This is an optimization exercise on Yosys and OpenROAD, whose aim is small area, not a production implementation.
RTL that was checked went through simulation tests only; none was proved equivalent to the original.
The series may have gaps, and a smaller design here may also do less where the tests do not look.
No functional check of the RTL was part of run 2.
Power is estimated from default activity; no workload was simulated.

[flow/design.v]
module top(
	input						clk,
	input						rst_n,
	input 	[8-1:0]	pixel_in,
	input						valid_in,
	input	[2-1:0]color_in,
	input						last_col_in,
	input						last_pic_in,
	input	[3-1:0]	mode_in,
	output 	[8-1:0]	pixel_out,
	output						valid_out,
	output  [2-1:0]color_out,
	output						last_col_out,
	output						last_pic_out,
	output						finish_operation
);
	reg	[8-1:0]	pixel_in_reg;    
	reg						valid_in_reg;    
	reg	[2-1:0]color_in_reg;    
	reg						last_col_in_reg; 
	reg						last_pic_in_reg; 
	reg	[3-1:0]	mode_reg;       
	reg	[8-1:0]	pixel_out_reg,   n_pixel_out_reg;
	reg						valid_out_reg,   n_valid_out_reg;
	reg	[2-1:0]color_out_reg,   n_color_out_reg;
	reg						last_col_out_reg,n_last_col_out_reg;
	reg						last_pic_out_reg,n_last_pic_out_reg;
	reg						finish_reg, n_finish_reg;
	assign pixel_out   		= pixel_out_reg;
	assign valid_out   		= valid_out_reg;
	assign color_out   		= color_out_reg;
	assign last_col_out		= last_col_out_reg;
	assign last_pic_out		= last_pic_out_reg;
	assign finish_operation = finish_reg;
	localparam  r_mean_local = 8'b00010110;
	localparam  g_mean_local = 8'b00100110;
	localparam  b_mean_local = 8'b00010110;
	localparam 	k_r_local = 16'b0000000100111010;
	localparam 	k_g_local = 16'b0000000010110101;
	localparam 	k_b_local = 16'b0000000100111010;
	wire 	[8-1:0]	pixel_in_dem;
	wire 						valid_in_dem;
	wire 	[2-1:0]color_in_dem;
	wire 						last_col_in_dem;
	wire 						last_pic_in_dem;
	wire 	[8-1:0]	pixel_out_dem;
	wire 						valid_out_dem;
	wire 	[2-1:0]color_out_dem;
	wire 						last_col_out_dem;
	wire 						last_pic_out_dem;
	assign pixel_in_dem		= mode_reg == 3'd6 || mode_reg == 3'd0 ? pixel_in_reg : 8'd0;
	assign valid_in_dem		= mode_reg == 3'd6 || mode_reg == 3'd0 ? valid_in_reg : 1'b0;		
	assign color_in_dem		= mode_reg == 3'd6 || mode_reg == 3'd0 ? color_in_reg : 2'd3;		
	assign last_col_in_dem	= mode_reg == 3'd6 || mode_reg == 3'd0 ? last_col_in_reg : 1'b0;	
	assign last_pic_in_dem	= mode_reg == 3'd6 || mode_reg == 3'd0 ? last_pic_in_reg : 1'b0;	
	wire 	[8-1:0]	pixel_in_den;
	wire 						valid_in_den;
	wire 	[2-1:0]color_in_den;
	wire 						last_col_in_den;
	wire 						last_pic_in_den;
	wire 	[8-1:0]	pixel_out_den;
	wire 						valid_out_den;
	wire 	[2-1:0]color_out_den;
	wire 						last_col_out_den;
	wire 						last_pic_out_den;
	assign pixel_in_den		= mode_reg == 3'd1 ? pixel_in_reg : pixel_out_dem;
	assign valid_in_den		= mode_reg == 3'd1 ? valid_in_reg : valid_out_dem;		
	assign color_in_den		= mode_reg == 3'd1 ? color_in_reg : color_out_dem;
	assign last_col_in_den	= mode_reg == 3'd1 ? last_col_in_reg	: last_col_out_dem;
	assign last_pic_in_den	= mode_reg == 3'd1 ? last_pic_in_reg	: last_pic_out_dem;
	wire 	[8-1:0]	pixel_in_mean;
	wire 						valid_in_mean;
	wire 	[2-1:0]color_in_mean;
	wire 						last_pic_in_mean;
	wire 	[8-1:0]	r_mean_out_mean;
	wire 	[8-1:0]	g_mean_out_mean;
	wire 	[8-1:0]	b_mean_out_mean;
	wire 						valid_out_mean;
	wire 	[2-1:0]color_out_mean;
	wire 						last_pic_out_mean;
	wire 						finish_out_mean;
	assign pixel_in_mean	=  mode_reg == 3'd2 ? pixel_in_reg : pixel_out_den;
	assign valid_in_mean	=  mode_reg == 3'd2 ? valid_in_reg : valid_out_den;		
	assign color_in_mean	=  mode_reg == 3'd2 ? color_in_reg : color_out_den;
	assign last_pic_in_mean	=  mode_reg == 3'd2 ? last_pic_in_reg	: last_pic_out_den;
	wire 						valid_in_gain;
	wire 	[8-1:0]	r_mean_in_gain;
	wire 	[8-1:0]	g_mean_in_gain;
	wire 	[8-1:0]	b_mean_in_gain;
	wire 						valid_out_gain;
	wire 	[11:0]	k_r_out_gain;
	wire 	[11:0]	k_g_out_gain;
	wire 	[11:0]	k_b_out_gain;
	assign valid_in_gain 	= mode_reg == 3'd3 ? valid_in_reg : finish_out_mean;
	assign r_mean_in_gain	= mode_reg == 3'd3 ? r_mean_local : r_mean_out_mean;
	assign g_mean_in_gain	= mode_reg == 3'd3 ? g_mean_local : g_mean_out_mean;
	assign b_mean_in_gain	= mode_reg == 3'd3 ? b_mean_local : b_mean_out_mean;
	wire						valid_value_in_wb;
	wire 	[8-1:0]	pixel_in_wb;
	wire 	[2-1:0]color_in_wb;
	wire						valid_gain_in_wb;
	wire 						last_pic_in_wb;
	wire 	[16-1:0]	k_r_in_wb;
	wire 	[16-1:0]	k_g_in_wb;
	wire 	[16-1:0]	k_b_in_wb;
	wire						valid_value_out_wb;
	wire 	[8-1:0]	pixel_out_wb;
	wire 	[2-1:0]color_out_wb;
	wire 						last_pic_out_wb;
	assign valid_value_in_wb	= valid_in_reg;
	assign pixel_in_wb			= pixel_in_reg; 
	assign color_in_wb			= color_in_reg;
	assign last_pic_in_wb		= last_pic_in_reg;
	assign valid_gain_in_wb		= mode_reg == 3'd4 ? last_col_in : valid_out_gain;  
	assign k_r_in_wb			= mode_reg == 3'd4 ? k_r_local :  k_r_out_gain;
	assign k_g_in_wb			= mode_reg == 3'd4 ? k_g_local :  k_g_out_gain;
	assign k_b_in_wb			= mode_reg == 3'd4 ? k_b_local :  k_b_out_gain;
	wire 	[8-1:0]	pixel_in_gamma;
	wire 						valid_in_gamma;
	wire 	[2-1:0]color_in_gamma;
	wire 						last_pic_in_gamma;
	wire 	[8-1:0]	pixel_out_gamma;
	wire 						valid_out_gamma;
	wire 	[2-1:0]color_out_gamma;
	wire 						last_pic_out_gamma;
	assign pixel_in_gamma 		= mode_reg == 3'd5 ? pixel_in_reg : pixel_out_wb;
	assign valid_in_gamma		= mode_reg == 3'd5 ? valid_in_reg : valid_value_out_wb;
	assign color_in_gamma		= mode_reg == 3'd5 ? color_in_reg : color_out_wb;
	assign last_pic_in_gamma	= mode_reg == 3'd5 ? last_pic_out_reg : last_pic_out_wb;
	reg last_col_d;
	wire [8-1:0] pixel_in_d;
	wire last_pic_d;
	always@(posedge clk) begin
		pixel_in_reg <= pixel_in;
		last_col_in_reg <= last_col_in;
		last_col_d <= last_col_in_reg;
	end
demosaic demosaic(
	.clk(clk),
	.rst_n(rst_n),
	.valid(valid_in_dem),
	.data_in_r(pixel_in_d),
	.end_col_r(last_col_d),
	.end_pic_r(last_pic_d),
	.RGB_valid(valid_out_dem),
	.RGB_data(pixel_out_dem),
	.color(color_out_dem),
	.col_last(last_col_out_dem),
	.pic_last(last_pic_out_dem)
);
denoise denoise(
	.clk(clk),
	.rst_n(rst_n),
	.pixel_in(pixel_in_den),
	.valid_in(valid_in_den),
	.last_col_in(last_col_in_den),
	.last_pic_in(last_pic_in_den),
	.pixel_out(pixel_out_den),
	.valid_out(valid_out_den),
	.color_out(color_out_den),
	.last_col_out(last_col_out_den),
	.last_pic_out(last_pic_out_den)
);
Mean mean(
	.clk(clk), 
	.rst_n(rst_n),
	.valid_i(valid_in_mean),   
	.color_i(color_in_mean),
	.value_i(pixel_in_mean),
	.last_i(last_pic_in_mean),  
	.r_mean_o(r_mean_out_mean),
	.g_mean_o(g_mean_out_mean),
	.b_mean_o(b_mean_out_mean),
	.valid_o(valid_out_mean),	 
	.color_o(color_out_mean),	 
	.last_o(last_pic_out_mean),	 
	.finish_o(finish_out_mean)
);
Gain gain(
	.clk(clk),
	.rst_n(rst_n),
	.valid_i(valid_in_gain),
	.r_mean_i(r_mean_in_gain),
	.g_mean_i(g_mean_in_gain),
	.b_mean_i(b_mean_in_gain),
	.K_R_o(k_r_out_gain),
	.K_G_o(k_g_out_gain),
	.K_B_o(k_b_out_gain),
	.valid_gain_o(valid_out_gain)  
	);
WB wb(
	.clk(clk),
	.rst_n(rst_n),
	.valid_value_i(valid_value_in_wb),  
	.color_i(color_in_wb),
	.value_i(pixel_in_wb),
	.valid_gain_i(valid_gain_in_wb),
	.last_i(last_pic_in_wb),
	.K_R(k_r_in_wb[11:4]),
	.K_G(k_g_in_wb[11:4]),
	.K_B(k_b_in_wb[11:4]),
	.value_r(pixel_in_d),
	.last_tmp(last_pic_d),
	.value_o(pixel_out_wb),
	.valid_o(valid_value_out_wb),
	.color_o(color_out_wb),
	.last_o(last_pic_out_wb)
	);
gamma_122 gamma(
	.clk(clk),
	.rst_n(rst_n),
	.pixel_in(pixel_in_gamma),
	.valid_in(valid_in_gamma),
	.color_in(color_in_gamma),
	.last_pic_in(last_pic_in_gamma),
	.pixel_out(pixel_out_gamma),
	.valid_out(valid_out_gamma),
	.color_out(color_out_gamma),
	.last_pic_out(last_pic_out_gamma)
);
always@(*) begin
	n_pixel_out_reg = pixel_out_reg;
	n_valid_out_reg = valid_out_reg;
	n_color_out_reg = color_out_reg;
	n_last_col_out_reg = 1'b0;
	n_last_pic_out_reg = 1'b0;
	n_finish_reg = 1'b0; 
	case(mode_reg)
		3'd0:begin
			n_pixel_out_reg =    pixel_out_dem;
			n_valid_out_reg =    valid_out_dem;
			n_color_out_reg =    color_out_dem;
			n_last_col_out_reg = last_col_out_dem;
			n_last_pic_out_reg = last_pic_out_dem;
			n_finish_reg = color_out_dem == 2'd2 && last_col_out_dem; 
		end
		3'd1:begin
			n_pixel_out_reg =    pixel_out_den;
			n_valid_out_reg =    valid_out_den;
			n_color_out_reg =    color_out_den;
			n_last_col_out_reg = last_col_out_den;
			n_last_pic_out_reg = last_pic_out_den;
			n_finish_reg = color_out_den == 2'd2 && last_col_out_den; 
		end
		3'd2:begin
			n_pixel_out_reg =    color_out_mean == 2'd0 ? r_mean_out_mean :
								 color_out_mean == 2'd1 ? g_mean_out_mean :
								 b_mean_out_mean;
			n_valid_out_reg =    valid_out_mean;
			n_color_out_reg =    color_out_mean;
			n_last_pic_out_reg = last_pic_out_mean;
			n_finish_reg = finish_out_mean; 
		end
		3'd3:begin
			n_pixel_out_reg = 	 k_r_out_gain;
			n_valid_out_reg =    valid_out_gain;
			n_color_out_reg =    2'd0;
			n_last_pic_out_reg = 1'b0;
			n_finish_reg = valid_out_gain; 
		end
		3'd4:begin
			n_pixel_out_reg = 	 pixel_out_wb;
			n_valid_out_reg =    valid_value_out_wb;
			n_color_out_reg =    color_out_wb;
			n_last_pic_out_reg = last_pic_out_wb;
			n_finish_reg = color_out_wb == 2'd2 && last_pic_out_wb; 
		end
		3'd5: begin
			n_pixel_out_reg = 	 pixel_out_gamma;
			n_valid_out_reg = 	 valid_out_gamma;
			n_color_out_reg = 	 color_out_gamma;
			n_last_pic_out_reg = last_pic_out_gamma;
			n_finish_reg	= 	 color_out_gamma == 2'd2 && last_pic_out_gamma;
		end
		3'd6: begin
			n_pixel_out_reg = 	 pixel_out_den;   
			n_valid_out_reg =    valid_out_den;  
			n_color_out_reg =    color_out_den;  
			n_last_col_out_reg = last_col_out_den;
			n_last_pic_out_reg = last_pic_out_den;
			n_finish_reg = valid_out_gain; 
		end
		3'd7: begin
			n_pixel_out_reg =    pixel_out_gamma;
			n_valid_out_reg = 	 valid_out_gamma;
			n_color_out_reg = 	 color_out_gamma;
			n_last_pic_out_reg = last_pic_out_gamma;
			n_finish_reg	= 	 color_out_gamma == 2'd2 && last_pic_out_gamma;
		end
	endcase
end
always@(posedge clk or negedge rst_n) begin
	if(!rst_n) begin
		valid_in_reg    <= 0;
		color_in_reg    <= 2'd3;
		last_pic_in_reg <= 0;
		mode_reg		<= 3'd0;
		pixel_out_reg	<= 0 ;  
		valid_out_reg	<= 0;
		color_out_reg	<= 2'd3;   
		last_col_out_reg <= 0;
		last_pic_out_reg <= 0;
		finish_reg 		<=  0;
	end 
	else begin
		valid_in_reg 	<= valid_in;
		color_in_reg 	<= color_in;
		last_pic_in_reg <=  last_pic_in;
		mode_reg 		<= mode_in;
		pixel_out_reg 	<= n_pixel_out_reg;
		valid_out_reg 	<= n_valid_out_reg;
		color_out_reg 	<= n_color_out_reg;
		last_col_out_reg <= n_last_col_out_reg;
		last_pic_out_reg <= n_last_pic_out_reg;
		finish_reg 		<=  n_finish_reg;
	end
end
endmodule
module demosaic(
        clk,
        rst_n,
        valid,           
        data_in_r,       
        end_col_r,       
        end_pic_r,       
        RGB_valid,
        RGB_data,
        color,
        col_last,
        pic_last
        );
input           clk;
input           rst_n;
input           valid;
input   [7:0]   data_in_r;
input           end_col_r;
input           end_pic_r;
output          RGB_valid;
output  [7:0]   RGB_data;
output  [1:0]   color;
output          col_last;
output          pic_last;
localparam  P_INIT1 = 2'd0;
localparam  P_INIT2 = 2'd1;
localparam  P_NEW   = 2'd2;
localparam  P_PAT   = 2'd3;
localparam  L_IDLE  = 2'd0;
localparam  L_R     = 2'd1;
localparam  L_G     = 2'd2;
localparam  L_B     = 2'd3;
reg         valid_r;
reg [1:0]   phase_r;
reg         ctype_r;         
reg [2:0]   counter_r;
reg [1:0]   lstate_r;
reg [127:0] xs;              
reg [8:0]   s1_r, s2_r;      
reg [7:0]   r_n, g_n, b_n;
reg         cl_buf, pl_buf;
reg         RGB_valid_r;
reg [7:0]   RGB_data_r;
reg [1:0]   color_r;
reg         col_last_r;
reg         pic_last_r;
assign RGB_valid = RGB_valid_r;
assign RGB_data = RGB_data_r;
assign color = color_r;
assign col_last = col_last_r;
assign pic_last = pic_last_r;
wire [7:0]  x8   = xs[63:56];
wire [7:0]  x9   = xs[71:64];
wire [7:0]  x10  = xs[79:72];
wire [7:0]  x16  = xs[127:120];
wire [8:0]  s0   = data_in_r + x16;
wire [8:0]  ver  = x8 + x10;
wire [9:0]  ud   = s0 + s2_r;
wire [9:0]  hv   = s1_r + ver;
wire [7:0]  vX   = ud[9:2];
wire [7:0]  vY   = hv[9:2];
wire [7:0]  vH   = s1_r[8:1];
wire [7:0]  vV   = ver[8:1];
wire [7:0]  vC   = x9;
wire        odd  = counter_r[0];
reg  [7:0]  r_w, g_w, b_w;
always @(*) begin
    g_w = (ctype_r ^ odd) ? vC : vY;
    case ({ctype_r, odd})
        2'b00: begin r_w = vX; b_w = vC; end    
        2'b01: begin r_w = vH; b_w = vV; end    
        2'b10: begin r_w = vV; b_w = vH; end    
        default: begin r_w = vC; b_w = vX; end  
    endcase
end
wire        load = valid_r && (lstate_r == L_IDLE || lstate_r == L_B);
wire        pat  = (phase_r == P_PAT);
always @(posedge clk) begin
    if (valid_r) begin
        xs <= {xs[119:0], data_in_r};
        s1_r <= s0;
        s2_r <= s1_r;
    end
    r_n <= r_w;
    if (load) begin
        g_n <= g_w;
        b_n <= b_w;
        cl_buf <= end_col_r;
        pl_buf <= end_pic_r;
    end
end
always @(posedge clk or negedge rst_n) begin
    if (!rst_n) begin
        valid_r <= 1'b0;
        phase_r <= P_INIT1;
        ctype_r <= 1'b0;
        counter_r <= 3'd0;
        lstate_r <= L_IDLE;
        RGB_valid_r <= 1'b0;
        RGB_data_r <= 8'd0;
        color_r <= 2'd0;
        col_last_r <= 1'b0;
        pic_last_r <= 1'b0;
    end
    else begin
        valid_r <= valid;
        if (valid_r) begin
            case (phase_r)
                P_INIT1: begin
                    counter_r <= counter_r + 3'd1;
                    if (counter_r == 3'd7) phase_r <= P_INIT2;
                end
                P_INIT2: begin
                    counter_r <= counter_r + 3'd1;
                    if (counter_r == 3'd7) begin
                        phase_r <= P_NEW;
                        ctype_r <= 1'b0;
                    end
                end
                P_NEW: begin
                    counter_r <= counter_r + 3'd1;
                    if (counter_r[0]) phase_r <= P_PAT;
                end
                default: begin
                    if (end_col_r) begin
                        phase_r <= P_INIT1;
                        counter_r <= 3'd0;
                    end
                    else begin
                        counter_r <= counter_r + 3'd1;
                        if (counter_r == 3'd7) begin
                            phase_r <= P_NEW;
                            ctype_r <= ~ctype_r;
                        end
                    end
                end
            endcase
        end
        case (lstate_r)
            L_IDLE: begin
                RGB_valid_r <= 1'b0;
                col_last_r <= 1'b0;
                pic_last_r <= 1'b0;
                if (load && pat) lstate_r <= L_R;
            end
            L_R: begin
                lstate_r <= L_G;
                RGB_valid_r <= 1'b1;
                RGB_data_r <= r_n;
                color_r <= 2'd0;
                col_last_r <= cl_buf;
                pic_last_r <= pl_buf;
            end
            L_G: begin
                lstate_r <= L_B;
                RGB_valid_r <= 1'b1;
                RGB_data_r <= g_n;
                color_r <= 2'd1;
            end
            default: begin
                lstate_r <= (load && pat) ? L_R : L_IDLE;
                RGB_valid_r <= 1'b1;
                RGB_data_r <= b_n;
                color_r <= 2'd2;
            end
        endcase
    end
end
endmodule
module denoise(
	input			clk,
	input			rst_n,
	input 	[8-1:0]	pixel_in,
	input			valid_in,
	input			last_col_in,
	input			last_pic_in,
	output 	[8-1:0]	pixel_out,
	output			valid_out,
	output  [2-1:0]	color_out,
	output			last_col_out,
	output			last_pic_out
);
localparam INIT_12 	= 2'd0;
localparam INIT_2	= 2'd1;
localparam OUT 		= 2'd3;
localparam VOID		= 2'd3;
reg	[7:0]	pixel_in_reg;
reg			valid_in_reg;
reg			last_col_in_reg;
reg			last_pic_in_reg;
reg	[7:0]	pixel_out_reg;
reg			valid_out_reg;
reg	[1:0]	color_out_reg;
reg			last_col_out_reg;
reg			last_pic_out_reg;
assign pixel_out = pixel_out_reg;
assign valid_out = valid_out_reg;
assign color_out = color_out_reg;
assign last_col_out = last_col_out_reg;
assign last_pic_out = last_pic_out_reg;
reg [1:0]	state_0;
reg [2:0]	counter_0;
reg [1:0]	valid_count_0;
reg			init_12_last_flag;
reg			last_col_1, last_col_2;
reg			last_pic_1, last_pic_2;
reg [1:0]	oc_1, oc_2;			 
reg [11:0]	s9_1;				 
reg [7:0]	q_2;				 
reg [287:0]	line;				 
reg			full18, full36;		 
reg [9:0]	sum6_r, sum3_r, sum6_g, sum3_g, sum6_b, sum3_b;
wire		adv  = valid_in_reg && valid_count_0 == 2'd2;
wire		wrap = counter_0 == 3'd5;
wire [7:0]	pos8 = full18 ? line[143:136] : 8'd0;
wire [7:0]	pos7 = full36 ? line[287:280] : 8'd0;
wire [9:0]	h    = pos7 + pos8 + pixel_in_reg;
reg  [9:0]	s6, s3;
always @(*) begin
	case (valid_count_0)
		2'd0: begin s6 = sum6_r; s3 = sum3_r; end
		2'd1: begin s6 = sum6_g; s3 = sum3_g; end
		default: begin s6 = sum6_b; s3 = sum3_b; end
	endcase
end
wire [11:0]	sum9 = h + s3 + s6;
wire [7:0]	q_1  = s9_1 / 4'd9;
wire		upd = valid_in_reg && (state_0 == OUT || state_0 == INIT_2);
always @(posedge clk) begin
	if (valid_in_reg) line <= {line[279:0], pixel_in_reg};
end
always @(posedge clk or negedge rst_n) begin
	if(!rst_n) begin
		pixel_in_reg  <= 0;
		valid_in_reg  <= 0;
		last_col_in_reg   <= 0;
		last_pic_in_reg   <= 0;
		pixel_out_reg <= 0;
		valid_out_reg <= 0;
		color_out_reg <= 0;
		last_col_out_reg  <= 0;
		last_pic_out_reg  <= 0;
		state_0 <= INIT_12;
		counter_0 <= 0;
		valid_count_0 <= 0;
		init_12_last_flag <= 0;
		last_col_1 <= 0;
		last_col_2 <= 0;
		last_pic_1 <= 0;
		last_pic_2 <= 0;
		oc_1 <= VOID;
		oc_2 <= VOID;
		s9_1 <= 0;
		q_2 <= 0;
		full18 <= 0;
		full36 <= 0;
		sum6_r <= 0;
		sum3_r <= 0;
		sum6_g <= 0;
		sum3_g <= 0;
		sum6_b <= 0;
		sum3_b <= 0;
	end
	else begin
		pixel_in_reg  <= pixel_in;
		valid_in_reg  <= valid_in;
		last_col_in_reg   <= last_col_in;
		last_pic_in_reg   <= last_pic_in;
		init_12_last_flag <= state_0 == INIT_12 ? ((valid_count_0 == 2'd2 && wrap) ? 1'b1 : init_12_last_flag) : 1'b0;
		case (state_0)
			INIT_12: begin
				if (adv && wrap && init_12_last_flag) state_0 <= INIT_2;
				if (adv) counter_0 <= wrap ? 3'd0 : counter_0 + 3'd1;
			end
			INIT_2: begin
				if (adv && counter_0 == 3'd1) state_0 <= OUT;
				if (adv) counter_0 <= counter_0 + 3'd1;
			end
			default: begin
				if (adv && wrap) state_0 <= last_col_1 ? INIT_12 : INIT_2;
				if (adv) counter_0 <= wrap ? 3'd0 : counter_0 + 3'd1;
			end
		endcase
		if (valid_in_reg) begin
			valid_count_0 <= valid_count_0 == 2'd2 ? 2'd0 : valid_count_0 + 2'd1;
			if (valid_count_0 == 2'd2 && wrap) begin
				full18 <= 1'b1;
				if (full18) full36 <= 1'b1;
			end
		end
		if (upd) begin
			case (valid_count_0)
				2'd0: begin sum6_r <= h; sum3_r <= sum6_r; end
				2'd1: begin sum6_g <= h; sum3_g <= sum6_g; end
				default: begin sum6_b <= h; sum3_b <= sum6_b; end
			endcase
		end
		oc_1 <= (valid_in_reg && state_0 == OUT) ? valid_count_0 : VOID;
		s9_1 <= sum9;
		last_col_1 <= last_col_in_reg;
		last_pic_1 <= last_pic_in_reg;
		oc_2 <= oc_1;
		q_2 <= q_1;
		last_col_2 <= last_col_1;
		last_pic_2 <= last_pic_1;
		pixel_out_reg <= q_2;
		valid_out_reg <= oc_2 != VOID;
		color_out_reg <= oc_2;
		last_col_out_reg <= last_col_2;
		last_pic_out_reg <= last_pic_2;
	end
end
endmodule
module Mean(
	clk,
	rst_n,
	valid_i,
	color_i,
	value_i,
	last_i,
	r_mean_o,
	g_mean_o,
	b_mean_o,
	valid_o,
	color_o,
	last_o,
	finish_o
	);
	localparam RED = 2'd0;
	localparam GREEN = 2'd1;
	localparam BLUE = 2'd2;
	input clk, rst_n, valid_i, last_i;
	input [1:0] color_i;
	input [7:0] value_i;
	output valid_o, last_o;
	output reg finish_o;
	output [1:0] color_o;
	output [7:0] r_mean_o, g_mean_o, b_mean_o;
	reg valid_r, last_r;
	reg [1:0] color_r;
	reg [7:0] value_r, value_d;
	reg valid_tmp, last_tmp, finish_tmp;
	reg [1:0] color_tmp;
	reg [1:0] last_state_r;
	reg [27:0] acc_r, acc_g, acc_b;
	assign valid_o = valid_tmp;
	assign last_o = last_tmp;
	assign color_o = color_tmp;
	assign r_mean_o = acc_r[27:20];
	assign g_mean_o = acc_g[27:20];
	assign b_mean_o = acc_b[27:20];
	reg [7:0] lo_sel;
	always @(*) begin
		case (color_tmp)
			RED:     lo_sel = acc_r[7:0];
			GREEN:   lo_sel = acc_g[7:0];
			default: lo_sel = acc_b[7:0];
		endcase
	end
	wire [8:0] lo_sum = lo_sel + value_d;
	wire sel_r = valid_tmp && color_tmp == RED;
	wire sel_g = valid_tmp && color_tmp == GREEN;
	wire sel_b = valid_tmp && color_tmp == BLUE;
	always @(posedge clk) begin
		value_r <= value_i;
		value_d <= value_r;
	end
	always @(posedge clk or negedge rst_n) begin
		if (~rst_n) begin
			valid_r <= 0;
			last_r <= 0;
			color_r <= 0;
			valid_tmp <= 0;
			last_tmp <= 0;
			color_tmp <= 0;
			finish_tmp <= 0;
			finish_o <= 0;
			last_state_r <= 0;
			acc_r <= 0;
			acc_g <= 0;
			acc_b <= 0;
		end
		else begin
			valid_r <= valid_i;
			last_r <= last_i;
			color_r <= color_i;
			valid_tmp <= valid_r;
			last_tmp <= last_r;
			color_tmp <= color_r;
			finish_o <= finish_tmp;
			finish_tmp <= last_state_r == 2'd3 ? 1'b1 :
			              last_state_r == 2'd0 ? 1'b0 : finish_o;
			case (last_state_r)
				2'd3: last_state_r <= 2'd0;
				default: if (last_i) last_state_r <= last_state_r + 2'd1;
			endcase
			if (sel_r) acc_r[7:0] <= lo_sum[7:0];
			if (sel_g) acc_g[7:0] <= lo_sum[7:0];
			if (sel_b) acc_b[7:0] <= lo_sum[7:0];
			acc_r[27:8] <= acc_r[27:8] + (sel_r & lo_sum[8]);
			acc_g[27:8] <= acc_g[27:8] + (sel_g & lo_sum[8]);
			acc_b[27:8] <= acc_b[27:8] + (sel_b & lo_sum[8]);
		end
	end
endmodule
module gain_div(
	input             clk,
	input             rst_n,
	input             valid_r,
	input      [7:0]  mean_i,
	input      [7:0]  k_mean,      
	output     [11:0] k_prev,      
	output reg        finish
	);
	localparam IDLE = 2'd0;
	localparam FIND = 2'd1;
	localparam CALC = 2'd2;
	localparam DONE = 2'd3;
	reg [1:0]  state;
	reg [3:0]  counter;
	reg [2:0]  msb;
	reg [7:0]  dv;        
	reg [8:0]  rem;
	reg [12:0] k_tmp;
	wire       found = dv[msb];
	wire [9:0] diff  = {1'b0, rem} - {2'b0, dv};
	wire       ge    = ~diff[9];
	wire [7:0] rem_s = ge ? diff[7:0] : rem[7:0];
	wire [2:0] sh    = 3'd7 - msb;
	wire       shifted = state == DONE || (state == CALC && counter != {1'b0, msb});
	assign k_prev = shifted ? k_tmp[12:1] : k_tmp[11:0];
	always @(posedge clk) begin
		case (state)
			IDLE: if (!valid_r) rem <= {1'b0, k_mean};
			DONE: rem <= {1'b0, k_mean};
			FIND: counter <= {1'b0, msb};
			CALC: begin
				counter <= counter + 4'd1;
				rem     <= {rem_s, 1'b0};
			end
			default: ;
		endcase
	end
	always @(posedge clk or negedge rst_n) begin
		if (~rst_n) begin
			state   <= IDLE;
			msb     <= 3'd7;
			finish  <= 0;
			dv      <= 0;
			k_tmp   <= 0;
		end
		else begin
			case (state)
				IDLE: begin
					if (valid_r) state <= FIND;
					else         dv <= mean_i;
				end
				FIND: begin
					if (found) begin
						state   <= CALC;
						dv      <= dv << sh;
					end
					else msb <= msb - 3'd1;
				end
				CALC: begin
					if (counter == 4'd15) begin
						state   <= DONE;
						dv      <= (dv >> 1) >> sh;
					end
					k_tmp <= {k_tmp[11:0], ge};
				end
				default: begin
					finish <= 1'b1;
					state  <= IDLE;
				end
			endcase
		end
	end
endmodule
module Gain(
	clk,
	rst_n,
	valid_i,
	r_mean_i,
	g_mean_i,
	b_mean_i,
	K_R_o,
	K_G_o,
	K_B_o,
	valid_gain_o
	);
	input clk, rst_n, valid_i;
	input [7:0] r_mean_i, g_mean_i, b_mean_i;
	output valid_gain_o;
	output [11:0] K_R_o, K_G_o, K_B_o;	 
	wire [9:0]  msum = r_mean_i + g_mean_i + b_mean_i;
	wire [7:0]  kmean = msum / 2'd3;
	reg valid_r;
	wire finish_R, finish_G, finish_B;
	assign valid_gain_o = finish_R & finish_G & finish_B;
	gain_div div_r(.clk(clk), .rst_n(rst_n), .valid_r(valid_r), .mean_i(r_mean_i),
		.k_mean(kmean), .k_prev(K_R_o), .finish(finish_R));
	gain_div div_g(.clk(clk), .rst_n(rst_n), .valid_r(valid_r), .mean_i(g_mean_i),
		.k_mean(kmean), .k_prev(K_G_o), .finish(finish_G));
	gain_div div_b(.clk(clk), .rst_n(rst_n), .valid_r(valid_r), .mean_i(b_mean_i),
		.k_mean(kmean), .k_prev(K_B_o), .finish(finish_B));
	always@(posedge clk or negedge rst_n) begin
		if(~rst_n) begin
			valid_r  	<= 0;
		end
		else begin
			valid_r  	<= valid_i;
		end
	end
endmodule
module WB(
	clk,
	rst_n,
	valid_value_i,
	color_i,
	value_i,
	valid_gain_i,
	last_i,
	K_R,
	K_G,
	K_B,
	value_r,
	last_tmp,
	value_o,
	valid_o,
	color_o,
	last_o
	);
	input clk, rst_n, valid_value_i, valid_gain_i, last_i;
	input [1:0] color_i;
	input [7:0] value_i;
	input [7:0] K_R, K_G, K_B;		 
	output reg [7:0] value_r;
	output reg last_tmp;
	output reg valid_o;
	output [1:0] color_o;
	output reg last_o;
	output reg [7:0] value_o;
	reg valid_tmp;
	reg [1:0] color_r, color_tmp;
	reg [7:0] k_sel;
	assign color_o = color_tmp;
	wire valid_w = valid_value_i & valid_gain_i;
	reg [7:0] k_w;
	always @(*) begin
		if (!valid_w) k_w = 8'd0;
		else case (color_i)
			2'd0: k_w = K_R;
			2'd1: k_w = K_G;
			2'd2: k_w = K_B;
			default: k_w = 8'd1;
		endcase
	end
	wire [15:0] value_tmp = k_sel * value_r;
	wire [7:0] value_tmp_2 = value_tmp[15:12] != 4'd0 ? 8'hff : value_tmp[11:4];
	always @(posedge clk) value_r <= value_i;
	always @(posedge clk or negedge rst_n) begin
		if(~rst_n) begin
			valid_tmp <= 1'd0;
			color_r 	<= 2'd0;
			color_tmp 	<= 2'd0;
			k_sel 	<= 8'd0;
			last_o 	<= 0;
			last_tmp<= 0;
			valid_o <= 0;
			value_o	<= 0;
		end
		else begin
			valid_tmp <= valid_w;
			color_r 	<= color_i;
			color_tmp 	<= color_r;
			k_sel 	<= k_w;
			last_tmp <= last_i;
			last_o 	<= last_tmp;
			valid_o <= valid_tmp;
			value_o <= value_tmp_2;
		end
	end
endmodule
module gamma_122(
	input			clk,
	input			rst_n,
	input 	[8-1:0]	pixel_in,
	input			valid_in,
	input	[2-1:0]	color_in,
	input			last_pic_in,
	output 	[8-1:0]	pixel_out,
	output			valid_out,
	output  [2-1:0]	color_out,
	output			last_pic_out
);
reg	[8-1:0]	pixel_in_reg;
reg						valid_in_reg;
reg	[2-1:0]				color_in_reg;
reg						last_pic_in_reg;
reg	[8-1:0]	pixel_out_reg, n_pixel_out_reg;
reg						valid_out_reg, n_valid_out_reg;
reg	[2-1:0]				color_out_reg, n_color_out_reg;
reg						last_pic_out_reg, n_last_pic_out_reg;
assign pixel_out = pixel_out_reg;
assign valid_out = valid_out_reg;
assign color_out = color_out_reg;
assign last_pic_out = last_pic_out_reg;
always@(*) begin
	n_valid_out_reg = valid_in_reg;
	n_color_out_reg = color_in_reg;
	n_last_pic_out_reg = last_pic_in_reg;
end
reg [7:0] gd;
always@(*) begin
	case(pixel_in_reg)
		8'd0: gd = 8'd0;
		8'd1: gd = 8'd20;
		8'd2: gd = 8'd27;
		8'd3: gd = 8'd32;
		8'd4: gd = 8'd36;
		8'd5: gd = 8'd40;
		8'd6: gd = 8'd43;
		8'd7: gd = 8'd46;
		8'd8: gd = 8'd48;
		8'd9: gd = 8'd51;
		8'd10: gd = 8'd53;
		8'd11: gd = 8'd56;
		8'd12: gd = 8'd57;
		8'd13: gd = 8'd59;
		8'd14: gd = 8'd61;
		8'd15: gd = 8'd63;
		8'd16: gd = 8'd64;
		8'd17: gd = 8'd66;
		8'd18: gd = 8'd67;
		8'd19: gd = 8'd69;
		8'd20: gd = 8'd70;
		8'd21: gd = 8'd71;
		8'd22: gd = 8'd72;
		8'd23: gd = 8'd74;
		8'd24: gd = 8'd75;
		8'd25: gd = 8'd76;
		8'd26: gd = 8'd77;
		8'd27: gd = 8'd78;
		8'd28: gd = 8'd79;
		8'd29: gd = 8'd80;
		8'd30: gd = 8'd81;
		8'd31: gd = 8'd82;
		8'd32: gd = 8'd83;
		8'd33: gd = 8'd84;
		8'd34: gd = 8'd85;
		8'd35: gd = 8'd86;
		8'd36: gd = 8'd86;
		8'd37: gd = 8'd88;
		8'd38: gd = 8'd88;
		8'd39: gd = 8'd89;
		8'd40: gd = 8'd89;
		8'd41: gd = 8'd91;
		8'd42: gd = 8'd91;
		8'd43: gd = 8'd92;
		8'd44: gd = 8'd92;
		8'd45: gd = 8'd93;
		8'd46: gd = 8'd94;
		8'd47: gd = 8'd95;
		8'd48: gd = 8'd95;
		8'd49: gd = 8'd96;
		8'd50: gd = 8'd96;
		8'd51: gd = 8'd97;
		8'd52: gd = 8'd97;
		8'd53: gd = 8'd98;
		8'd54: gd = 8'd98;
		8'd55: gd = 8'd99;
		8'd56: gd = 8'd100;
		8'd57: gd = 8'd101;
		8'd58: gd = 8'd101;
		8'd59: gd = 8'd102;
		8'd60: gd = 8'd102;
		8'd61: gd = 8'd103;
		8'd62: gd = 8'd103;
		8'd63: gd = 8'd104;
		8'd64: gd = 8'd104;
		8'd65: gd = 8'd104;
		8'd66: gd = 8'd104;
		8'd67: gd = 8'd105;
		8'd68: gd = 8'd105;
		8'd69: gd = 8'd106;
		8'd70: gd = 8'd106;
		8'd71: gd = 8'd107;
		8'd72: gd = 8'd107;
		8'd73: gd = 8'd108;
		8'd74: gd = 8'd108;
		8'd75: gd = 8'd109;
		8'd76: gd = 8'd109;
		8'd77: gd = 8'd109;
		8'd78: gd = 8'd109;
		8'd79: gd = 8'd110;
		8'd80: gd = 8'd110;
		8'd81: gd = 8'd111;
		8'd82: gd = 8'd111;
		8'd83: gd = 8'd112;
		8'd84: gd = 8'd111;
		8'd85: gd = 8'd112;
		8'd86: gd = 8'd112;
		8'd87: gd = 8'd113;
		8'd88: gd = 8'd113;
		8'd89: gd = 8'd114;
		8'd90: gd = 8'd113;
		8'd91: gd = 8'd114;
		8'd92: gd = 8'd114;
		8'd93: gd = 8'd115;
		8'd94: gd = 8'd115;
		8'd95: gd = 8'd115;
		8'd96: gd = 8'd115;
		8'd97: gd = 8'd116;
		8'd98: gd = 8'd116;
		8'd99: gd = 8'd116;
		8'd100: gd = 8'd116;
		8'd101: gd = 8'd117;
		8'd102: gd = 8'd117;
		8'd103: gd = 8'd117;
		8'd104: gd = 8'd117;
		8'd105: gd = 8'd118;
		8'd106: gd = 8'd118;
		8'd107: gd = 8'd118;
		8'd108: gd = 8'd118;
		8'd109: gd = 8'd119;
		8'd110: gd = 8'd119;
		8'd111: gd = 8'd119;
		8'd112: gd = 8'd119;
		8'd113: gd = 8'd120;
		8'd114: gd = 8'd119;
		8'd115: gd = 8'd120;
		8'd116: gd = 8'd120;
		8'd117: gd = 8'd120;
		8'd118: gd = 8'd120;
		8'd119: gd = 8'd121;
		8'd120: gd = 8'd121;
		8'd121: gd = 8'd121;
		8'd122: gd = 8'd121;
		8'd123: gd = 8'd122;
		8'd124: gd = 8'd121;
		8'd125: gd = 8'd122;
		8'd126: gd = 8'd122;
		8'd127: gd = 8'd122;
		8'd128: gd = 8'd122;
		8'd129: gd = 8'd123;
		8'd130: gd = 8'd122;
		8'd131: gd = 8'd123;
		8'd132: gd = 8'd123;
		8'd133: gd = 8'd123;
		8'd134: gd = 8'd123;
		8'd135: gd = 8'd123;
		8'd136: gd = 8'd123;
		8'd137: gd = 8'd124;
		8'd138: gd = 8'd123;
		8'd139: gd = 8'd124;
		8'd140: gd = 8'd124;
		8'd141: gd = 8'd124;
		8'd142: gd = 8'd124;
		8'd143: gd = 8'd125;
		8'd144: gd = 8'd124;
		8'd145: gd = 8'd125;
		8'd146: gd = 8'd124;
		8'd147: gd = 8'd125;
		8'd148: gd = 8'd125;
		8'd149: gd = 8'd125;
		8'd150: gd = 8'd125;
		8'd151: gd = 8'd125;
		8'd152: gd = 8'd125;
		8'd153: gd = 8'd126;
		8'd154: gd = 8'd125;
		8'd155: gd = 8'd126;
		8'd156: gd = 8'd125;
		8'd157: gd = 8'd126;
		8'd158: gd = 8'd126;
		8'd159: gd = 8'd126;
		8'd160: gd = 8'd126;
		8'd161: gd = 8'd126;
		8'd162: gd = 8'd126;
		8'd163: gd = 8'd127;
		8'd164: gd = 8'd126;
		8'd165: gd = 8'd127;
		8'd166: gd = 8'd126;
		8'd167: gd = 8'd127;
		8'd168: gd = 8'd126;
		8'd169: gd = 8'd127;
		8'd170: gd = 8'd127;
		8'd171: gd = 8'd127;
		8'd172: gd = 8'd127;
		8'd173: gd = 8'd127;
		8'd174: gd = 8'd127;
		8'd175: gd = 8'd127;
		8'd176: gd = 8'd127;
		8'd177: gd = 8'd128;
		8'd178: gd = 8'd127;
		8'd179: gd = 8'd128;
		8'd180: gd = 8'd127;
		8'd181: gd = 8'd128;
		8'd182: gd = 8'd127;
		8'd183: gd = 8'd128;
		8'd184: gd = 8'd127;
		8'd185: gd = 8'd128;
		8'd186: gd = 8'd127;
		8'd187: gd = 8'd128;
		8'd188: gd = 8'd128;
		8'd189: gd = 8'd128;
		8'd190: gd = 8'd128;
		8'd191: gd = 8'd128;
		8'd192: gd = 8'd128;
		8'd193: gd = 8'd128;
		8'd194: gd = 8'd128;
		8'd195: gd = 8'd128;
		8'd196: gd = 8'd128;
		8'd197: gd = 8'd128;
		8'd198: gd = 8'd128;
		8'd199: gd = 8'd128;
		8'd200: gd = 8'd128;
		8'd201: gd = 8'd128;
		8'd202: gd = 8'd128;
		8'd203: gd = 8'd128;
		8'd204: gd = 8'd128;
		8'd205: gd = 8'd128;
		8'd206: gd = 8'd128;
		8'd207: gd = 8'd128;
		8'd208: gd = 8'd128;
		8'd209: gd = 8'd128;
		8'd210: gd = 8'd128;
		8'd211: gd = 8'd128;
		8'd212: gd = 8'd128;
		8'd213: gd = 8'd128;
		8'd214: gd = 8'd128;
		8'd215: gd = 8'd128;
		8'd216: gd = 8'd128;
		8'd217: gd = 8'd128;
		8'd218: gd = 8'd128;
		8'd219: gd = 8'd128;
		8'd220: gd = 8'd128;
		8'd221: gd = 8'd128;
		8'd222: gd = 8'd128;
		8'd223: gd = 8'd128;
		8'd224: gd = 8'd128;
		8'd225: gd = 8'd128;
		8'd226: gd = 8'd128;
		8'd227: gd = 8'd128;
		8'd228: gd = 8'd128;
		8'd229: gd = 8'd128;
		8'd230: gd = 8'd128;
		8'd231: gd = 8'd128;
		8'd232: gd = 8'd128;
		8'd233: gd = 8'd128;
		8'd234: gd = 8'd128;
		8'd235: gd = 8'd128;
		8'd236: gd = 8'd128;
		8'd237: gd = 8'd128;
		8'd238: gd = 8'd128;
		8'd239: gd = 8'd128;
		8'd240: gd = 8'd128;
		8'd241: gd = 8'd128;
		8'd242: gd = 8'd128;
		8'd243: gd = 8'd128;
		8'd244: gd = 8'd127;
		8'd245: gd = 8'd128;
		8'd246: gd = 8'd127;
		8'd247: gd = 8'd128;
		8'd248: gd = 8'd127;
		8'd249: gd = 8'd128;
		8'd250: gd = 8'd127;
		8'd251: gd = 8'd128;
		8'd252: gd = 8'd127;
		8'd253: gd = 8'd128;
		8'd254: gd = 8'd127;
		8'd255: gd = 8'd128;
		default: gd = 8'd0;
	endcase
	n_pixel_out_reg = {1'b0, pixel_in_reg[7:1]} + 8'd128 + gd + 8'd128;
end
always@(posedge clk or negedge rst_n)
	if(!rst_n) begin
		pixel_in_reg <= 0;
		valid_in_reg <= 0;
		color_in_reg <= 0;
		last_pic_in_reg <= 0;
		pixel_out_reg <= 0;
		valid_out_reg <= 0;
		color_out_reg <= 0;
		last_pic_out_reg <= 0;
	end
	else begin
		pixel_in_reg <= pixel_in;
		valid_in_reg <= valid_in;
		color_in_reg <= color_in;
		last_pic_in_reg <= last_pic_in;
		pixel_out_reg <= n_pixel_out_reg;
		valid_out_reg <= n_valid_out_reg;
		color_out_reg <= n_color_out_reg;
		last_pic_out_reg <= n_last_pic_out_reg;
	end
endmodule
[flow/flow/run.sh]
#!/bin/bash
# The standard layout with two changes:
# - the synthesis maps with an area-oriented ABC script (flow/abc_area.script);
#   everything else in it is the standard flow's own synthesis script (synth_recipe.tcl)
# - clock tree synthesis adds no dummy loads (inverters that drive nothing)
set -euo pipefail
HERE=$(pwd)
cat > "$HERE/area_synth.tcl" <<EOT
proc abc {args} {
  set i [lsearch -exact \$args -script]
  if {\$i >= 0} { set args [lreplace \$args [expr {\$i+1}] [expr {\$i+1}] $HERE/flow/abc_area.script] }
  yosys abc {*}\$args
}
source $HERE/synth_recipe.tcl
EOT
bash standard.sh SYNTH_SCRIPT="$HERE/area_synth.tcl" \
  CTS_ARGS="-sink_clustering_enable -repair_clock_nets -dont_use_dummy_load -sink_clustering_size 16 -sink_clustering_max_diameter 50 -buf_list sky130_fd_sc_hd__clkbuf_8" \
  finish > standard.log 2>&1
[flow/flow/abc_area.script]
strash
dch -f
amap -m -F 3 -A 10
topo
stime -c
[flow/standard.sh]
#!/bin/bash
# synth_recipe.tcl (not shown) runs the flow's synth.tcl, then flattens the netlist and writes it again
# the make line also repeats each setting of config.mk as NAME=value (left out here)
make -C /OpenROAD-flow-scripts/flow DESIGN_CONFIG=/design/flow/config.mk WORK_HOME=/design/flow/orfs CLKGATE_MAP_FILE= SYNTH_SCRIPT=/design/flow/synth_recipe.tcl "${@:-finish}"
[flow/config.mk]
export PLATFORM = sky130hd
export DESIGN_NAME = top
export DESIGN_NICKNAME = top
export VERILOG_FILES = /design/flow/design.v
export SDC_FILE = /design/flow/constraint.sdc
export NUM_CORES = 4
export LEC_CHECK = 0
export ABC_AREA = 1
export CAP_MARGIN = 20
export CORE_MARGIN = 2
export CORE_UTILIZATION = 75
export SLEW_MARGIN = 20
[flow/constraint.sdc]
create_clock -name core_clock -period 10.0 [get_ports {clk}]
set_input_delay 2.0000 -clock core_clock [delete_from_list [all_inputs] [get_ports {clk}]]
set_output_delay 2.0000 -clock core_clock [all_outputs]
set_load 0.01 [all_outputs]
Run 1, I/O pins on the die edge:
Pins as bars across the die edge, other pins in gray.
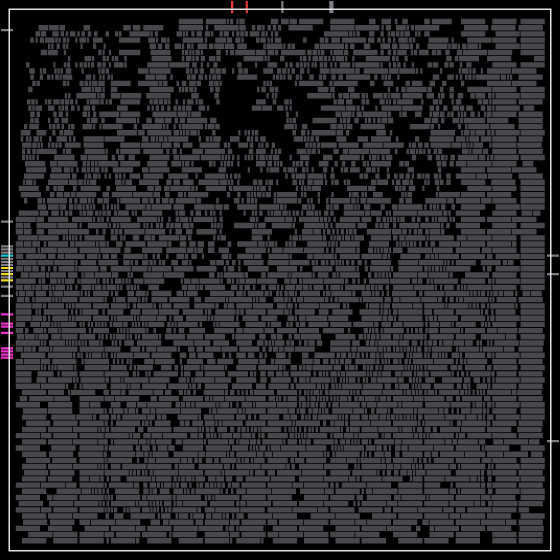
legend:
  mode_in:
    color: yellow
    pins: 3
    direction: input
    edge: left
  last_pic_out:
    color: cyan
    pins: 1
    direction: output
    edge: left
  pixel_in:
    color: magenta
    pins: 8
    direction: input
    edge: left
  color_in:
    color: red
    pins: 2
    direction: input
    edge: top
all pins by edge: 24 left, 5 top, 3 right
chip height: 238 µm
I/O Buffers: 31
Chip Width: 238 µm

Run 1, routed metal, one color a layer:
Only two layers are drawn.
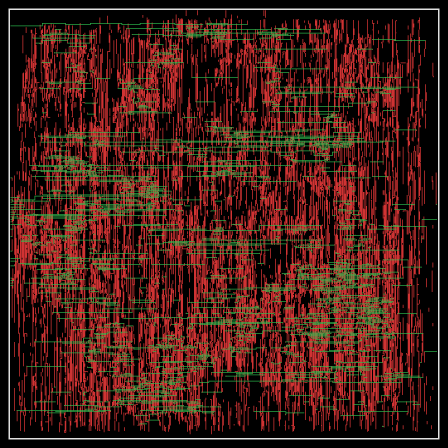
legend:
  met2:
    color: red
    wire_length: 49.2 mm
  met3:
    color: green
    wire_length: 10800 µm

==> impl_metrics.py, run 1 <==
metrics = {
    "placement": {
        "placed_cells": 4258,
        "placed_area_mm2": 0.0424,
        "pre_cts_ws_ps": 639,
    },
    "clock_tree": {
        "htree_num_levels": 3,
        "hold_buffers": 0,
        "cts_tree": "yes",
        "cts_resized": 0,
        "clock_sinks": 924,
        "cts_root_buf": "clkbuf_8",
        "cts_setup_buffers": 0,
    },
    "final_layout": {
        "most-common-layout-cells": "504 x nor2_1, 491 x edfxtp_1, 435 x clkinv_1",
        "reg_top3": "denoise.line: 288 flops, demosaic.xs: 128 flops",
        "fin_nets": 3923,
        "largest_reg_flops": 288,
        "area_growth_pct": 6.38,
        "final_common_cell": "nor2_1",
        "fin_cells": 4340,
    },
    "timing": {
        "relSlewSlack_pct": 27.0,
        "post-route-period-util_pct": 91.7,
        "maxClockFrequency_mhz": 109,
        "fin_crit_ps": 9170,
    },
    "setup_path": {
        "cp_max_fo": 6,
        "regToRegStartpoint": "denoise.s9_1[8]$_DFF_PN0_",
        "r2r_slack_ps": 830,
        "cp_common_cell": "nor2_1",
        "arrival_ps": 9770,
        "critPathSlowestCell": "dfrtp_1",
        "rr_worst_depth": 46,
    },
    "yosys": {
        "synth_flop_cell": "edfxtp_1",
        "syn_area_mm2": 0.0409,
        "ys_seq_elements": 924,
        "synthDistinctLibCells": 52,
    },
    "pwr": {
        "p_leak_nw": 16.8,
        "vdd_drop_max_v": 0.000347,
        "cellPowerDensity_mw_per_mm2": 322,
    },
    "detailed_routing": {
        "antenna_left": 0,
        "vias": 30200,
    },
    "floorplanning": {
        "fp.dieArea_mm2": 0.0565,
        "core-area_mm2": 0.0539,
    },
    "global_routing": {
        "grtUsageTotal_pct": 37.6,
        "grt_max_degree": 161,
    },
    "hold_path": {
        "hold_class": "flop to flop",
    },
    "outcome": {
        "status": "no timing/DRC/antenna violations",
    },
}
Run 1, full-chip view from the flow's report step:
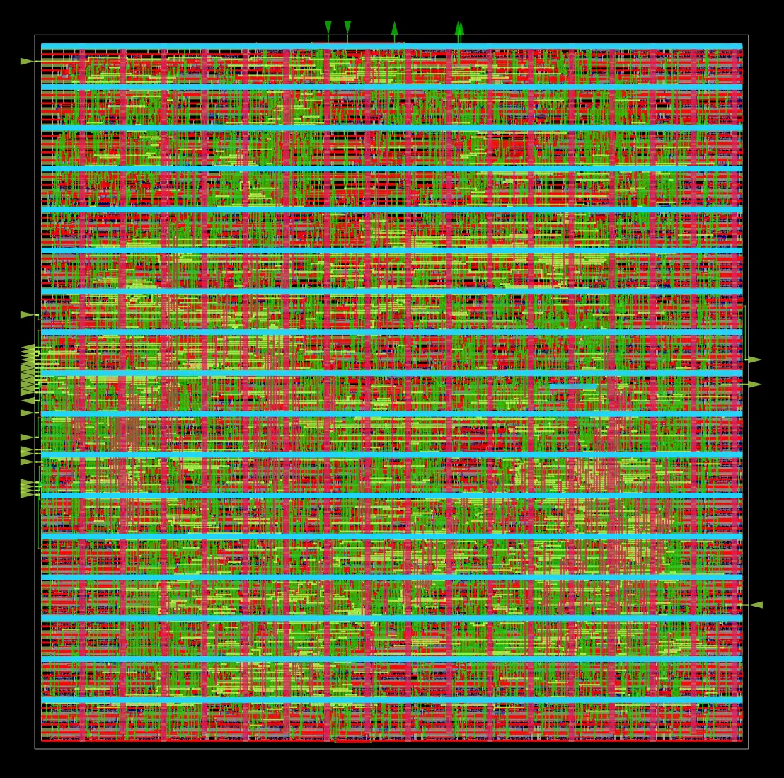
row count: 85
cell area after layout: 0.0436 mm²
Total Routed Length: 104000 µm
IO Count: 32

Run 1, where the registers sit:
The bar under the picture is 50 µm long. Other sequential cells in the stronger gray, the rest of the logic in the fainter gray.
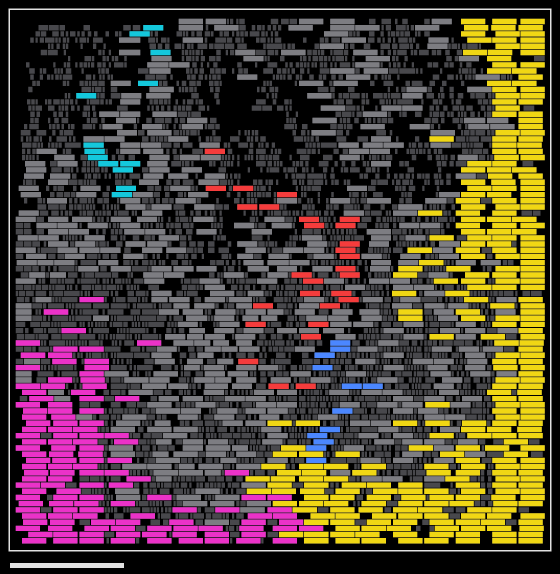
legend:
  denoise.s9_1:
    color: blue
    sequential_cells: 12
    where: bottom center
  gain.div_b.k_tmp:
    color: cyan
    sequential_cells: 13
    where: upper left
  mean.acc_r:
    color: red
    sequential_cells: 28
    where: center
  denoise.line:
    color: yellow
    sequential_cells: 288
  demosaic.xs:
    color: magenta
    sequential_cells: 128
    where: lower left
not colored: 455
Reg area: 0.0254 mm²
register share of the cell area: 58.3%
final core utilization: 80.8%
sequential logic power: 6.41 mW

-- run 1: cell usage after synthesis (22+ instances only) --
library cell,number
o21ai_0,137
ha_1,211
o221ai_1,25
fa_1,49
a222oi_1,32
nand3_1,30
a221oi_1,29
dfrtp_1,374
o22a_1,119
clkinv_1,436
or2_0,22
nor3_1,50
dfxtp_1,42
nand2_1,170
o22ai_1,212
a21oi_1,314
a22oi_1,38
nor2_1,504
edfxtp_1,491
-- run 1: layer usage --
metal | track usage [%] | vias up | wire length [µm]
met3 | 8.08 | 533 | 10800
li1 | - | 13100 | -
met5 | 0 | - | 13
met2 | 60.4 | 2120 | 49200
met4 | 17.1 | 2 | 5470
met1 | 50.0 | 14400 | 38800
-- run 1: layout make-up --
class	instances	area (µm²)
diodes	1	2.50
clock buffers	80	1100
repair buffers	62	568
inverters	436	1640
flip-flops and latches	924	25400
multi-input cells	2141	14000
well taps	696	871
fillers	2874	10400
-- run 1: worst max path at each step --
stage / start / end / slack [ps] / cells after the start
6_report: denoise.s9_1[8]$_DFF_PN0_ / denoise.q_2[0]$_DFF_PN0_ / 830 / 46
5_1_grt: denoise.s9_1[8]$_DFF_PN0_ / denoise.q_2[0]$_DFF_PN0_ / -20 / 46
4_1_cts: denoise.s9_1[8]$_DFF_PN0_ / denoise.q_2[0]$_DFF_PN0_ / 620 / 45
3_5_place_dp: denoise.s9_1[8]$_DFF_PN0_ / denoise.q_2[0]$_DFF_PN0_ / 640 / 45
3_3_place_gp: mode_reg[0]$_DFF_PN0_ / gain.div_b.rem[0]$_SDFFCE_PP0P_ / 1220 / 46
2_1_floorplan: denoise.valid_in_reg$_DFF_PN0_ / denoise.sum6_b[2]$_DFFE_PN0P_ / 900 / 4
-- run 1: kinds of logic after synthesis --
group | after synthesis | share of synthesized area, %
xor gates and xnor gates | 2 | 0.0428
adders and majority gates | 260 | 8.84
DFF | 924 | 62.0
buffers and inverters | 436 | 4.00
and+or+nand+nor | 824 | 8.23
AOI/OAI and AO/OA | 1055 | 16.9
-- run 1: through the flow --
stage | power, mW | TNS [ps]
final | 14.0 | 0
after global placement | 11.4 | 0
after floorplan | 10.1 | 0
after detailed placement | 11.9 | 0
after global routing | 14.8 | -21.8
after CTS | 13.8 | 0
-- run 1: where the power goes --
part	leakage (nW)	internal, mW	switching, mW
Combinational	6.21	1.96	3.80
Clock	0.575	0.715	1.14
Sequential	10.0	5.58	0.827
Total	16.8	8.25	5.77
==> run 1 -> run 2 <==
--- a/flow/design.v
+++ b/flow/design.v
@@ -529,3 +529,3 @@
 reg			full18, full36;		 
-reg [9:0]	sum6_r, sum3_r, sum6_g, sum3_g, sum6_b, sum3_b;
+reg [9:0]	s6_0, s3_0, s6_1, s3_1, s6_2, s3_2;
 wire		adv  = valid_in_reg && valid_count_0 == 2'd2;
@@ -535,11 +535,3 @@
 wire [9:0]	h    = pos7 + pos8 + pixel_in_reg;
-reg  [9:0]	s6, s3;
-always @(*) begin
-	case (valid_count_0)
-		2'd0: begin s6 = sum6_r; s3 = sum3_r; end
-		2'd1: begin s6 = sum6_g; s3 = sum3_g; end
-		default: begin s6 = sum6_b; s3 = sum3_b; end
-	endcase
-end
-wire [11:0]	sum9 = h + s3 + s6;
+wire [11:0]	sum9 = h + s3_0 + s6_0;
 wire [7:0]	q_1  = s9_1 / 4'd9;
@@ -574,8 +566,8 @@
 		full36 <= 0;
-		sum6_r <= 0;
-		sum3_r <= 0;
-		sum6_g <= 0;
-		sum3_g <= 0;
-		sum6_b <= 0;
-		sum3_b <= 0;
+		s6_0 <= 0;
+		s3_0 <= 0;
+		s6_1 <= 0;
+		s3_1 <= 0;
+		s6_2 <= 0;
+		s3_2 <= 0;
 	end
@@ -608,8 +600,9 @@
 		end
-		if (upd) begin
-			case (valid_count_0)
-				2'd0: begin sum6_r <= h; sum3_r <= sum6_r; end
-				2'd1: begin sum6_g <= h; sum3_g <= sum6_g; end
-				default: begin sum6_b <= h; sum3_b <= sum6_b; end
-			endcase
+		if (valid_in_reg) begin
+			s6_0 <= s6_1;
+			s3_0 <= s3_1;
+			s6_1 <= s6_2;
+			s3_1 <= s3_2;
+			s6_2 <= upd ? h : s6_0;
+			s3_2 <= upd ? s6_0 : s3_0;
 		end
@@ -729,3 +722,3 @@
 	input      [7:0]  k_mean,      
-	output     [11:0] k_prev,      
+	output reg [11:0] k_prev,      
 	output reg        finish
@@ -741,3 +734,4 @@
 	reg [8:0]  rem;
-	reg [12:0] k_tmp;
+	reg        calc_d;
+	reg        ge_d;
 	wire       found = dv[msb];
@@ -747,5 +741,4 @@
 	wire [2:0] sh    = 3'd7 - msb;
-	wire       shifted = state == DONE || (state == CALC && counter != {1'b0, msb});
-	assign k_prev = shifted ? k_tmp[12:1] : k_tmp[11:0];
 	always @(posedge clk) begin
+		ge_d <= ge;
 		case (state)
@@ -767,5 +760,8 @@
 			dv      <= 0;
-			k_tmp   <= 0;
+			calc_d  <= 0;
+			k_prev  <= 0;
 		end
 		else begin
+			calc_d <= state == CALC;
+			if (calc_d) k_prev <= {k_prev[10:0], ge_d};
 			case (state)
@@ -787,3 +783,2 @@
 					end
-					k_tmp <= {k_tmp[11:0], ge};
 				end
==> impl_metrics.py, run 2 <==
metrics = {
    "global_routing": {
        "grt_max_degree": 214,
        "grtUsageTotal_pct": 38.5,
    },
    "final_layout": {
        "fin_cells": 4242,
        "final_area_mm2": 0.0432,
        "area_growth_pct": 6.56,
        "largest_reg_flops": 288,
        "most-common-layout-cells": "491 x edfxtp_1, 453 x nor2_1, 437 x clkinv_1",
        "fill_cells": 2861,
        "reg_top3": "denoise.line: 288 flops, demosaic.xs: 128 flops",
        "final_common_cell": "edfxtp_1",
        "fin_nets": 3820,
    },
    "setup_path": {
        "r2r_slack_ps": 580,
        "cp_common_cell": "nor2_1",
        "arrival_ps": 10010,
        "regToRegStartpoint": "denoise.s9_1[8]$_DFF_PN0_",
        "rr_worst_depth": 49,
        "cp_max_fo": 5,
        "slowest_delay_ps": 530,
    },
    "pwr": {
        "swShare_pct": 41.3,
        "vdd_drop_max_v": 0.000339,
        "p_clk_share_pct": 13.1,
        "seq_power_share_pct": 46.3,
        "total_power_mw": 14.5,
        "p_int_mw": 8.49,
        "combPwrFrac_pct": 40.6,
        "cellPowerDensity_mw_per_mm2": 335,
        "p_switching_mw": 5.98,
    },
    "outcome": {
        "status": "no timing/DRC/antenna violations",
    },
    "clock_tree": {
        "cts_tree": "yes",
        "cts_root_buf": "clkbuf_8",
        "htree_num_levels": 3,
        "clock_sinks": 927,
        "cts.reportedPaths.clkPinSlew_ps": 100,
    },
    "placement": {
        "placed_area_mm2": 0.0419,
        "portBuffers": 31,
        "placed_cells": 4151,
        "pre_cts_ws_ps": 29.7,
    },
    "timing": {
        "fin_crit_ps": 9420,
        "relSlewSlack_pct": 21.3,
        "timing.final.ws_setup_ps": 579,
        "maxClockFrequency_mhz": 106,
        "tns_ps": 0,
        "hold_slack_ps": 314,
    },
    "yosys": {
        "synth.most_common_cell": "edfxtp_1",
        "yosys-top-cells-area": "edfxtp_1 36%, dfrtp_1 23%, ha_1 6.4%, nor2_1 4.2%, clkinv_1 4.1%",
        "ys_seq_elements": 927,
        "synth_flop_cell": "edfxtp_1",
        "synthDistinctLibCells": 53,
        "syn_area_mm2": 0.0405,
    },
    "floorplanning": {
        "die_h_um": 236,
        "rows": 85,
        "core-area_mm2": 0.0536,
        "die_x_um": 236,
        "fp.dieArea_mm2": 0.0559,
    },
    "detailed_routing": {
        "first_pass_iters": 9,
        "viasPerCell": 7.01,
        "vias": 29700,
        "totalWireLength_um": 106000,
    },
    "hold_path": {
        "hold_class": "flop to flop",
    },
}
run 2: power by group through the flow:
stage          clock [mW]  sequential, mW  combinational [mW]
6_report             1.90            6.70                5.88
2_1_floorplan           0            6.44                3.79
5_1_grt              2.03            6.78                6.38
4_1_cts              1.90            6.65                5.46
3_3_place_gp            0            6.54                4.98
3_5_place_dp            0            6.67                5.32
run 2: cell type report:
| class | instances | area, µm² | share of cell area (%) |
|---|---|---|---|
| sequential | 927 | 25500 | 59.0 |
| multi-input combinational | 2040 | 13500 | 31.3 |
| inverter | 440 | 1650 | 3.83 |
| clock buffer | 81 | 1110 | 2.58 |
| tap | 696 | 871 | 2.02 |
| timing repair buffer | 55 | 539 | 1.25 |
| antenna | 3 | 7.51 | 0.0174 |
run 2: worst max path at each step:
| stage | from | end | depth (start not counted) |
|---|---|---|---|
| floorplan | denoise.valid_in_reg$_DFF_PN0_ | denoise.s6_2[5]$_DFFE_PN0P_ | 5 |
| global placement | denoise.s9_1[8]$_DFF_PN0_ | denoise.q_2[0]$_DFF_PN0_ | 52 |
| detailed placement | denoise.s9_1[8]$_DFF_PN0_ | denoise.q_2[0]$_DFF_PN0_ | 52 |
| CTS | denoise.s9_1[8]$_DFF_PN0_ | denoise.q_2[0]$_DFF_PN0_ | 52 |
| global route | denoise.s9_1[8]$_DFF_PN0_ | denoise.q_2[0]$_DFF_PN0_ | 49 |
| finish | denoise.s9_1[8]$_DFF_PN0_ | denoise.q_2[0]$_DFF_PN0_ | 49 |
run 2: metal layers:
metal	vias up	GRT usage (%)	part of all wire, %
met1	14300	49.0	36
met5	-	0	0.031
met4	6	21.9	7.1
met2	2131	62.5	47
met3	597	7.85	9.8
li1	12700	-	-
run 2: critical path, delay by kind of cell, from the launching register on:
kind / cells / cell delay [ps]
AO/OA/AOI/OAI: 17 / 4060
AND/OR/NAND/NOR: 21 / 3300
buffers and inverters: 11 / 1480
flip-flops: 1 / 430
run 2: logic make-up (layout without fill, tap and decap cells):
kind of cell	Yosys count	after routing	share of synthesized area, %
XOR/XNOR	1	1	0.0216
AND/OR/NAND/NOR	785	785	7.92
buffers and inverters	440	576	4.08
flip-flops	927	927	62.8
other	0	3	0
adder cells (fa/ha/maj)	257	257	8.84
AO/OA/AOI/OAI	997	997	16.3
run 2: repair_timing:
action                     CTS  global route
gates resized for setup      1            25
setup endpoints to repair    1             8
setup buffers                0             6
pin swaps                    0             4
hold buffers                 0             0
Run 2, where the registers sit:
The bar under the picture is 50 µm long. Other sequential cells in the stronger gray, the rest of the logic in the fainter gray.
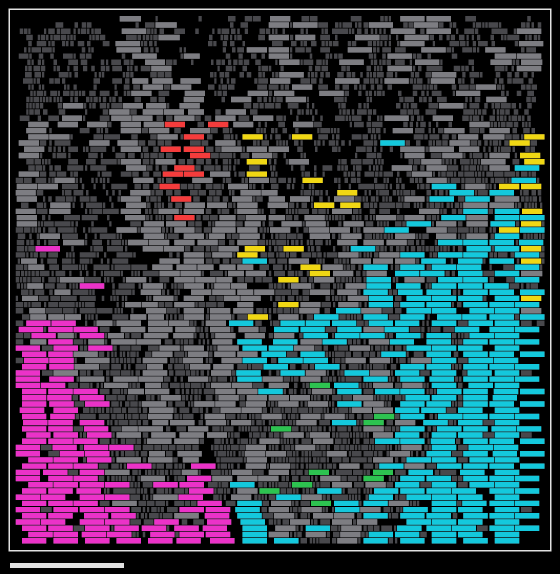
legend:
  mean.acc_r:
    color: yellow
    sequential_cells: 28
  denoise.s6_0:
    color: green
    sequential_cells: 10
    where: bottom center
  denoise.line:
    color: cyan
    sequential_cells: 288
  gain.div_r.k_prev:
    color: red
    sequential_cells: 12
  demosaic.xs:
    color: magenta
    sequential_cells: 128
    where: lower left
not colored: 461
sequential logic power: 6.70 mW
register share of the cell area: 59.0%
final core utilization: 80.5%
Reg area: 0.0255 mm²

Run 2, flops by top-level scope:
Other sequential cells in the stronger gray, the rest of the logic in the fainter gray.
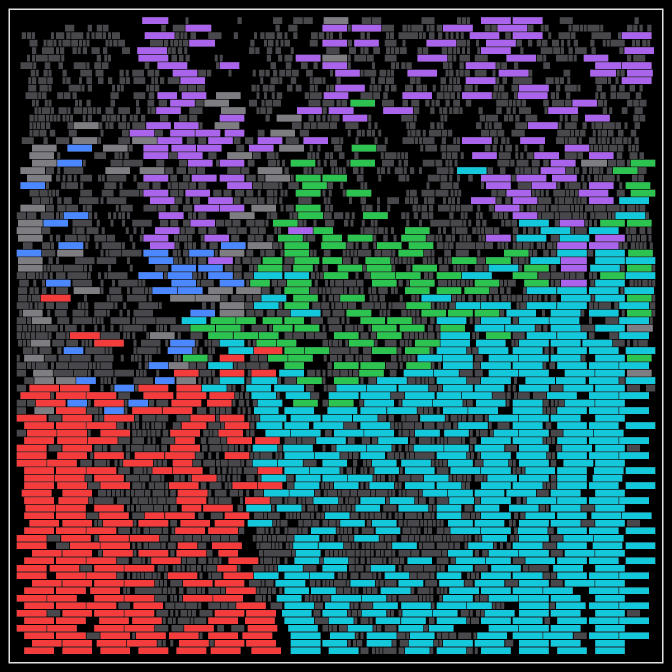
legend:
  wb:
    color: blue
    sequential_cells: 32
    where: middle left
  denoise:
    color: cyan
    sequential_cells: 410
  gain:
    color: purple
    sequential_cells: 124
  demosaic:
    color: red
    sequential_cells: 194
    where: lower left
  mean:
    color: green
    sequential_cells: 112

==> run 2 -> run 3 <==
--- a/flow/design.v
+++ b/flow/design.v
@@ -525,3 +525,3 @@
 reg [1:0]	oc_1, oc_2;			 
-reg [11:0]	s9_1;				 
+reg [11:0]	s9_1;
 reg [7:0]	q_2;				 
@@ -536,3 +536,23 @@
 wire [11:0]	sum9 = h + s3_0 + s6_0;
-wire [7:0]	q_1  = s9_1 / 4'd9;
+reg  [2:0]	qh;
+reg  [3:0]	rh;
+reg  [4:0]	qt;
+reg  [4:0]	ql;
+reg  [3:0]	rl;
+integer		di;
+always @(*) begin
+	rh = sum9[11:8];
+	for (di = 7; di >= 5; di = di - 1) begin
+		qt = {rh, sum9[di]};
+		qh[di-5] = qt >= 5'd9;
+		rh = qh[di-5] ? qt - 5'd9 : qt[3:0];
+	end
+	rl = s9_1[8:5];
+	for (di = 4; di >= 0; di = di - 1) begin
+		qt = {rl, s9_1[di]};
+		ql[di] = qt >= 5'd9;
+		rl = ql[di] ? qt - 5'd9 : qt[3:0];
+	end
+end
+wire [7:0]	q_1  = {s9_1[11:9], ql};
 wire		upd = valid_in_reg && (state_0 == OUT || state_0 == INIT_2);
@@ -609,3 +629,3 @@
 		oc_1 <= (valid_in_reg && state_0 == OUT) ? valid_count_0 : VOID;
-		s9_1 <= sum9;
+		s9_1 <= {qh, rh, sum9[4:0]};
 		last_col_1 <= last_col_in_reg;
Run 3, congestion heat map:
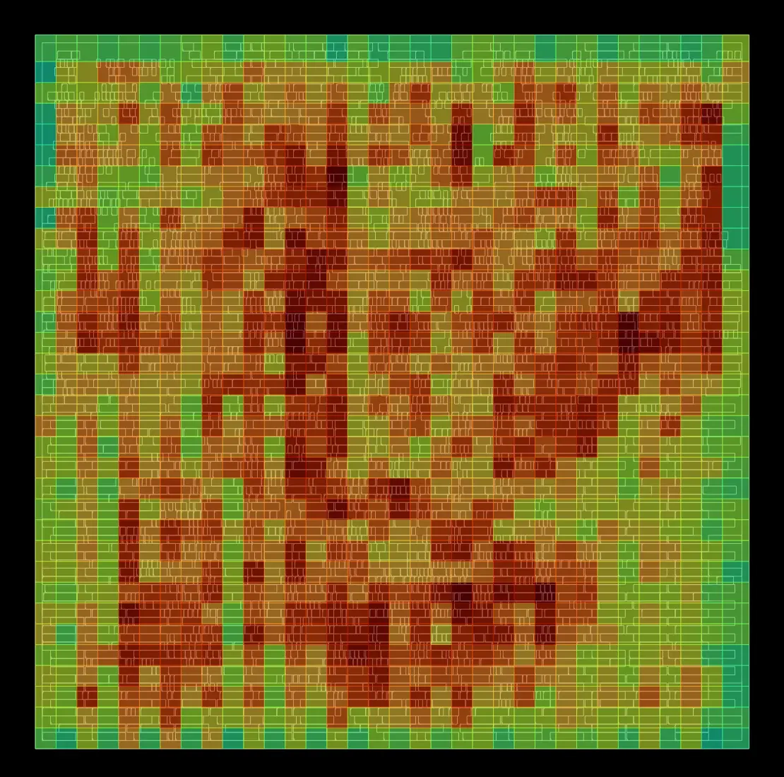
final core utilization: 80.3%
busiest grt layer: met2
GR Util met2: 58.4%
grt met1 use: 44.4%
average wire per standard cell: 22.9 µm

Run 3, routed metal, one color a layer:
Only two layers are drawn.
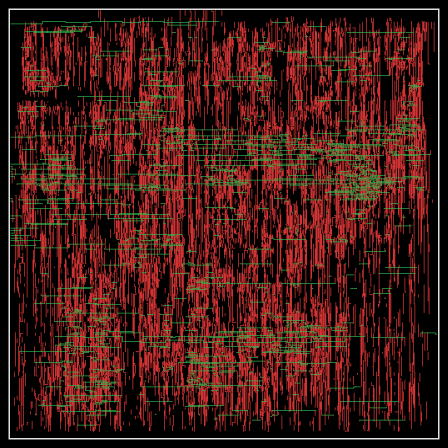
legend:
  met2:
    color: red
    wire_length: 47.5 mm
  met3:
    color: green
    wire_length: 7300 µm
routed vias: 28.3k
GR Util All Layers: 34.7%
Total Routed Length: 96000 µm

==> impl_metrics.py, run 3 <==
metrics = {
    "outcome": {
        "status": "no timing/DRC/antenna violations",
    },
    "final_layout": {
        "largest_reg_flops": 288,
        "fill_cells": 2927,
        "reg_top3": "denoise.line: 288 flops, demosaic.xs: 128 flops",
        "fin_nets": 3789,
        "most-common-layout-cells": "491 x edfxtp_1, 440 x clkinv_1, 429 x nor2_1",
        "area_growth_pct": 6.17,
        "multi_input_area_mm2": 0.0135,
    },
    "setup_path": {
        "cp_max_fo": 31,
        "regToRegStartpoint": "mode_reg[1]$_DFF_PN0_",
        "rr_worst_depth": 45,
        "arrival_ps": 9410,
        "crit_buf_inv": 5,
    },
    "detailed_routing": {
        "wl_met1_um": 36100,
        "first_pass_iters": 10,
        "wl_met2_um": 47500,
        "viasPerCell": 6.75,
    },
    "clock_tree": {
        "cts_root_buf": "clkbuf_8",
        "cts_tree": "yes",
        "clock_sinks": 927,
        "htree_num_levels": 3,
    },
    "yosys": {
        "yosys-top-cells-area": "edfxtp_1 36%, dfrtp_1 23%, ha_1 6.4%, clkinv_1 4.1%, nor2_1 4.0%",
        "syn_area_mm2": 0.0406,
        "synthDistinctLibCells": 51,
        "ys_seq_elements": 927,
    },
    "floorplanning": {
        "die_x_um": 237,
        "fp.dieArea_mm2": 0.0560,
        "die_h_um": 237,
    },
    "pwr": {
        "vdd_drop_max_v": 0.000399,
        "cellPowerDensity_mw_per_mm2": 341,
    },
    "timing": {
        "relSlewSlack_pct": 26.9,
    },
}
[run 3: metal layers]
layer	track usage, %	vias up
li1	-	12600
met1	44.4	13800
met2	58.4	1579
met3	5.82	396
met4	16.6	4
met5	0	-
[run 3: cell type report]
class	count	share of cell area (%)
Timing Repair Buffer	51	1.24
Tap cell	696	2.02
Multi-Input combinational cell	2005	31.3
Antenna cell	1	0.00581
Clock buffer	78	2.49
Inverter	441	3.84
Sequential cell	927	59.1
[run 3: through the flow]
stage	utilization, %	cell area (µm²)	instances	total power, mW	hold slack (ps)
floorplan	-	40600	3373	10.7	310
global placement	78.2	41900	4118	12.0	312
detailed placement	78.2	41900	4118	12.6	314
CTS	80.2	43000	4196	14.5	320
global route	80.3	43100	4199	15.5	332
finish	80.3	43100	4199	14.7	320
[run 3: kinds of logic (layout without fill, tap and decap cells)]
| group | Yosys count | after routing | synth area share, % |
|---|---|---|---|
| AO/OA/AOI/OAI | 996 | 996 | 16.3 |
| flip-flops | 927 | 927 | 62.8 |
| AND/OR/NAND/NOR | 739 | 739 | 7.47 |
| buffers and inverters | 441 | 570 | 4.08 |
| adder cells (fa/ha/maj) | 267 | 267 | 9.31 |
| multiplexers | 2 | 2 | 0.0524 |
| XOR/XNOR | 1 | 1 | 0.0216 |
| other | 0 | 1 | 0 |
[run 3: where the power goes]
group          internal (mW)  leakage, nW  switching, mW
clock                  0.698        0.561           1.13
sequential              5.74         9.82          0.899
combinational           2.16         6.10           4.06
[run 3: worst max-delay path by stage]
stage | from | endpoint | slack, ps | cells past startpoint
floorplan | denoise.valid_in_reg$_DFF_PN0_ | denoise.s6_2[2]$_DFFE_PN0P_ | 590 | 5
global placement | mode_reg[0]$_DFF_PN0_ | gain.div_g.rem[0]$_SDFFCE_PP0P_ | 1750 | 45
detailed placement | mode_reg[1]$_DFF_PN0_ | gain.div_r.rem[0]$_SDFFCE_PP0P_ | 1150 | 45
CTS | mode_reg[1]$_DFF_PN0_ | gain.div_r.rem[0]$_SDFFCE_PP0P_ | 1090 | 45
global route | mode_reg[1]$_DFF_PN0_ | gain.div_r.rem[0]$_SDFFCE_PP0P_ | 70 | 45
finish | mode_reg[1]$_DFF_PN0_ | gain.div_r.rem[0]$_SDFFCE_PP0P_ | 990 | 45
Run 3, I/O pins on the die edge:
Pins as bars across the die edge, other pins in gray.
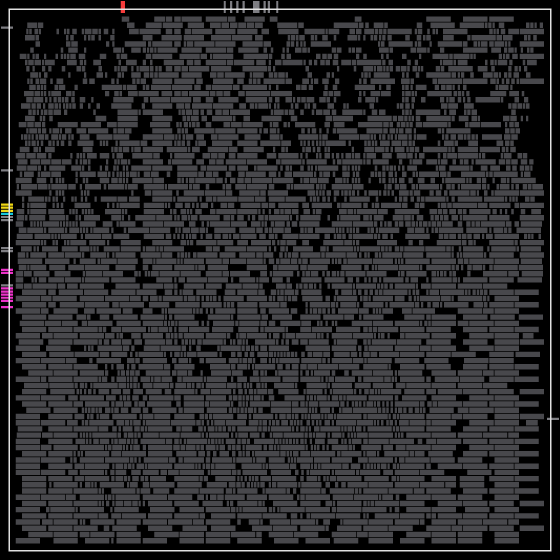

==> run 3 -> run 4 <==
--- a/flow/flow/run.sh
+++ b/flow/flow/run.sh
@@ -16,3 +16,3 @@
 bash standard.sh SYNTH_SCRIPT="$HERE/area_synth.tcl" \
-  CTS_ARGS="-sink_clustering_enable -repair_clock_nets -dont_use_dummy_load -sink_clustering_size 16 -sink_clustering_max_diameter 50 -buf_list sky130_fd_sc_hd__clkbuf_8" \
+  CTS_ARGS="-sink_clustering_enable -repair_clock_nets -dont_use_dummy_load -sink_clustering_size 14 -sink_clustering_max_diameter 45 -buf_list sky130_fd_sc_hd__clkbuf_8" \
   finish > standard.log 2>&1
Run 4, I/O pins on the die edge:
Pins as bars across the die edge, other pins in gray.
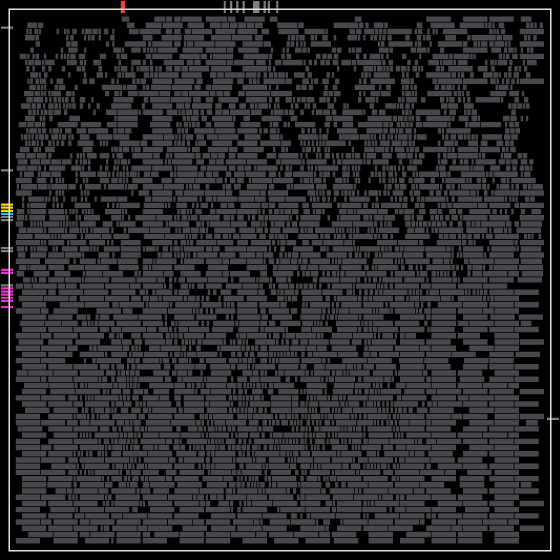
legend:
  mode_in:
    color: yellow
    pins: 3
    direction: input
    edge: left
  last_pic_out:
    color: cyan
    pins: 1
    direction: output
    edge: left
  pixel_in:
    color: magenta
    pins: 8
    direction: input
    edge: left
  color_in:
    color: red
    pins: 2
    direction: input
    edge: top
Chip Width: 237 µm
chip height: 237 µm

Run 4, flops by top-level scope:
Other sequential cells in the stronger gray, the rest of the logic in the fainter gray.
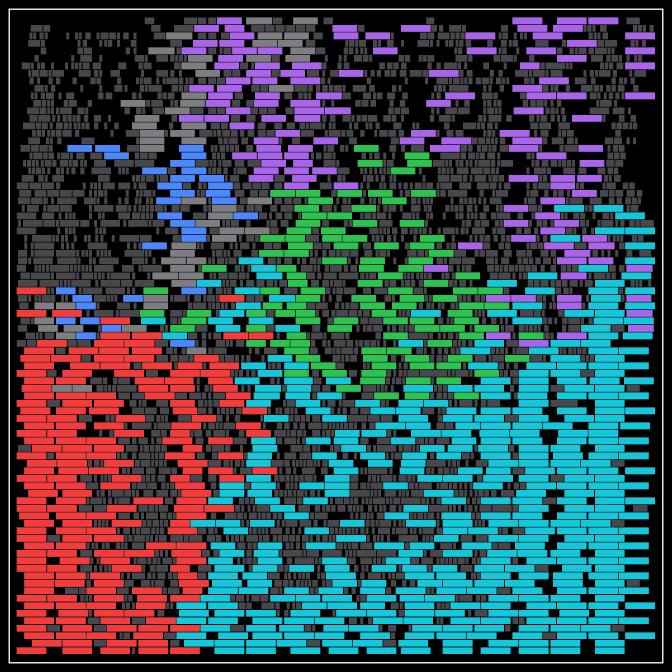
legend:
  demosaic:
    color: red
    sequential_cells: 194
  denoise:
    color: cyan
    sequential_cells: 410
  wb:
    color: blue
    sequential_cells: 32
  mean:
    color: green
    sequential_cells: 112
    where: center
  gain:
    color: purple
    sequential_cells: 124
not colored: 55
fin cells: 4215
die area: 0.0560 mm²
final core utilization: 80.7%

==> impl_metrics.py, run 4 <==
metrics = {
    "outcome": {
        "status": "no timing/DRC/antenna violations",
    },
    "timing": {
        "maxClockFrequency_mhz": 109,
        "fin_crit_ps": 9210,
        "worst_pin_slew_ps": 1130,
        "clock_skew_ps": 86.7,
        "hold_slack_ps": 335,
        "relSlewSlack_pct": 24.2,
    },
    "yosys": {
        "yosys-top-cells-area": "edfxtp_1 36%, dfrtp_1 23%, ha_1 6.4%, clkinv_1 4.1%, nor2_1 4.0%",
        "yosys.area_share.simple_pct": 7.47,
        "ys_seq_elements": 927,
        "synth_top_family_by_area": "compound AO/OA/AOI/OAI gates",
        "synth_top_area_share_pct": 36.4,
        "syn_inst": 3373,
        "synthAdderAreaFrac_pct": 9.31,
        "syn-num-nets": 3658,
        "synth_warnings": 8,
        "synth_xor_area_share_pct": 0.0216,
        "synthDistinctLibCells": 51,
        "synth_compound_area_share_pct": 16.3,
        "synthMuxAreaShare_pct": 0.0524,
        "syn_area_mm2": 0.0406,
        "ys_seq_area_share_pct": 62.8,
    },
    "setup_path": {
        "cp_common_cell": "nor2_1",
        "cp_max_fo": 31,
        "critPathSlowestCell": "fa_1",
        "rr_worst_depth": 45,
        "crit_buf_inv": 4,
        "arrival_ps": 9580,
        "cp.depth": 45,
    },
    "hold_path": {
        "holdPathStages": 0,
    },
    "clock_tree": {
        "htree_num_levels": 3,
        "cts_tree": "yes",
        "cts_root_buf": "clkbuf_8",
        "clock_sinks": 927,
    },
    "final_layout": {
        "fill_cells": 2884,
        "area_growth_pct": 6.69,
        "reg_top3": "denoise.line: 288 flops, demosaic.xs: 128 flops",
        "most-common-layout-cells": "491 x edfxtp_1, 440 x clkinv_1, 429 x nor2_1",
        "fin_nets": 3804,
        "largest_reg_flops": 288,
    },
    "detailed_routing": {
        "post_drt_wl_per_cell_um": 23.0,
        "viasPerCell": 6.74,
        "drtIter0Drc": 3790,
        "totalWireLength_um": 96800,
        "vias": 28400,
        "first_pass_iters": 10,
    },
    "global_routing": {
        "grt_max_degree": 234,
        "grtUsageTotal_pct": 35.0,
        "antenna_found_initial": 1,
    },
    "placement": {
        "placed_cells": 4118,
        "gp_congestion": 0.962,
    },
    "floorplanning": {
        "rows": 85,
        "ios": 32,
    },
    "pwr": {
        "vdd_drop_max_v": 0.000366,
        "cellPowerDensity_mw_per_mm2": 343,
    },
}
-- run 4: cell types whose count changed in the layout (fill, tap and decap cells not counted), sizes merged --
cell and change:
diode +1, clkbuf +15
-- run 4: where the power goes --
group | internal [mW] | switching (mW) | total, mW | leakage, nW
registers | 5.74 | 0.900 | 6.64 | 9.82
clock network | 0.825 | 1.18 | 2.00 | 0.669
logic | 2.16 | 4.04 | 6.20 | 6.10
-- run 4: path summary, 6_finish.rpt --
path	slack, ps	from	end
worst max-delay path	790	mode_reg[1]$_DFF_PN0_	gain.div_r.rem[0]$_SDFFCE_PP0P_
worst min-delay path	340	mean.value_r[5]$_DFF_P_	mean.value_d[5]$_DFF_P_
worst max register to register	790	mode_reg[1]$_DFF_PN0_	gain.div_r.rem[0]$_SDFFCE_PP0P_
worst min register to register	340	mean.value_r[5]$_DFF_P_	mean.value_d[5]$_DFF_P_
max in group asynchronous	7020	rst_n	wb.value_o[5]$_DFF_PN0_
min in group asynchronous	1360	rst_n	denoise.s3_2[4]$_DFFE_PN0P_
-- run 4: cell type report --
class / instances / area, µm² / share of cell area (%)
Timing Repair Buffer: 51 / 534 / 1.23
Multi-Input combinational cell: 2005 / 13500 / 31.1
Sequential cell: 927 / 25500 / 58.8
Antenna cell: 2 / 5.00 / 0.0116
Tap cell: 696 / 871 / 2.01
Inverter: 441 / 1660 / 3.83
Clock buffer: 93 / 1280 / 2.96
-- run 4: through the flow --
step | cell area (µm²) | total power, mW | util (%) | setup slack [ps]
after global routing | 43300 | 15.7 | 80.7 | 30.0
after global placement | 41900 | 12.0 | 78.2 | 1750
final | 43300 | 14.8 | 80.7 | 789
after floorplan | 40600 | 10.7 | - | 593
after CTS | 43200 | 14.7 | 80.6 | 1030
after detailed placement | 41900 | 12.6 | 78.2 | 1150
-- run 4: per-layer routing --
layer	part of all wire, %	vias up	wire length [µm]	global-route usage, %
li1	-	12600	-	-
met1	38	13800	36400	44.9
met2	49	1636	47900	58.7
met3	8.1	373	7810	5.58
met4	4.9	0	4750	17.6
met5	0	-	0	0
-- run 4: worst reg2reg max path: cells and delay by family (launching register included) --
kind	cells	cell delay (ps)
buffers and inverters	4	720
adder cells (fa/ha/maj)	4	1240
AND/OR/NAND/NOR	18	2340
multiplexers	1	300
flip-flops	1	390
AO/OA/AOI/OAI	18	3920
==> run 4 -> run 5 <==
--- a/flow/design.v
+++ b/flow/design.v
@@ -402,2 +402,4 @@
     r_n <= r_w;
+    cl_buf <= end_col_r;
+    pl_buf <= end_pic_r;
     if (load) begin
@@ -405,4 +407,2 @@
         b_n <= b_w;
-        cl_buf <= end_col_r;
-        pl_buf <= end_pic_r;
     end
@@ -536,6 +536,6 @@
 wire [11:0]	sum9 = h + s3_0 + s6_0;
-reg  [2:0]	qh;
+reg  [1:0]	qh;
 reg  [3:0]	rh;
 reg  [4:0]	qt;
-reg  [4:0]	ql;
+reg  [5:0]	ql;
 reg  [3:0]	rl;
@@ -544,9 +544,9 @@
 	rh = sum9[11:8];
-	for (di = 7; di >= 5; di = di - 1) begin
+	for (di = 7; di >= 6; di = di - 1) begin
 		qt = {rh, sum9[di]};
-		qh[di-5] = qt >= 5'd9;
-		rh = qh[di-5] ? qt - 5'd9 : qt[3:0];
+		qh[di-6] = qt >= 5'd9;
+		rh = qh[di-6] ? qt - 5'd9 : qt[3:0];
 	end
-	rl = s9_1[8:5];
-	for (di = 4; di >= 0; di = di - 1) begin
+	rl = s9_1[9:6];
+	for (di = 5; di >= 0; di = di - 1) begin
 		qt = {rl, s9_1[di]};
@@ -556,3 +556,3 @@
 end
-wire [7:0]	q_1  = {s9_1[11:9], ql};
+wire [7:0]	q_1  = {s9_1[11:10], ql};
 wire		upd = valid_in_reg && (state_0 == OUT || state_0 == INIT_2);
@@ -629,3 +629,3 @@
 		oc_1 <= (valid_in_reg && state_0 == OUT) ? valid_count_0 : VOID;
-		s9_1 <= {qh, rh, sum9[4:0]};
+		s9_1 <= {qh, rh, sum9[5:0]};
 		last_col_1 <= last_col_in_reg;
@@ -763,2 +763,3 @@
 		ge_d <= ge;
+		counter <= state == FIND ? {1'b0, msb} : counter + 4'd1;
 		case (state)
@@ -766,7 +767,3 @@
 			DONE: rem <= {1'b0, k_mean};
-			FIND: counter <= {1'b0, msb};
-			CALC: begin
-				counter <= counter + 4'd1;
-				rem     <= {rem_s, 1'b0};
-			end
+			CALC: rem <= {rem_s, 1'b0};
 			default: ;
Run 5, I/O pins on the die edge:
Pins as bars across the die edge, other pins in gray.
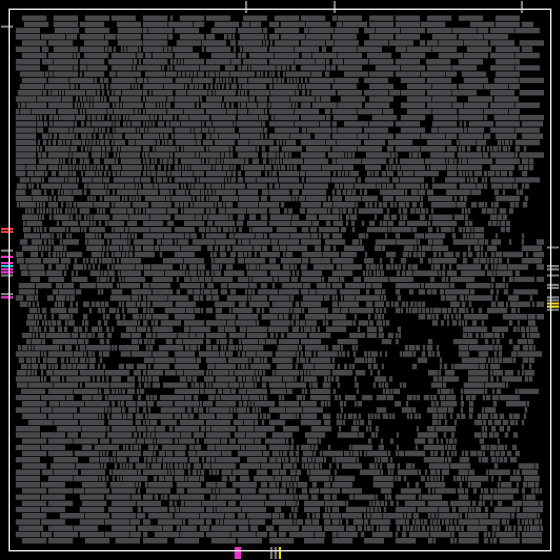
legend:
  pixel_in:
    color: magenta
    pins: 8
    direction: input
    edge: 5 left, 3 bottom
  last_pic_out:
    color: cyan
    pins: 1
    direction: output
    edge: left
  mode_in:
    color: yellow
    pins: 3
    direction: input
    edge: 2 right, 1 bottom
  color_in:
    color: red
    pins: 2
    direction: input
    edge: left
all pins by edge: 12 left, 11 right, 6 bottom, 3 top

==> impl_metrics.py, run 5 <==
metrics = {
    "timing": {
        "clock_skew_ps": 74.9,
        "relSlewSlack_pct": 22.0,
        "maxClockFrequency_mhz": 108,
    },
    "setup_path": {
        "r2r_slack_ps": 750,
        "critPathSlowestCell": "nor3_4",
        "rr_worst_depth": 48,
        "cp_common_cell": "nor2_1",
    },
    "detailed_routing": {
        "wl_met2_um": 47000,
        "vias": 28600,
        "met3_length_um": 8880,
        "wl_met1_um": 37800,
        "top_layer": "met5",
    },
    "hold_path": {
        "worstHoldStart": "denoise.s9_1[11]$_DFF_PN0_",
    },
    "yosys": {
        "syn-num-nets": 3657,
        "ys_seq_area_share_pct": 62.6,
        "synth_warnings": 8,
        "syn_area_mm2": 0.0404,
    },
    "global_routing": {
        "antenna_found_initial": 4,
        "grtUsageMet1_pct": 48.5,
        "grt-busiest-layer": "met2",
        "use_met2_pct": 57.7,
    },
    "placement": {
        "gp_congestion": 0.983,
    },
    "final_layout": {
        "reg_top3": "denoise.line: 288 flops, demosaic.xs: 128 flops",
        "largest_reg_flops": 288,
        "fin_nets": 3809,
    },
    "pwr": {
        "cellPowerDensity_mw_per_mm2": 341,
    },
    "outcome": {
        "status": "no timing/DRC/antenna violations",
    },
    "floorplanning": {
        "ios": 32,
        "fp.dieArea_mm2": 0.0558,
    },
    "clock_tree": {
        "htree_num_levels": 3,
    },
}
Run 5, where the registers sit:
The bar under the picture is 50 µm long. Other sequential cells in the stronger gray, the rest of the logic in the fainter gray.
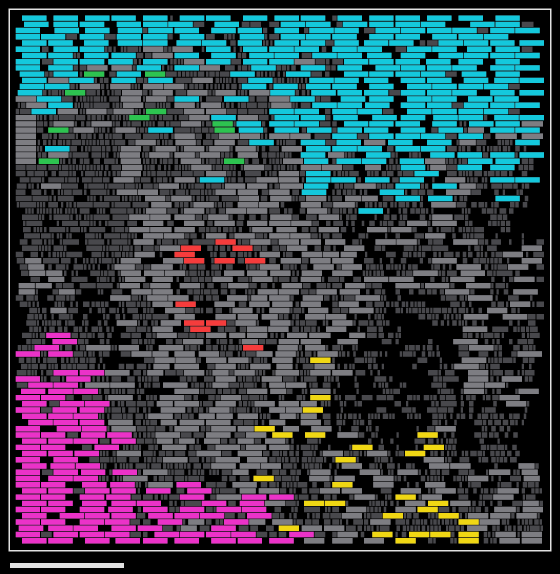
legend:
  demosaic.xs:
    color: magenta
    sequential_cells: 128
    where: lower left
  denoise.line:
    color: cyan
    sequential_cells: 288
    where: a band across the top
  gain.div_r.k_prev:
    color: red
    sequential_cells: 12
  mean.acc_r:
    color: yellow
    sequential_cells: 28
  denoise.s6_0:
    color: green
    sequential_cells: 10
not colored: 461

run 5: changes by cell type in the layout (fill, tap and decap cells not counted), moves of 8 or more:
cell	change
o21ai_0	+9
nand2_1	+9
o22ai_1	+8
nor2_1	-19
dfxtp_1	+14
a21oi_1	-17
edfxtp_1	-14
run 5: repair_timing:
action                                 4_1_cts  5_1_grt
setup buffers                                0        1
setup endpoints to repair                    0        5
endpoints found under the hold margin        0        0
resized for setup                            0        8
run 5: layout make-up:
type / count / area (µm²)
inverters: 448 / 1680
fillers: 2838 / 10300
repair buffers: 53 / 524
diodes: 2 / 5.00
well taps: 696 / 871
flip-flops and latches: 927 / 25300
multi-input cells: 1996 / 13500
clock buffers: 97 / 1340
run 5: cells by family (layout without fill, tap and decap cells):
group / Yosys count / count (layout) / synth area share [%]
flip-flops: 927 / 927 / 62.6
other: 0 / 2 / 0
multiplexers: 1 / 1 / 0.0248
XOR/XNOR: 4 / 4 / 0.0867
AND/OR/NAND/NOR: 740 / 740 / 7.54
AO/OA/AOI/OAI: 983 / 983 / 16.2
buffers and inverters: 448 / 598 / 4.16
adder cells (fa/ha/maj): 268 / 268 / 9.38
run 5: worst reg2reg max path, delay by kind of cell (launching register included):
kind            cells  cell delay (ps)
fa+ha+maj           2              570
flops               1              380
buf+inv             8             1190
simple gates       15             1890
compound gates     23             4950
run 5: report_power, final:
group / total, mW / switching [mW] / internal, mW
clock network: 2.05 / 1.19 / 0.858
registers: 6.57 / 0.862 / 5.71
logic: 6.11 / 4.05 / 2.06
run 5: stage by stage:
stage | utilization [%] | setup WS, ps | instance area (µm²) | hold slack [ps] | instances
floorplan | - | 403 | 40400 | 310 | 3371
global placement | 78.1 | 797 | 41800 | 315 | 4117
detailed placement | 78.1 | 347 | 41800 | 315 | 4117
CTS | 80.6 | 291 | 43100 | 340 | 4214
global route | 80.7 | 72.5 | 43200 | 333 | 4218
finish | 80.7 | 754 | 43200 | 333 | 4219
run 5: how the worst min path moves through the flow:
stage	endpoint
2_1_floorplan	mean.value_d[0]$_DFF_P_
3_3_place_gp	mean.value_d[7]$_DFF_P_
3_5_place_dp	mean.value_d[7]$_DFF_P_
4_1_cts	denoise.q_2[7]$_DFF_PN0_
5_1_grt	denoise.q_2[7]$_DFF_PN0_
6_report	denoise.q_2[7]$_DFF_PN0_
Run 5, full-chip view from the flow's report step:
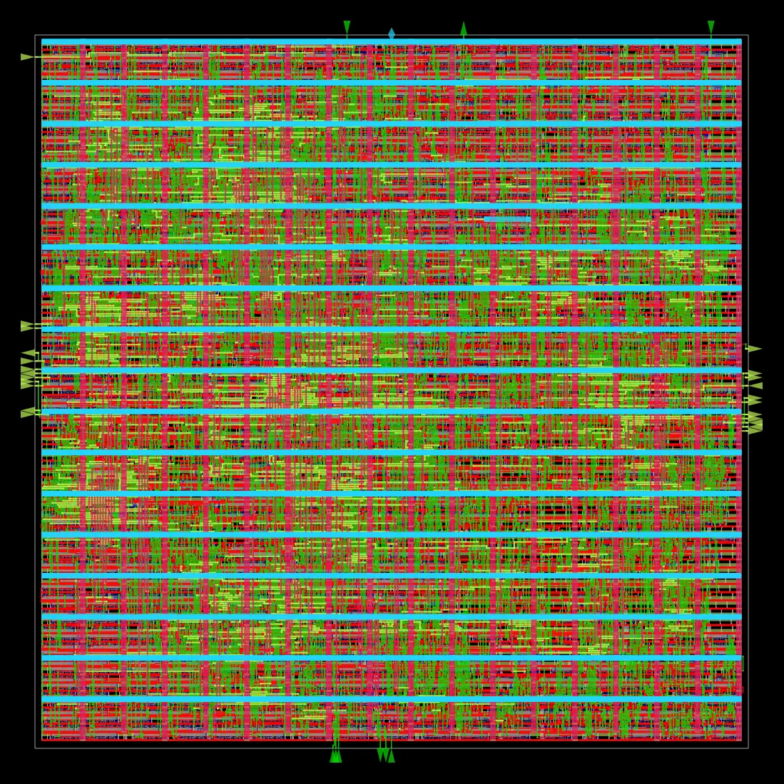

==> run 5 -> run 6 <==
--- a/flow/flow/run.sh
+++ b/flow/flow/run.sh
@@ -16,3 +16,3 @@
 bash standard.sh SYNTH_SCRIPT="$HERE/area_synth.tcl" \
-  CTS_ARGS="-sink_clustering_enable -repair_clock_nets -dont_use_dummy_load -sink_clustering_size 14 -sink_clustering_max_diameter 45 -buf_list sky130_fd_sc_hd__clkbuf_8" \
+  CTS_ARGS="-sink_clustering_enable -repair_clock_nets -dont_use_dummy_load -sink_clustering_size 16 -sink_clustering_max_diameter 50 -buf_list sky130_fd_sc_hd__clkbuf_8" \
   finish > standard.log 2>&1
--- a/flow/config.mk
+++ b/flow/config.mk
@@ -11,2 +11,4 @@
 export CORE_UTILIZATION = 75
+export GPL_ROUTABILITY_DRIVEN = 0
+export GPL_TIMING_DRIVEN = 0
 export SLEW_MARGIN = 20
Run 6, full-chip view from the flow's report step:
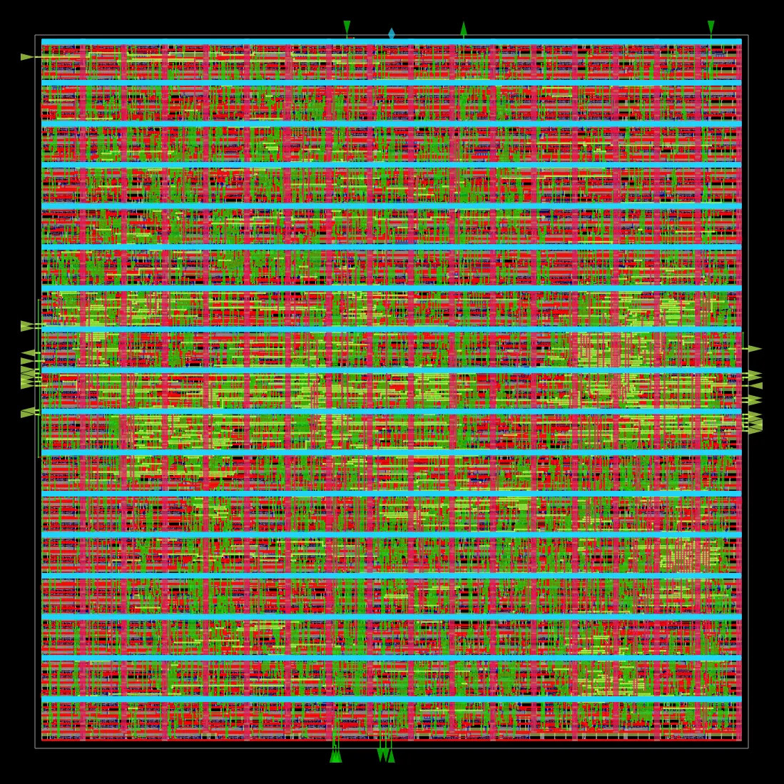
Total Routed Length: 86800 µm
fin cells: 4206
cell area after layout: 0.0432 mm²

==> impl_metrics.py, run 6 <==
metrics = {
    "outcome": {
        "status": "no timing/DRC/antenna violations",
    },
    "final_layout": {
        "largest-register": "denoise.line",
        "reg_top3": "denoise.line: 288 flops, demosaic.xs: 128 flops",
        "fin_nets": 3793,
        "largest_reg_flops": 288,
        "fill_cells": 2965,
    },
    "setup_path": {
        "cp_common_cell": "nor2_1",
        "critPathSlowestCell": "fa_1",
        "path_class": "flop to flop",
        "end_kind": "flop",
    },
    "floorplanning": {
        "ios": 32,
        "rows": 85,
    },
    "timing": {
        "finalMaxSlewViolations": 0,
        "relSlewSlack_pct": 30.6,
        "tns_ps": 0,
        "maxClockFrequency_mhz": 104,
        "post-route-period-util_pct": 95.9,
        "clock_skew_ps": 90.6,
    },
    "clock_tree": {
        "hold_buffers": 0,
        "htree_num_levels": 3,
        "clock_latency_ps": 710,
        "clockBufferDepth": 3,
    },
    "hold_path": {
        "hold_class": "flop to flop",
    },
    "pwr": {
        "vdd_drop_max_v": 0.000308,
        "cellPowerDensity_mw_per_mm2": 323,
    },
    "detailed_routing": {
        "drtIter0Drc": 3314,
        "vias": 27400,
    },
    "yosys": {
        "syn-num-nets": 3657,
        "synthTopCellsByCount": "477 x edfxtp_1, 448 x clkinv_1, 412 x nor2_1",
        "synth_warnings": 8,
        "yosys-top-cells-area": "edfxtp_1 35%, dfrtp_1 23%, ha_1 6.5%, clkinv_1 4.2%, nor2_1 3.8%",
        "synth_top_area_share_pct": 35.4,
        "syn_area_mm2": 0.0404,
        "ys_seq_area_share_pct": 62.6,
        "ys_seq_elements": 927,
        "synth_flop_cell": "edfxtp_1",
        "synthDistinctLibCells": 52,
    },
    "global_routing": {
        "grt_max_degree": 105,
        "grt_pass1_wl_um": 139000,
        "antenna_found_initial": 4,
    },
    "placement": {
        "portBuffers": 31,
        "placed_cells": 4115,
    },
}
Run 6, flops by top-level scope:
Other sequential cells in the stronger gray, the rest of the logic in the fainter gray.
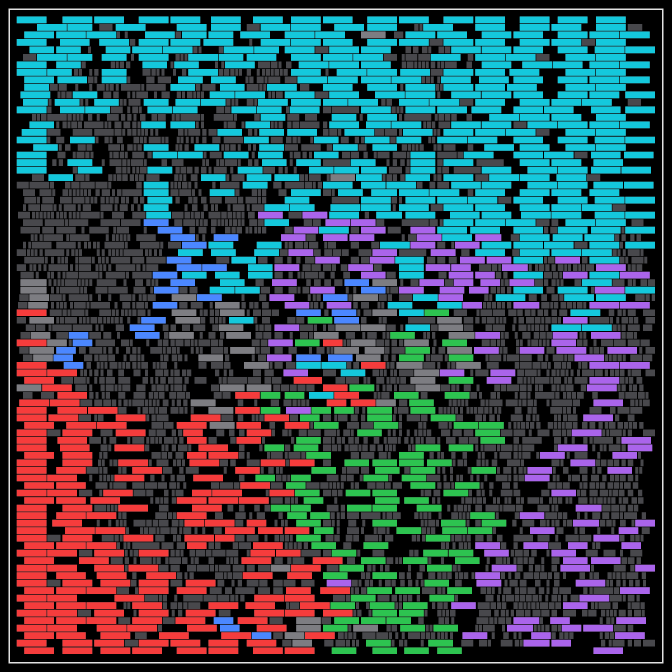
legend:
  demosaic:
    color: red
    sequential_cells: 194
    where: lower left
  gain:
    color: purple
    sequential_cells: 124
  denoise:
    color: cyan
    sequential_cells: 410
  mean:
    color: green
    sequential_cells: 112
  wb:
    color: blue
    sequential_cells: 32
die area: 0.0558 mm²
final core utilization: 80.8%

==> run 6: cell counts after synthesis <==
Identical to the previous run, type by type.
==> run 6: area by class of cell <==
type,instances,area (µm²),share of cell area (%)
tap,696,871,2.01
inverter,448,1690,3.90
multi-input combinational,1996,13500,31.3
clock buffer,80,1100,2.55
antenna,5,12.5,0.0289
timing repair buffer,54,726,1.68
sequential,927,25300,58.6
==> run 6: metrics by stage <==
stage          hold slack [ps]  utilization [%]  total power, mW  area [µm²]  setup slack [ps]
2_1_floorplan              310                -             10.4       40400               403
3_3_place_gp               316             77.7             11.5       41600            -10780
3_5_place_dp               313             78.5             12.0       42000             -1560
4_1_cts                    268             80.7             13.9       43100              64.0
5_1_grt                    266             80.8             14.9       43200             -76.4
6_report                   280             80.8             14.0       43200               412
==> run 6: timing repair <==
item	CTS	global route
pin swaps	1	3
setup buffers	1	5
resized for setup	9	6
setup endpoints to repair	6	3
==> run 6: path summary, 6_finish.rpt <==
path / start / to / slack, ps / depth (start not counted)
max reg2reg: mode_reg[0]$_DFF_PN0_ / gain.div_g.rem[0]$_SDFFCE_PP0P_ / 410 / 46
min in group asynchronous: rst_n / valid_out_reg$_DFF_PN0_ / 1200 / 1
min reg2reg: denoise.last_col_2$_DFF_PN0_ / denoise.last_col_out_reg$_DFF_PN0_ / 280 / 0
min: denoise.last_col_2$_DFF_PN0_ / denoise.last_col_out_reg$_DFF_PN0_ / 280 / 0
max in group asynchronous: rst_n / color_in_reg[0]$_DFF_PN1_ / 7540 / 3
max: mode_reg[0]$_DFF_PN0_ / gain.div_g.rem[0]$_SDFFCE_PP0P_ / 410 / 46
==> run 6: kinds of logic after synthesis <==
kind of cell	after synthesis	share of synthesized area, %
compound gates	983	16.2
flops	927	62.6
simple gates	740	7.54
buf+inv	448	4.16
fa+ha+maj	268	9.38
xor+xnor	4	0.0867
mux	1	0.0248
==> run 6: where the power goes <==
part           switching, mW  internal (mW)
Sequential             0.804           5.69
Clock                   1.12          0.714
Combinational           3.55           2.07
Total                   5.48           8.48
==> run 6: metal layers <==
layer	wire, µm	global-route usage (%)	vias up
met4	3990	13.4	0
li1	-	-	12600
met5	0	0	-
met1	35100	44.1	13200
met2	40500	50.4	1330
met3	7190	5.41	311
==> run 6 -> run 7 <==
--- a/flow/config.mk
+++ b/flow/config.mk
@@ -11,4 +11,2 @@
 export CORE_UTILIZATION = 75
-export GPL_ROUTABILITY_DRIVEN = 0
-export GPL_TIMING_DRIVEN = 0
 export SLEW_MARGIN = 20
==> impl_metrics.py, run 7 <==
metrics = {
    "outcome": {
        "status": "no timing/DRC/antenna violations",
    },
    "timing": {
        "post-route-period-util_pct": 91.3,
        "maxClockFrequency_mhz": 110,
        "tns_ps": 0,
        "relSlewSlack_pct": 22.5,
        "finalMaxSlewViolations": 0,
        "clock_skew_ps": 77.8,
    },
    "yosys": {
        "syn_area_mm2": 0.0404,
        "yosys-top-cells-area": "edfxtp_1 35%, dfrtp_1 23%, ha_1 6.5%, clkinv_1 4.2%, nor2_1 3.8%",
        "synthTopCellsByCount": "477 x edfxtp_1, 448 x clkinv_1, 412 x nor2_1",
        "ys_seq_area_share_pct": 62.6,
        "syn-num-nets": 3657,
        "synthDistinctLibCells": 52,
        "synth_warnings": 8,
        "synth_top_area_share_pct": 35.4,
        "ys_seq_elements": 927,
    },
    "detailed_routing": {
        "top_layer": "met5",
        "met3_length_um": 8140,
        "totalWireLength_um": 97600,
        "drtIter0Drc": 3541,
        "wl_met2_um": 46600,
        "vias": 28200,
        "wl_met1_um": 37400,
    },
    "global_routing": {
        "grt_pass1_wl_um": 154000,
        "grt_max_degree": 219,
        "antenna_found_initial": 3,
    },
    "placement": {
        "placed_area_mm2": 0.0418,
        "portBuffers": 31,
        "placed_cells": 4117,
    },
    "setup_path": {
        "end_kind": "flop",
        "path_class": "flop to flop",
        "cp_common_cell": "nor2_1",
        "regToRegStartpoint": "mode_reg[1]$_DFF_PN0_",
        "cp-startpoint": "mode_reg[1]$_DFF_PN0_",
        "critPathSlowestCell": "o31ai_2",
    },
    "pwr": {
        "cellPowerDensity_mw_per_mm2": 333,
        "vdd_drop_max_v": 0.000338,
    },
    "final_layout": {
        "fin_cells": 4202,
        "diodes": 0,
        "fin_nets": 3794,
        "largest_reg_flops": 288,
        "reg_top3": "denoise.line: 288 flops, demosaic.xs: 128 flops",
        "drive_gt1_share_pct": 3.79,
        "largest-register": "denoise.line",
    },
    "clock_tree": {
        "clock_latency_ps": 700,
        "clockBufferDepth": 3,
        "hold_buffers": 0,
        "clock_sinks": 927,
        "htree_num_levels": 3,
    },
    "floorplanning": {
        "ios": 32,
        "rows": 85,
        "fp.dieArea_mm2": 0.0558,
    },
    "hold_path": {
        "worstHoldStart": "denoise.q_2[1]$_DFF_PN0_",
        "hold_class": "flop to flop",
    },
}
[run 7: cell count changes in the layout (fill, tap and decap cells not counted), sizes merged]
| cell | delta |
|---|---|
| diode | -5 |
| clkbuf | +3 |
| buf | -2 |
| inv | +2 |
| clkinv | -1 |
| clkinvlp | -1 |
[run 7: stage by stage]
stage               power (mW)  hold slack (ps)  utilization, %  setup WS (ps)
floorplan                 10.4              310               -            403
global route              15.2              324            80.4           82.7
detailed placement        12.2              315            78.1            347
CTS                       14.1              307            80.2            236
finish                    14.3              332            80.4            869
global placement          11.6              315            78.1            797
[run 7: cells by family after synthesis]
family / share of synthesized area (%)
compound gates: 16.2
xor+xnor: 0.0867
fa+ha+maj: 9.38
buf+inv: 4.16
flops: 62.6
mux: 0.0248
simple gates: 7.54
[run 7: worst reg2reg max path, delay by kind of cell, from the launching register on]
family | cells | cell delay, ps
adder cells (fa/ha/maj) | 2 | 570
AO/OA/AOI/OAI | 23 | 4830
AND/OR/NAND/NOR | 15 | 1800
flip-flops | 1 | 380
buffers and inverters | 8 | 1250
[run 7: repair_timing]
action,4_1_cts,5_1_grt
resized for setup,0,7
endpoints found under the setup margin,0,6
buffers inserted,0,1
[run 7: final cells by class]
class | count | area, µm²
Inverter | 448 | 1680
Timing Repair Buffer | 52 | 529
Multi-Input combinational cell | 1996 | 13500
Sequential cell | 927 | 25300
Tap cell | 696 | 871
Fill cell | 2877 | 10500
Clock buffer | 83 | 1140
[run 7: path summary, 6_finish.rpt]
check	slack, ps	end	cells after the start
hold / removal	330	denoise.pixel_out_reg[1]$_DFF_PN0_	0
min in group asynchronous	1300	gain.div_g.state[1]$_DFFE_PN0P_	1
max in group asynchronous	7080	denoise.s3_0[8]$_DFFE_PN0P_	3
setup / recovery	870	gain.div_b.rem[0]$_SDFFCE_PP0P_	48
setup reg to reg	870	gain.div_b.rem[0]$_SDFFCE_PP0P_	48
hold reg to reg	330	denoise.pixel_out_reg[1]$_DFF_PN0_	0
[run 7: routing by layer]
metal | vias to the layer above | track usage [%]
li1 | 12600 | -
met2 | 1539 | 57.3
met3 | 383 | 6.34
met1 | 13700 | 48.2
met5 | - | 0
met4 | 2 | 17.6
[run 7: report_power, final]
part	internal [mW]	switching, mW	leakage [nW]
clock network	0.740	1.15	0.597
registers	5.70	0.854	9.79
logic	2.04	3.82	6.08
Run 7, I/O pins on the die edge:
Pins as bars across the die edge, other pins in gray.
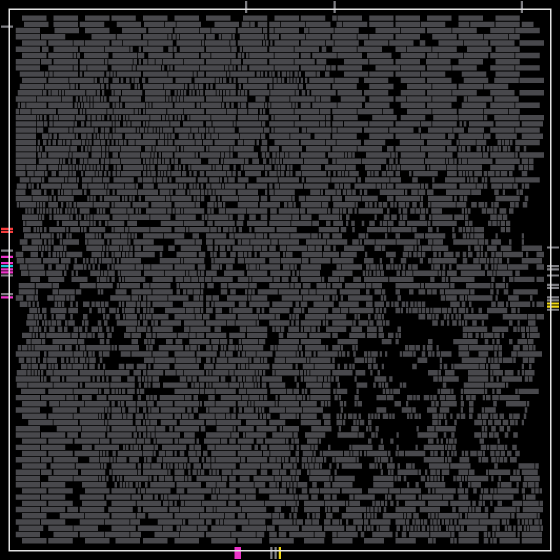
legend:
  color_in:
    color: red
    pins: 2
    direction: input
    edge: left
  last_pic_out:
    color: cyan
    pins: 1
    direction: output
    edge: left
  mode_in:
    color: yellow
    pins: 3
    direction: input
    edge: 2 right, 1 bottom
  pixel_in:
    color: magenta
    pins: 8
    direction: input
    edge: 5 left, 3 bottom
all pins by edge: 12 left, 11 right, 6 bottom, 3 top
chip height: 236 µm
Chip Width: 236 µm

Run 7, where the registers sit:
The bar under the picture is 50 µm long. Other sequential cells in the stronger gray, the rest of the logic in the fainter gray.
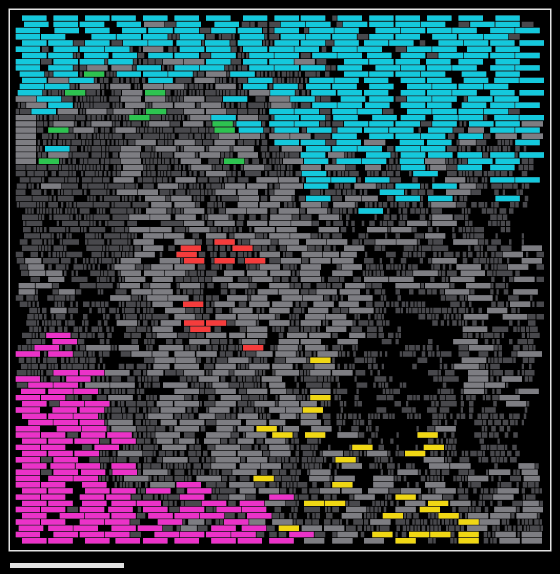
legend:
  demosaic.xs:
    color: magenta
    sequential_cells: 128
    where: lower left
  gain.div_r.k_prev:
    color: red
    sequential_cells: 12
  denoise.line:
    color: cyan
    sequential_cells: 288
    where: a band across the top
  denoise.s6_0:
    color: green
    sequential_cells: 10
  mean.acc_r:
    color: yellow
    sequential_cells: 28
not colored: 461
sequential logic power: 6.55 mW
Reg area: 0.0253 mm²
register share of the cell area: 58.9%
final core utilization: 80.4%

==> port drivers added, routing unchanged <==
Ports are ideal in the flow. The routed layouts listed here were re-timed in OpenROAD.
Step 1: set_driving_cell puts a clkbuf_16 on clk and a buf_2 on each other input, an assumption about the parent block.
Step 2 times the ports against the registers' clock, not the clock port: input delays grow and output delays shrink by t, the midpoint of the rising clock arrivals with the driver on.
Slacks: no drivers / after step 1 / after step 2; pairs: no drivers / after step 1.
run | shift t [ns] | setup WS [ns] | worst data-port slew with drivers (ns)
run 1 | 0.726 | 0.833 / 0.833 / 0.833 | 0.07
run 2 | 0.728 | 0.579 / 0.579 / 0.579 | 0.06
run 3 | 0.730 | 0.987 / 0.987 / 0.987 | 0.08
run 4 | 0.738 | 0.789 / 0.789 / 0.789 | 0.07
run 5 | 0.746 | 0.754 / 0.754 / 0.754 | 0.11
run 6 | 0.726 | 0.412 / 0.412 / 0.412 | 0.11
run 7 | 0.725 | 0.869 / 0.869 / 0.869 | 0.12
After both steps every run listed still meets setup and hold.
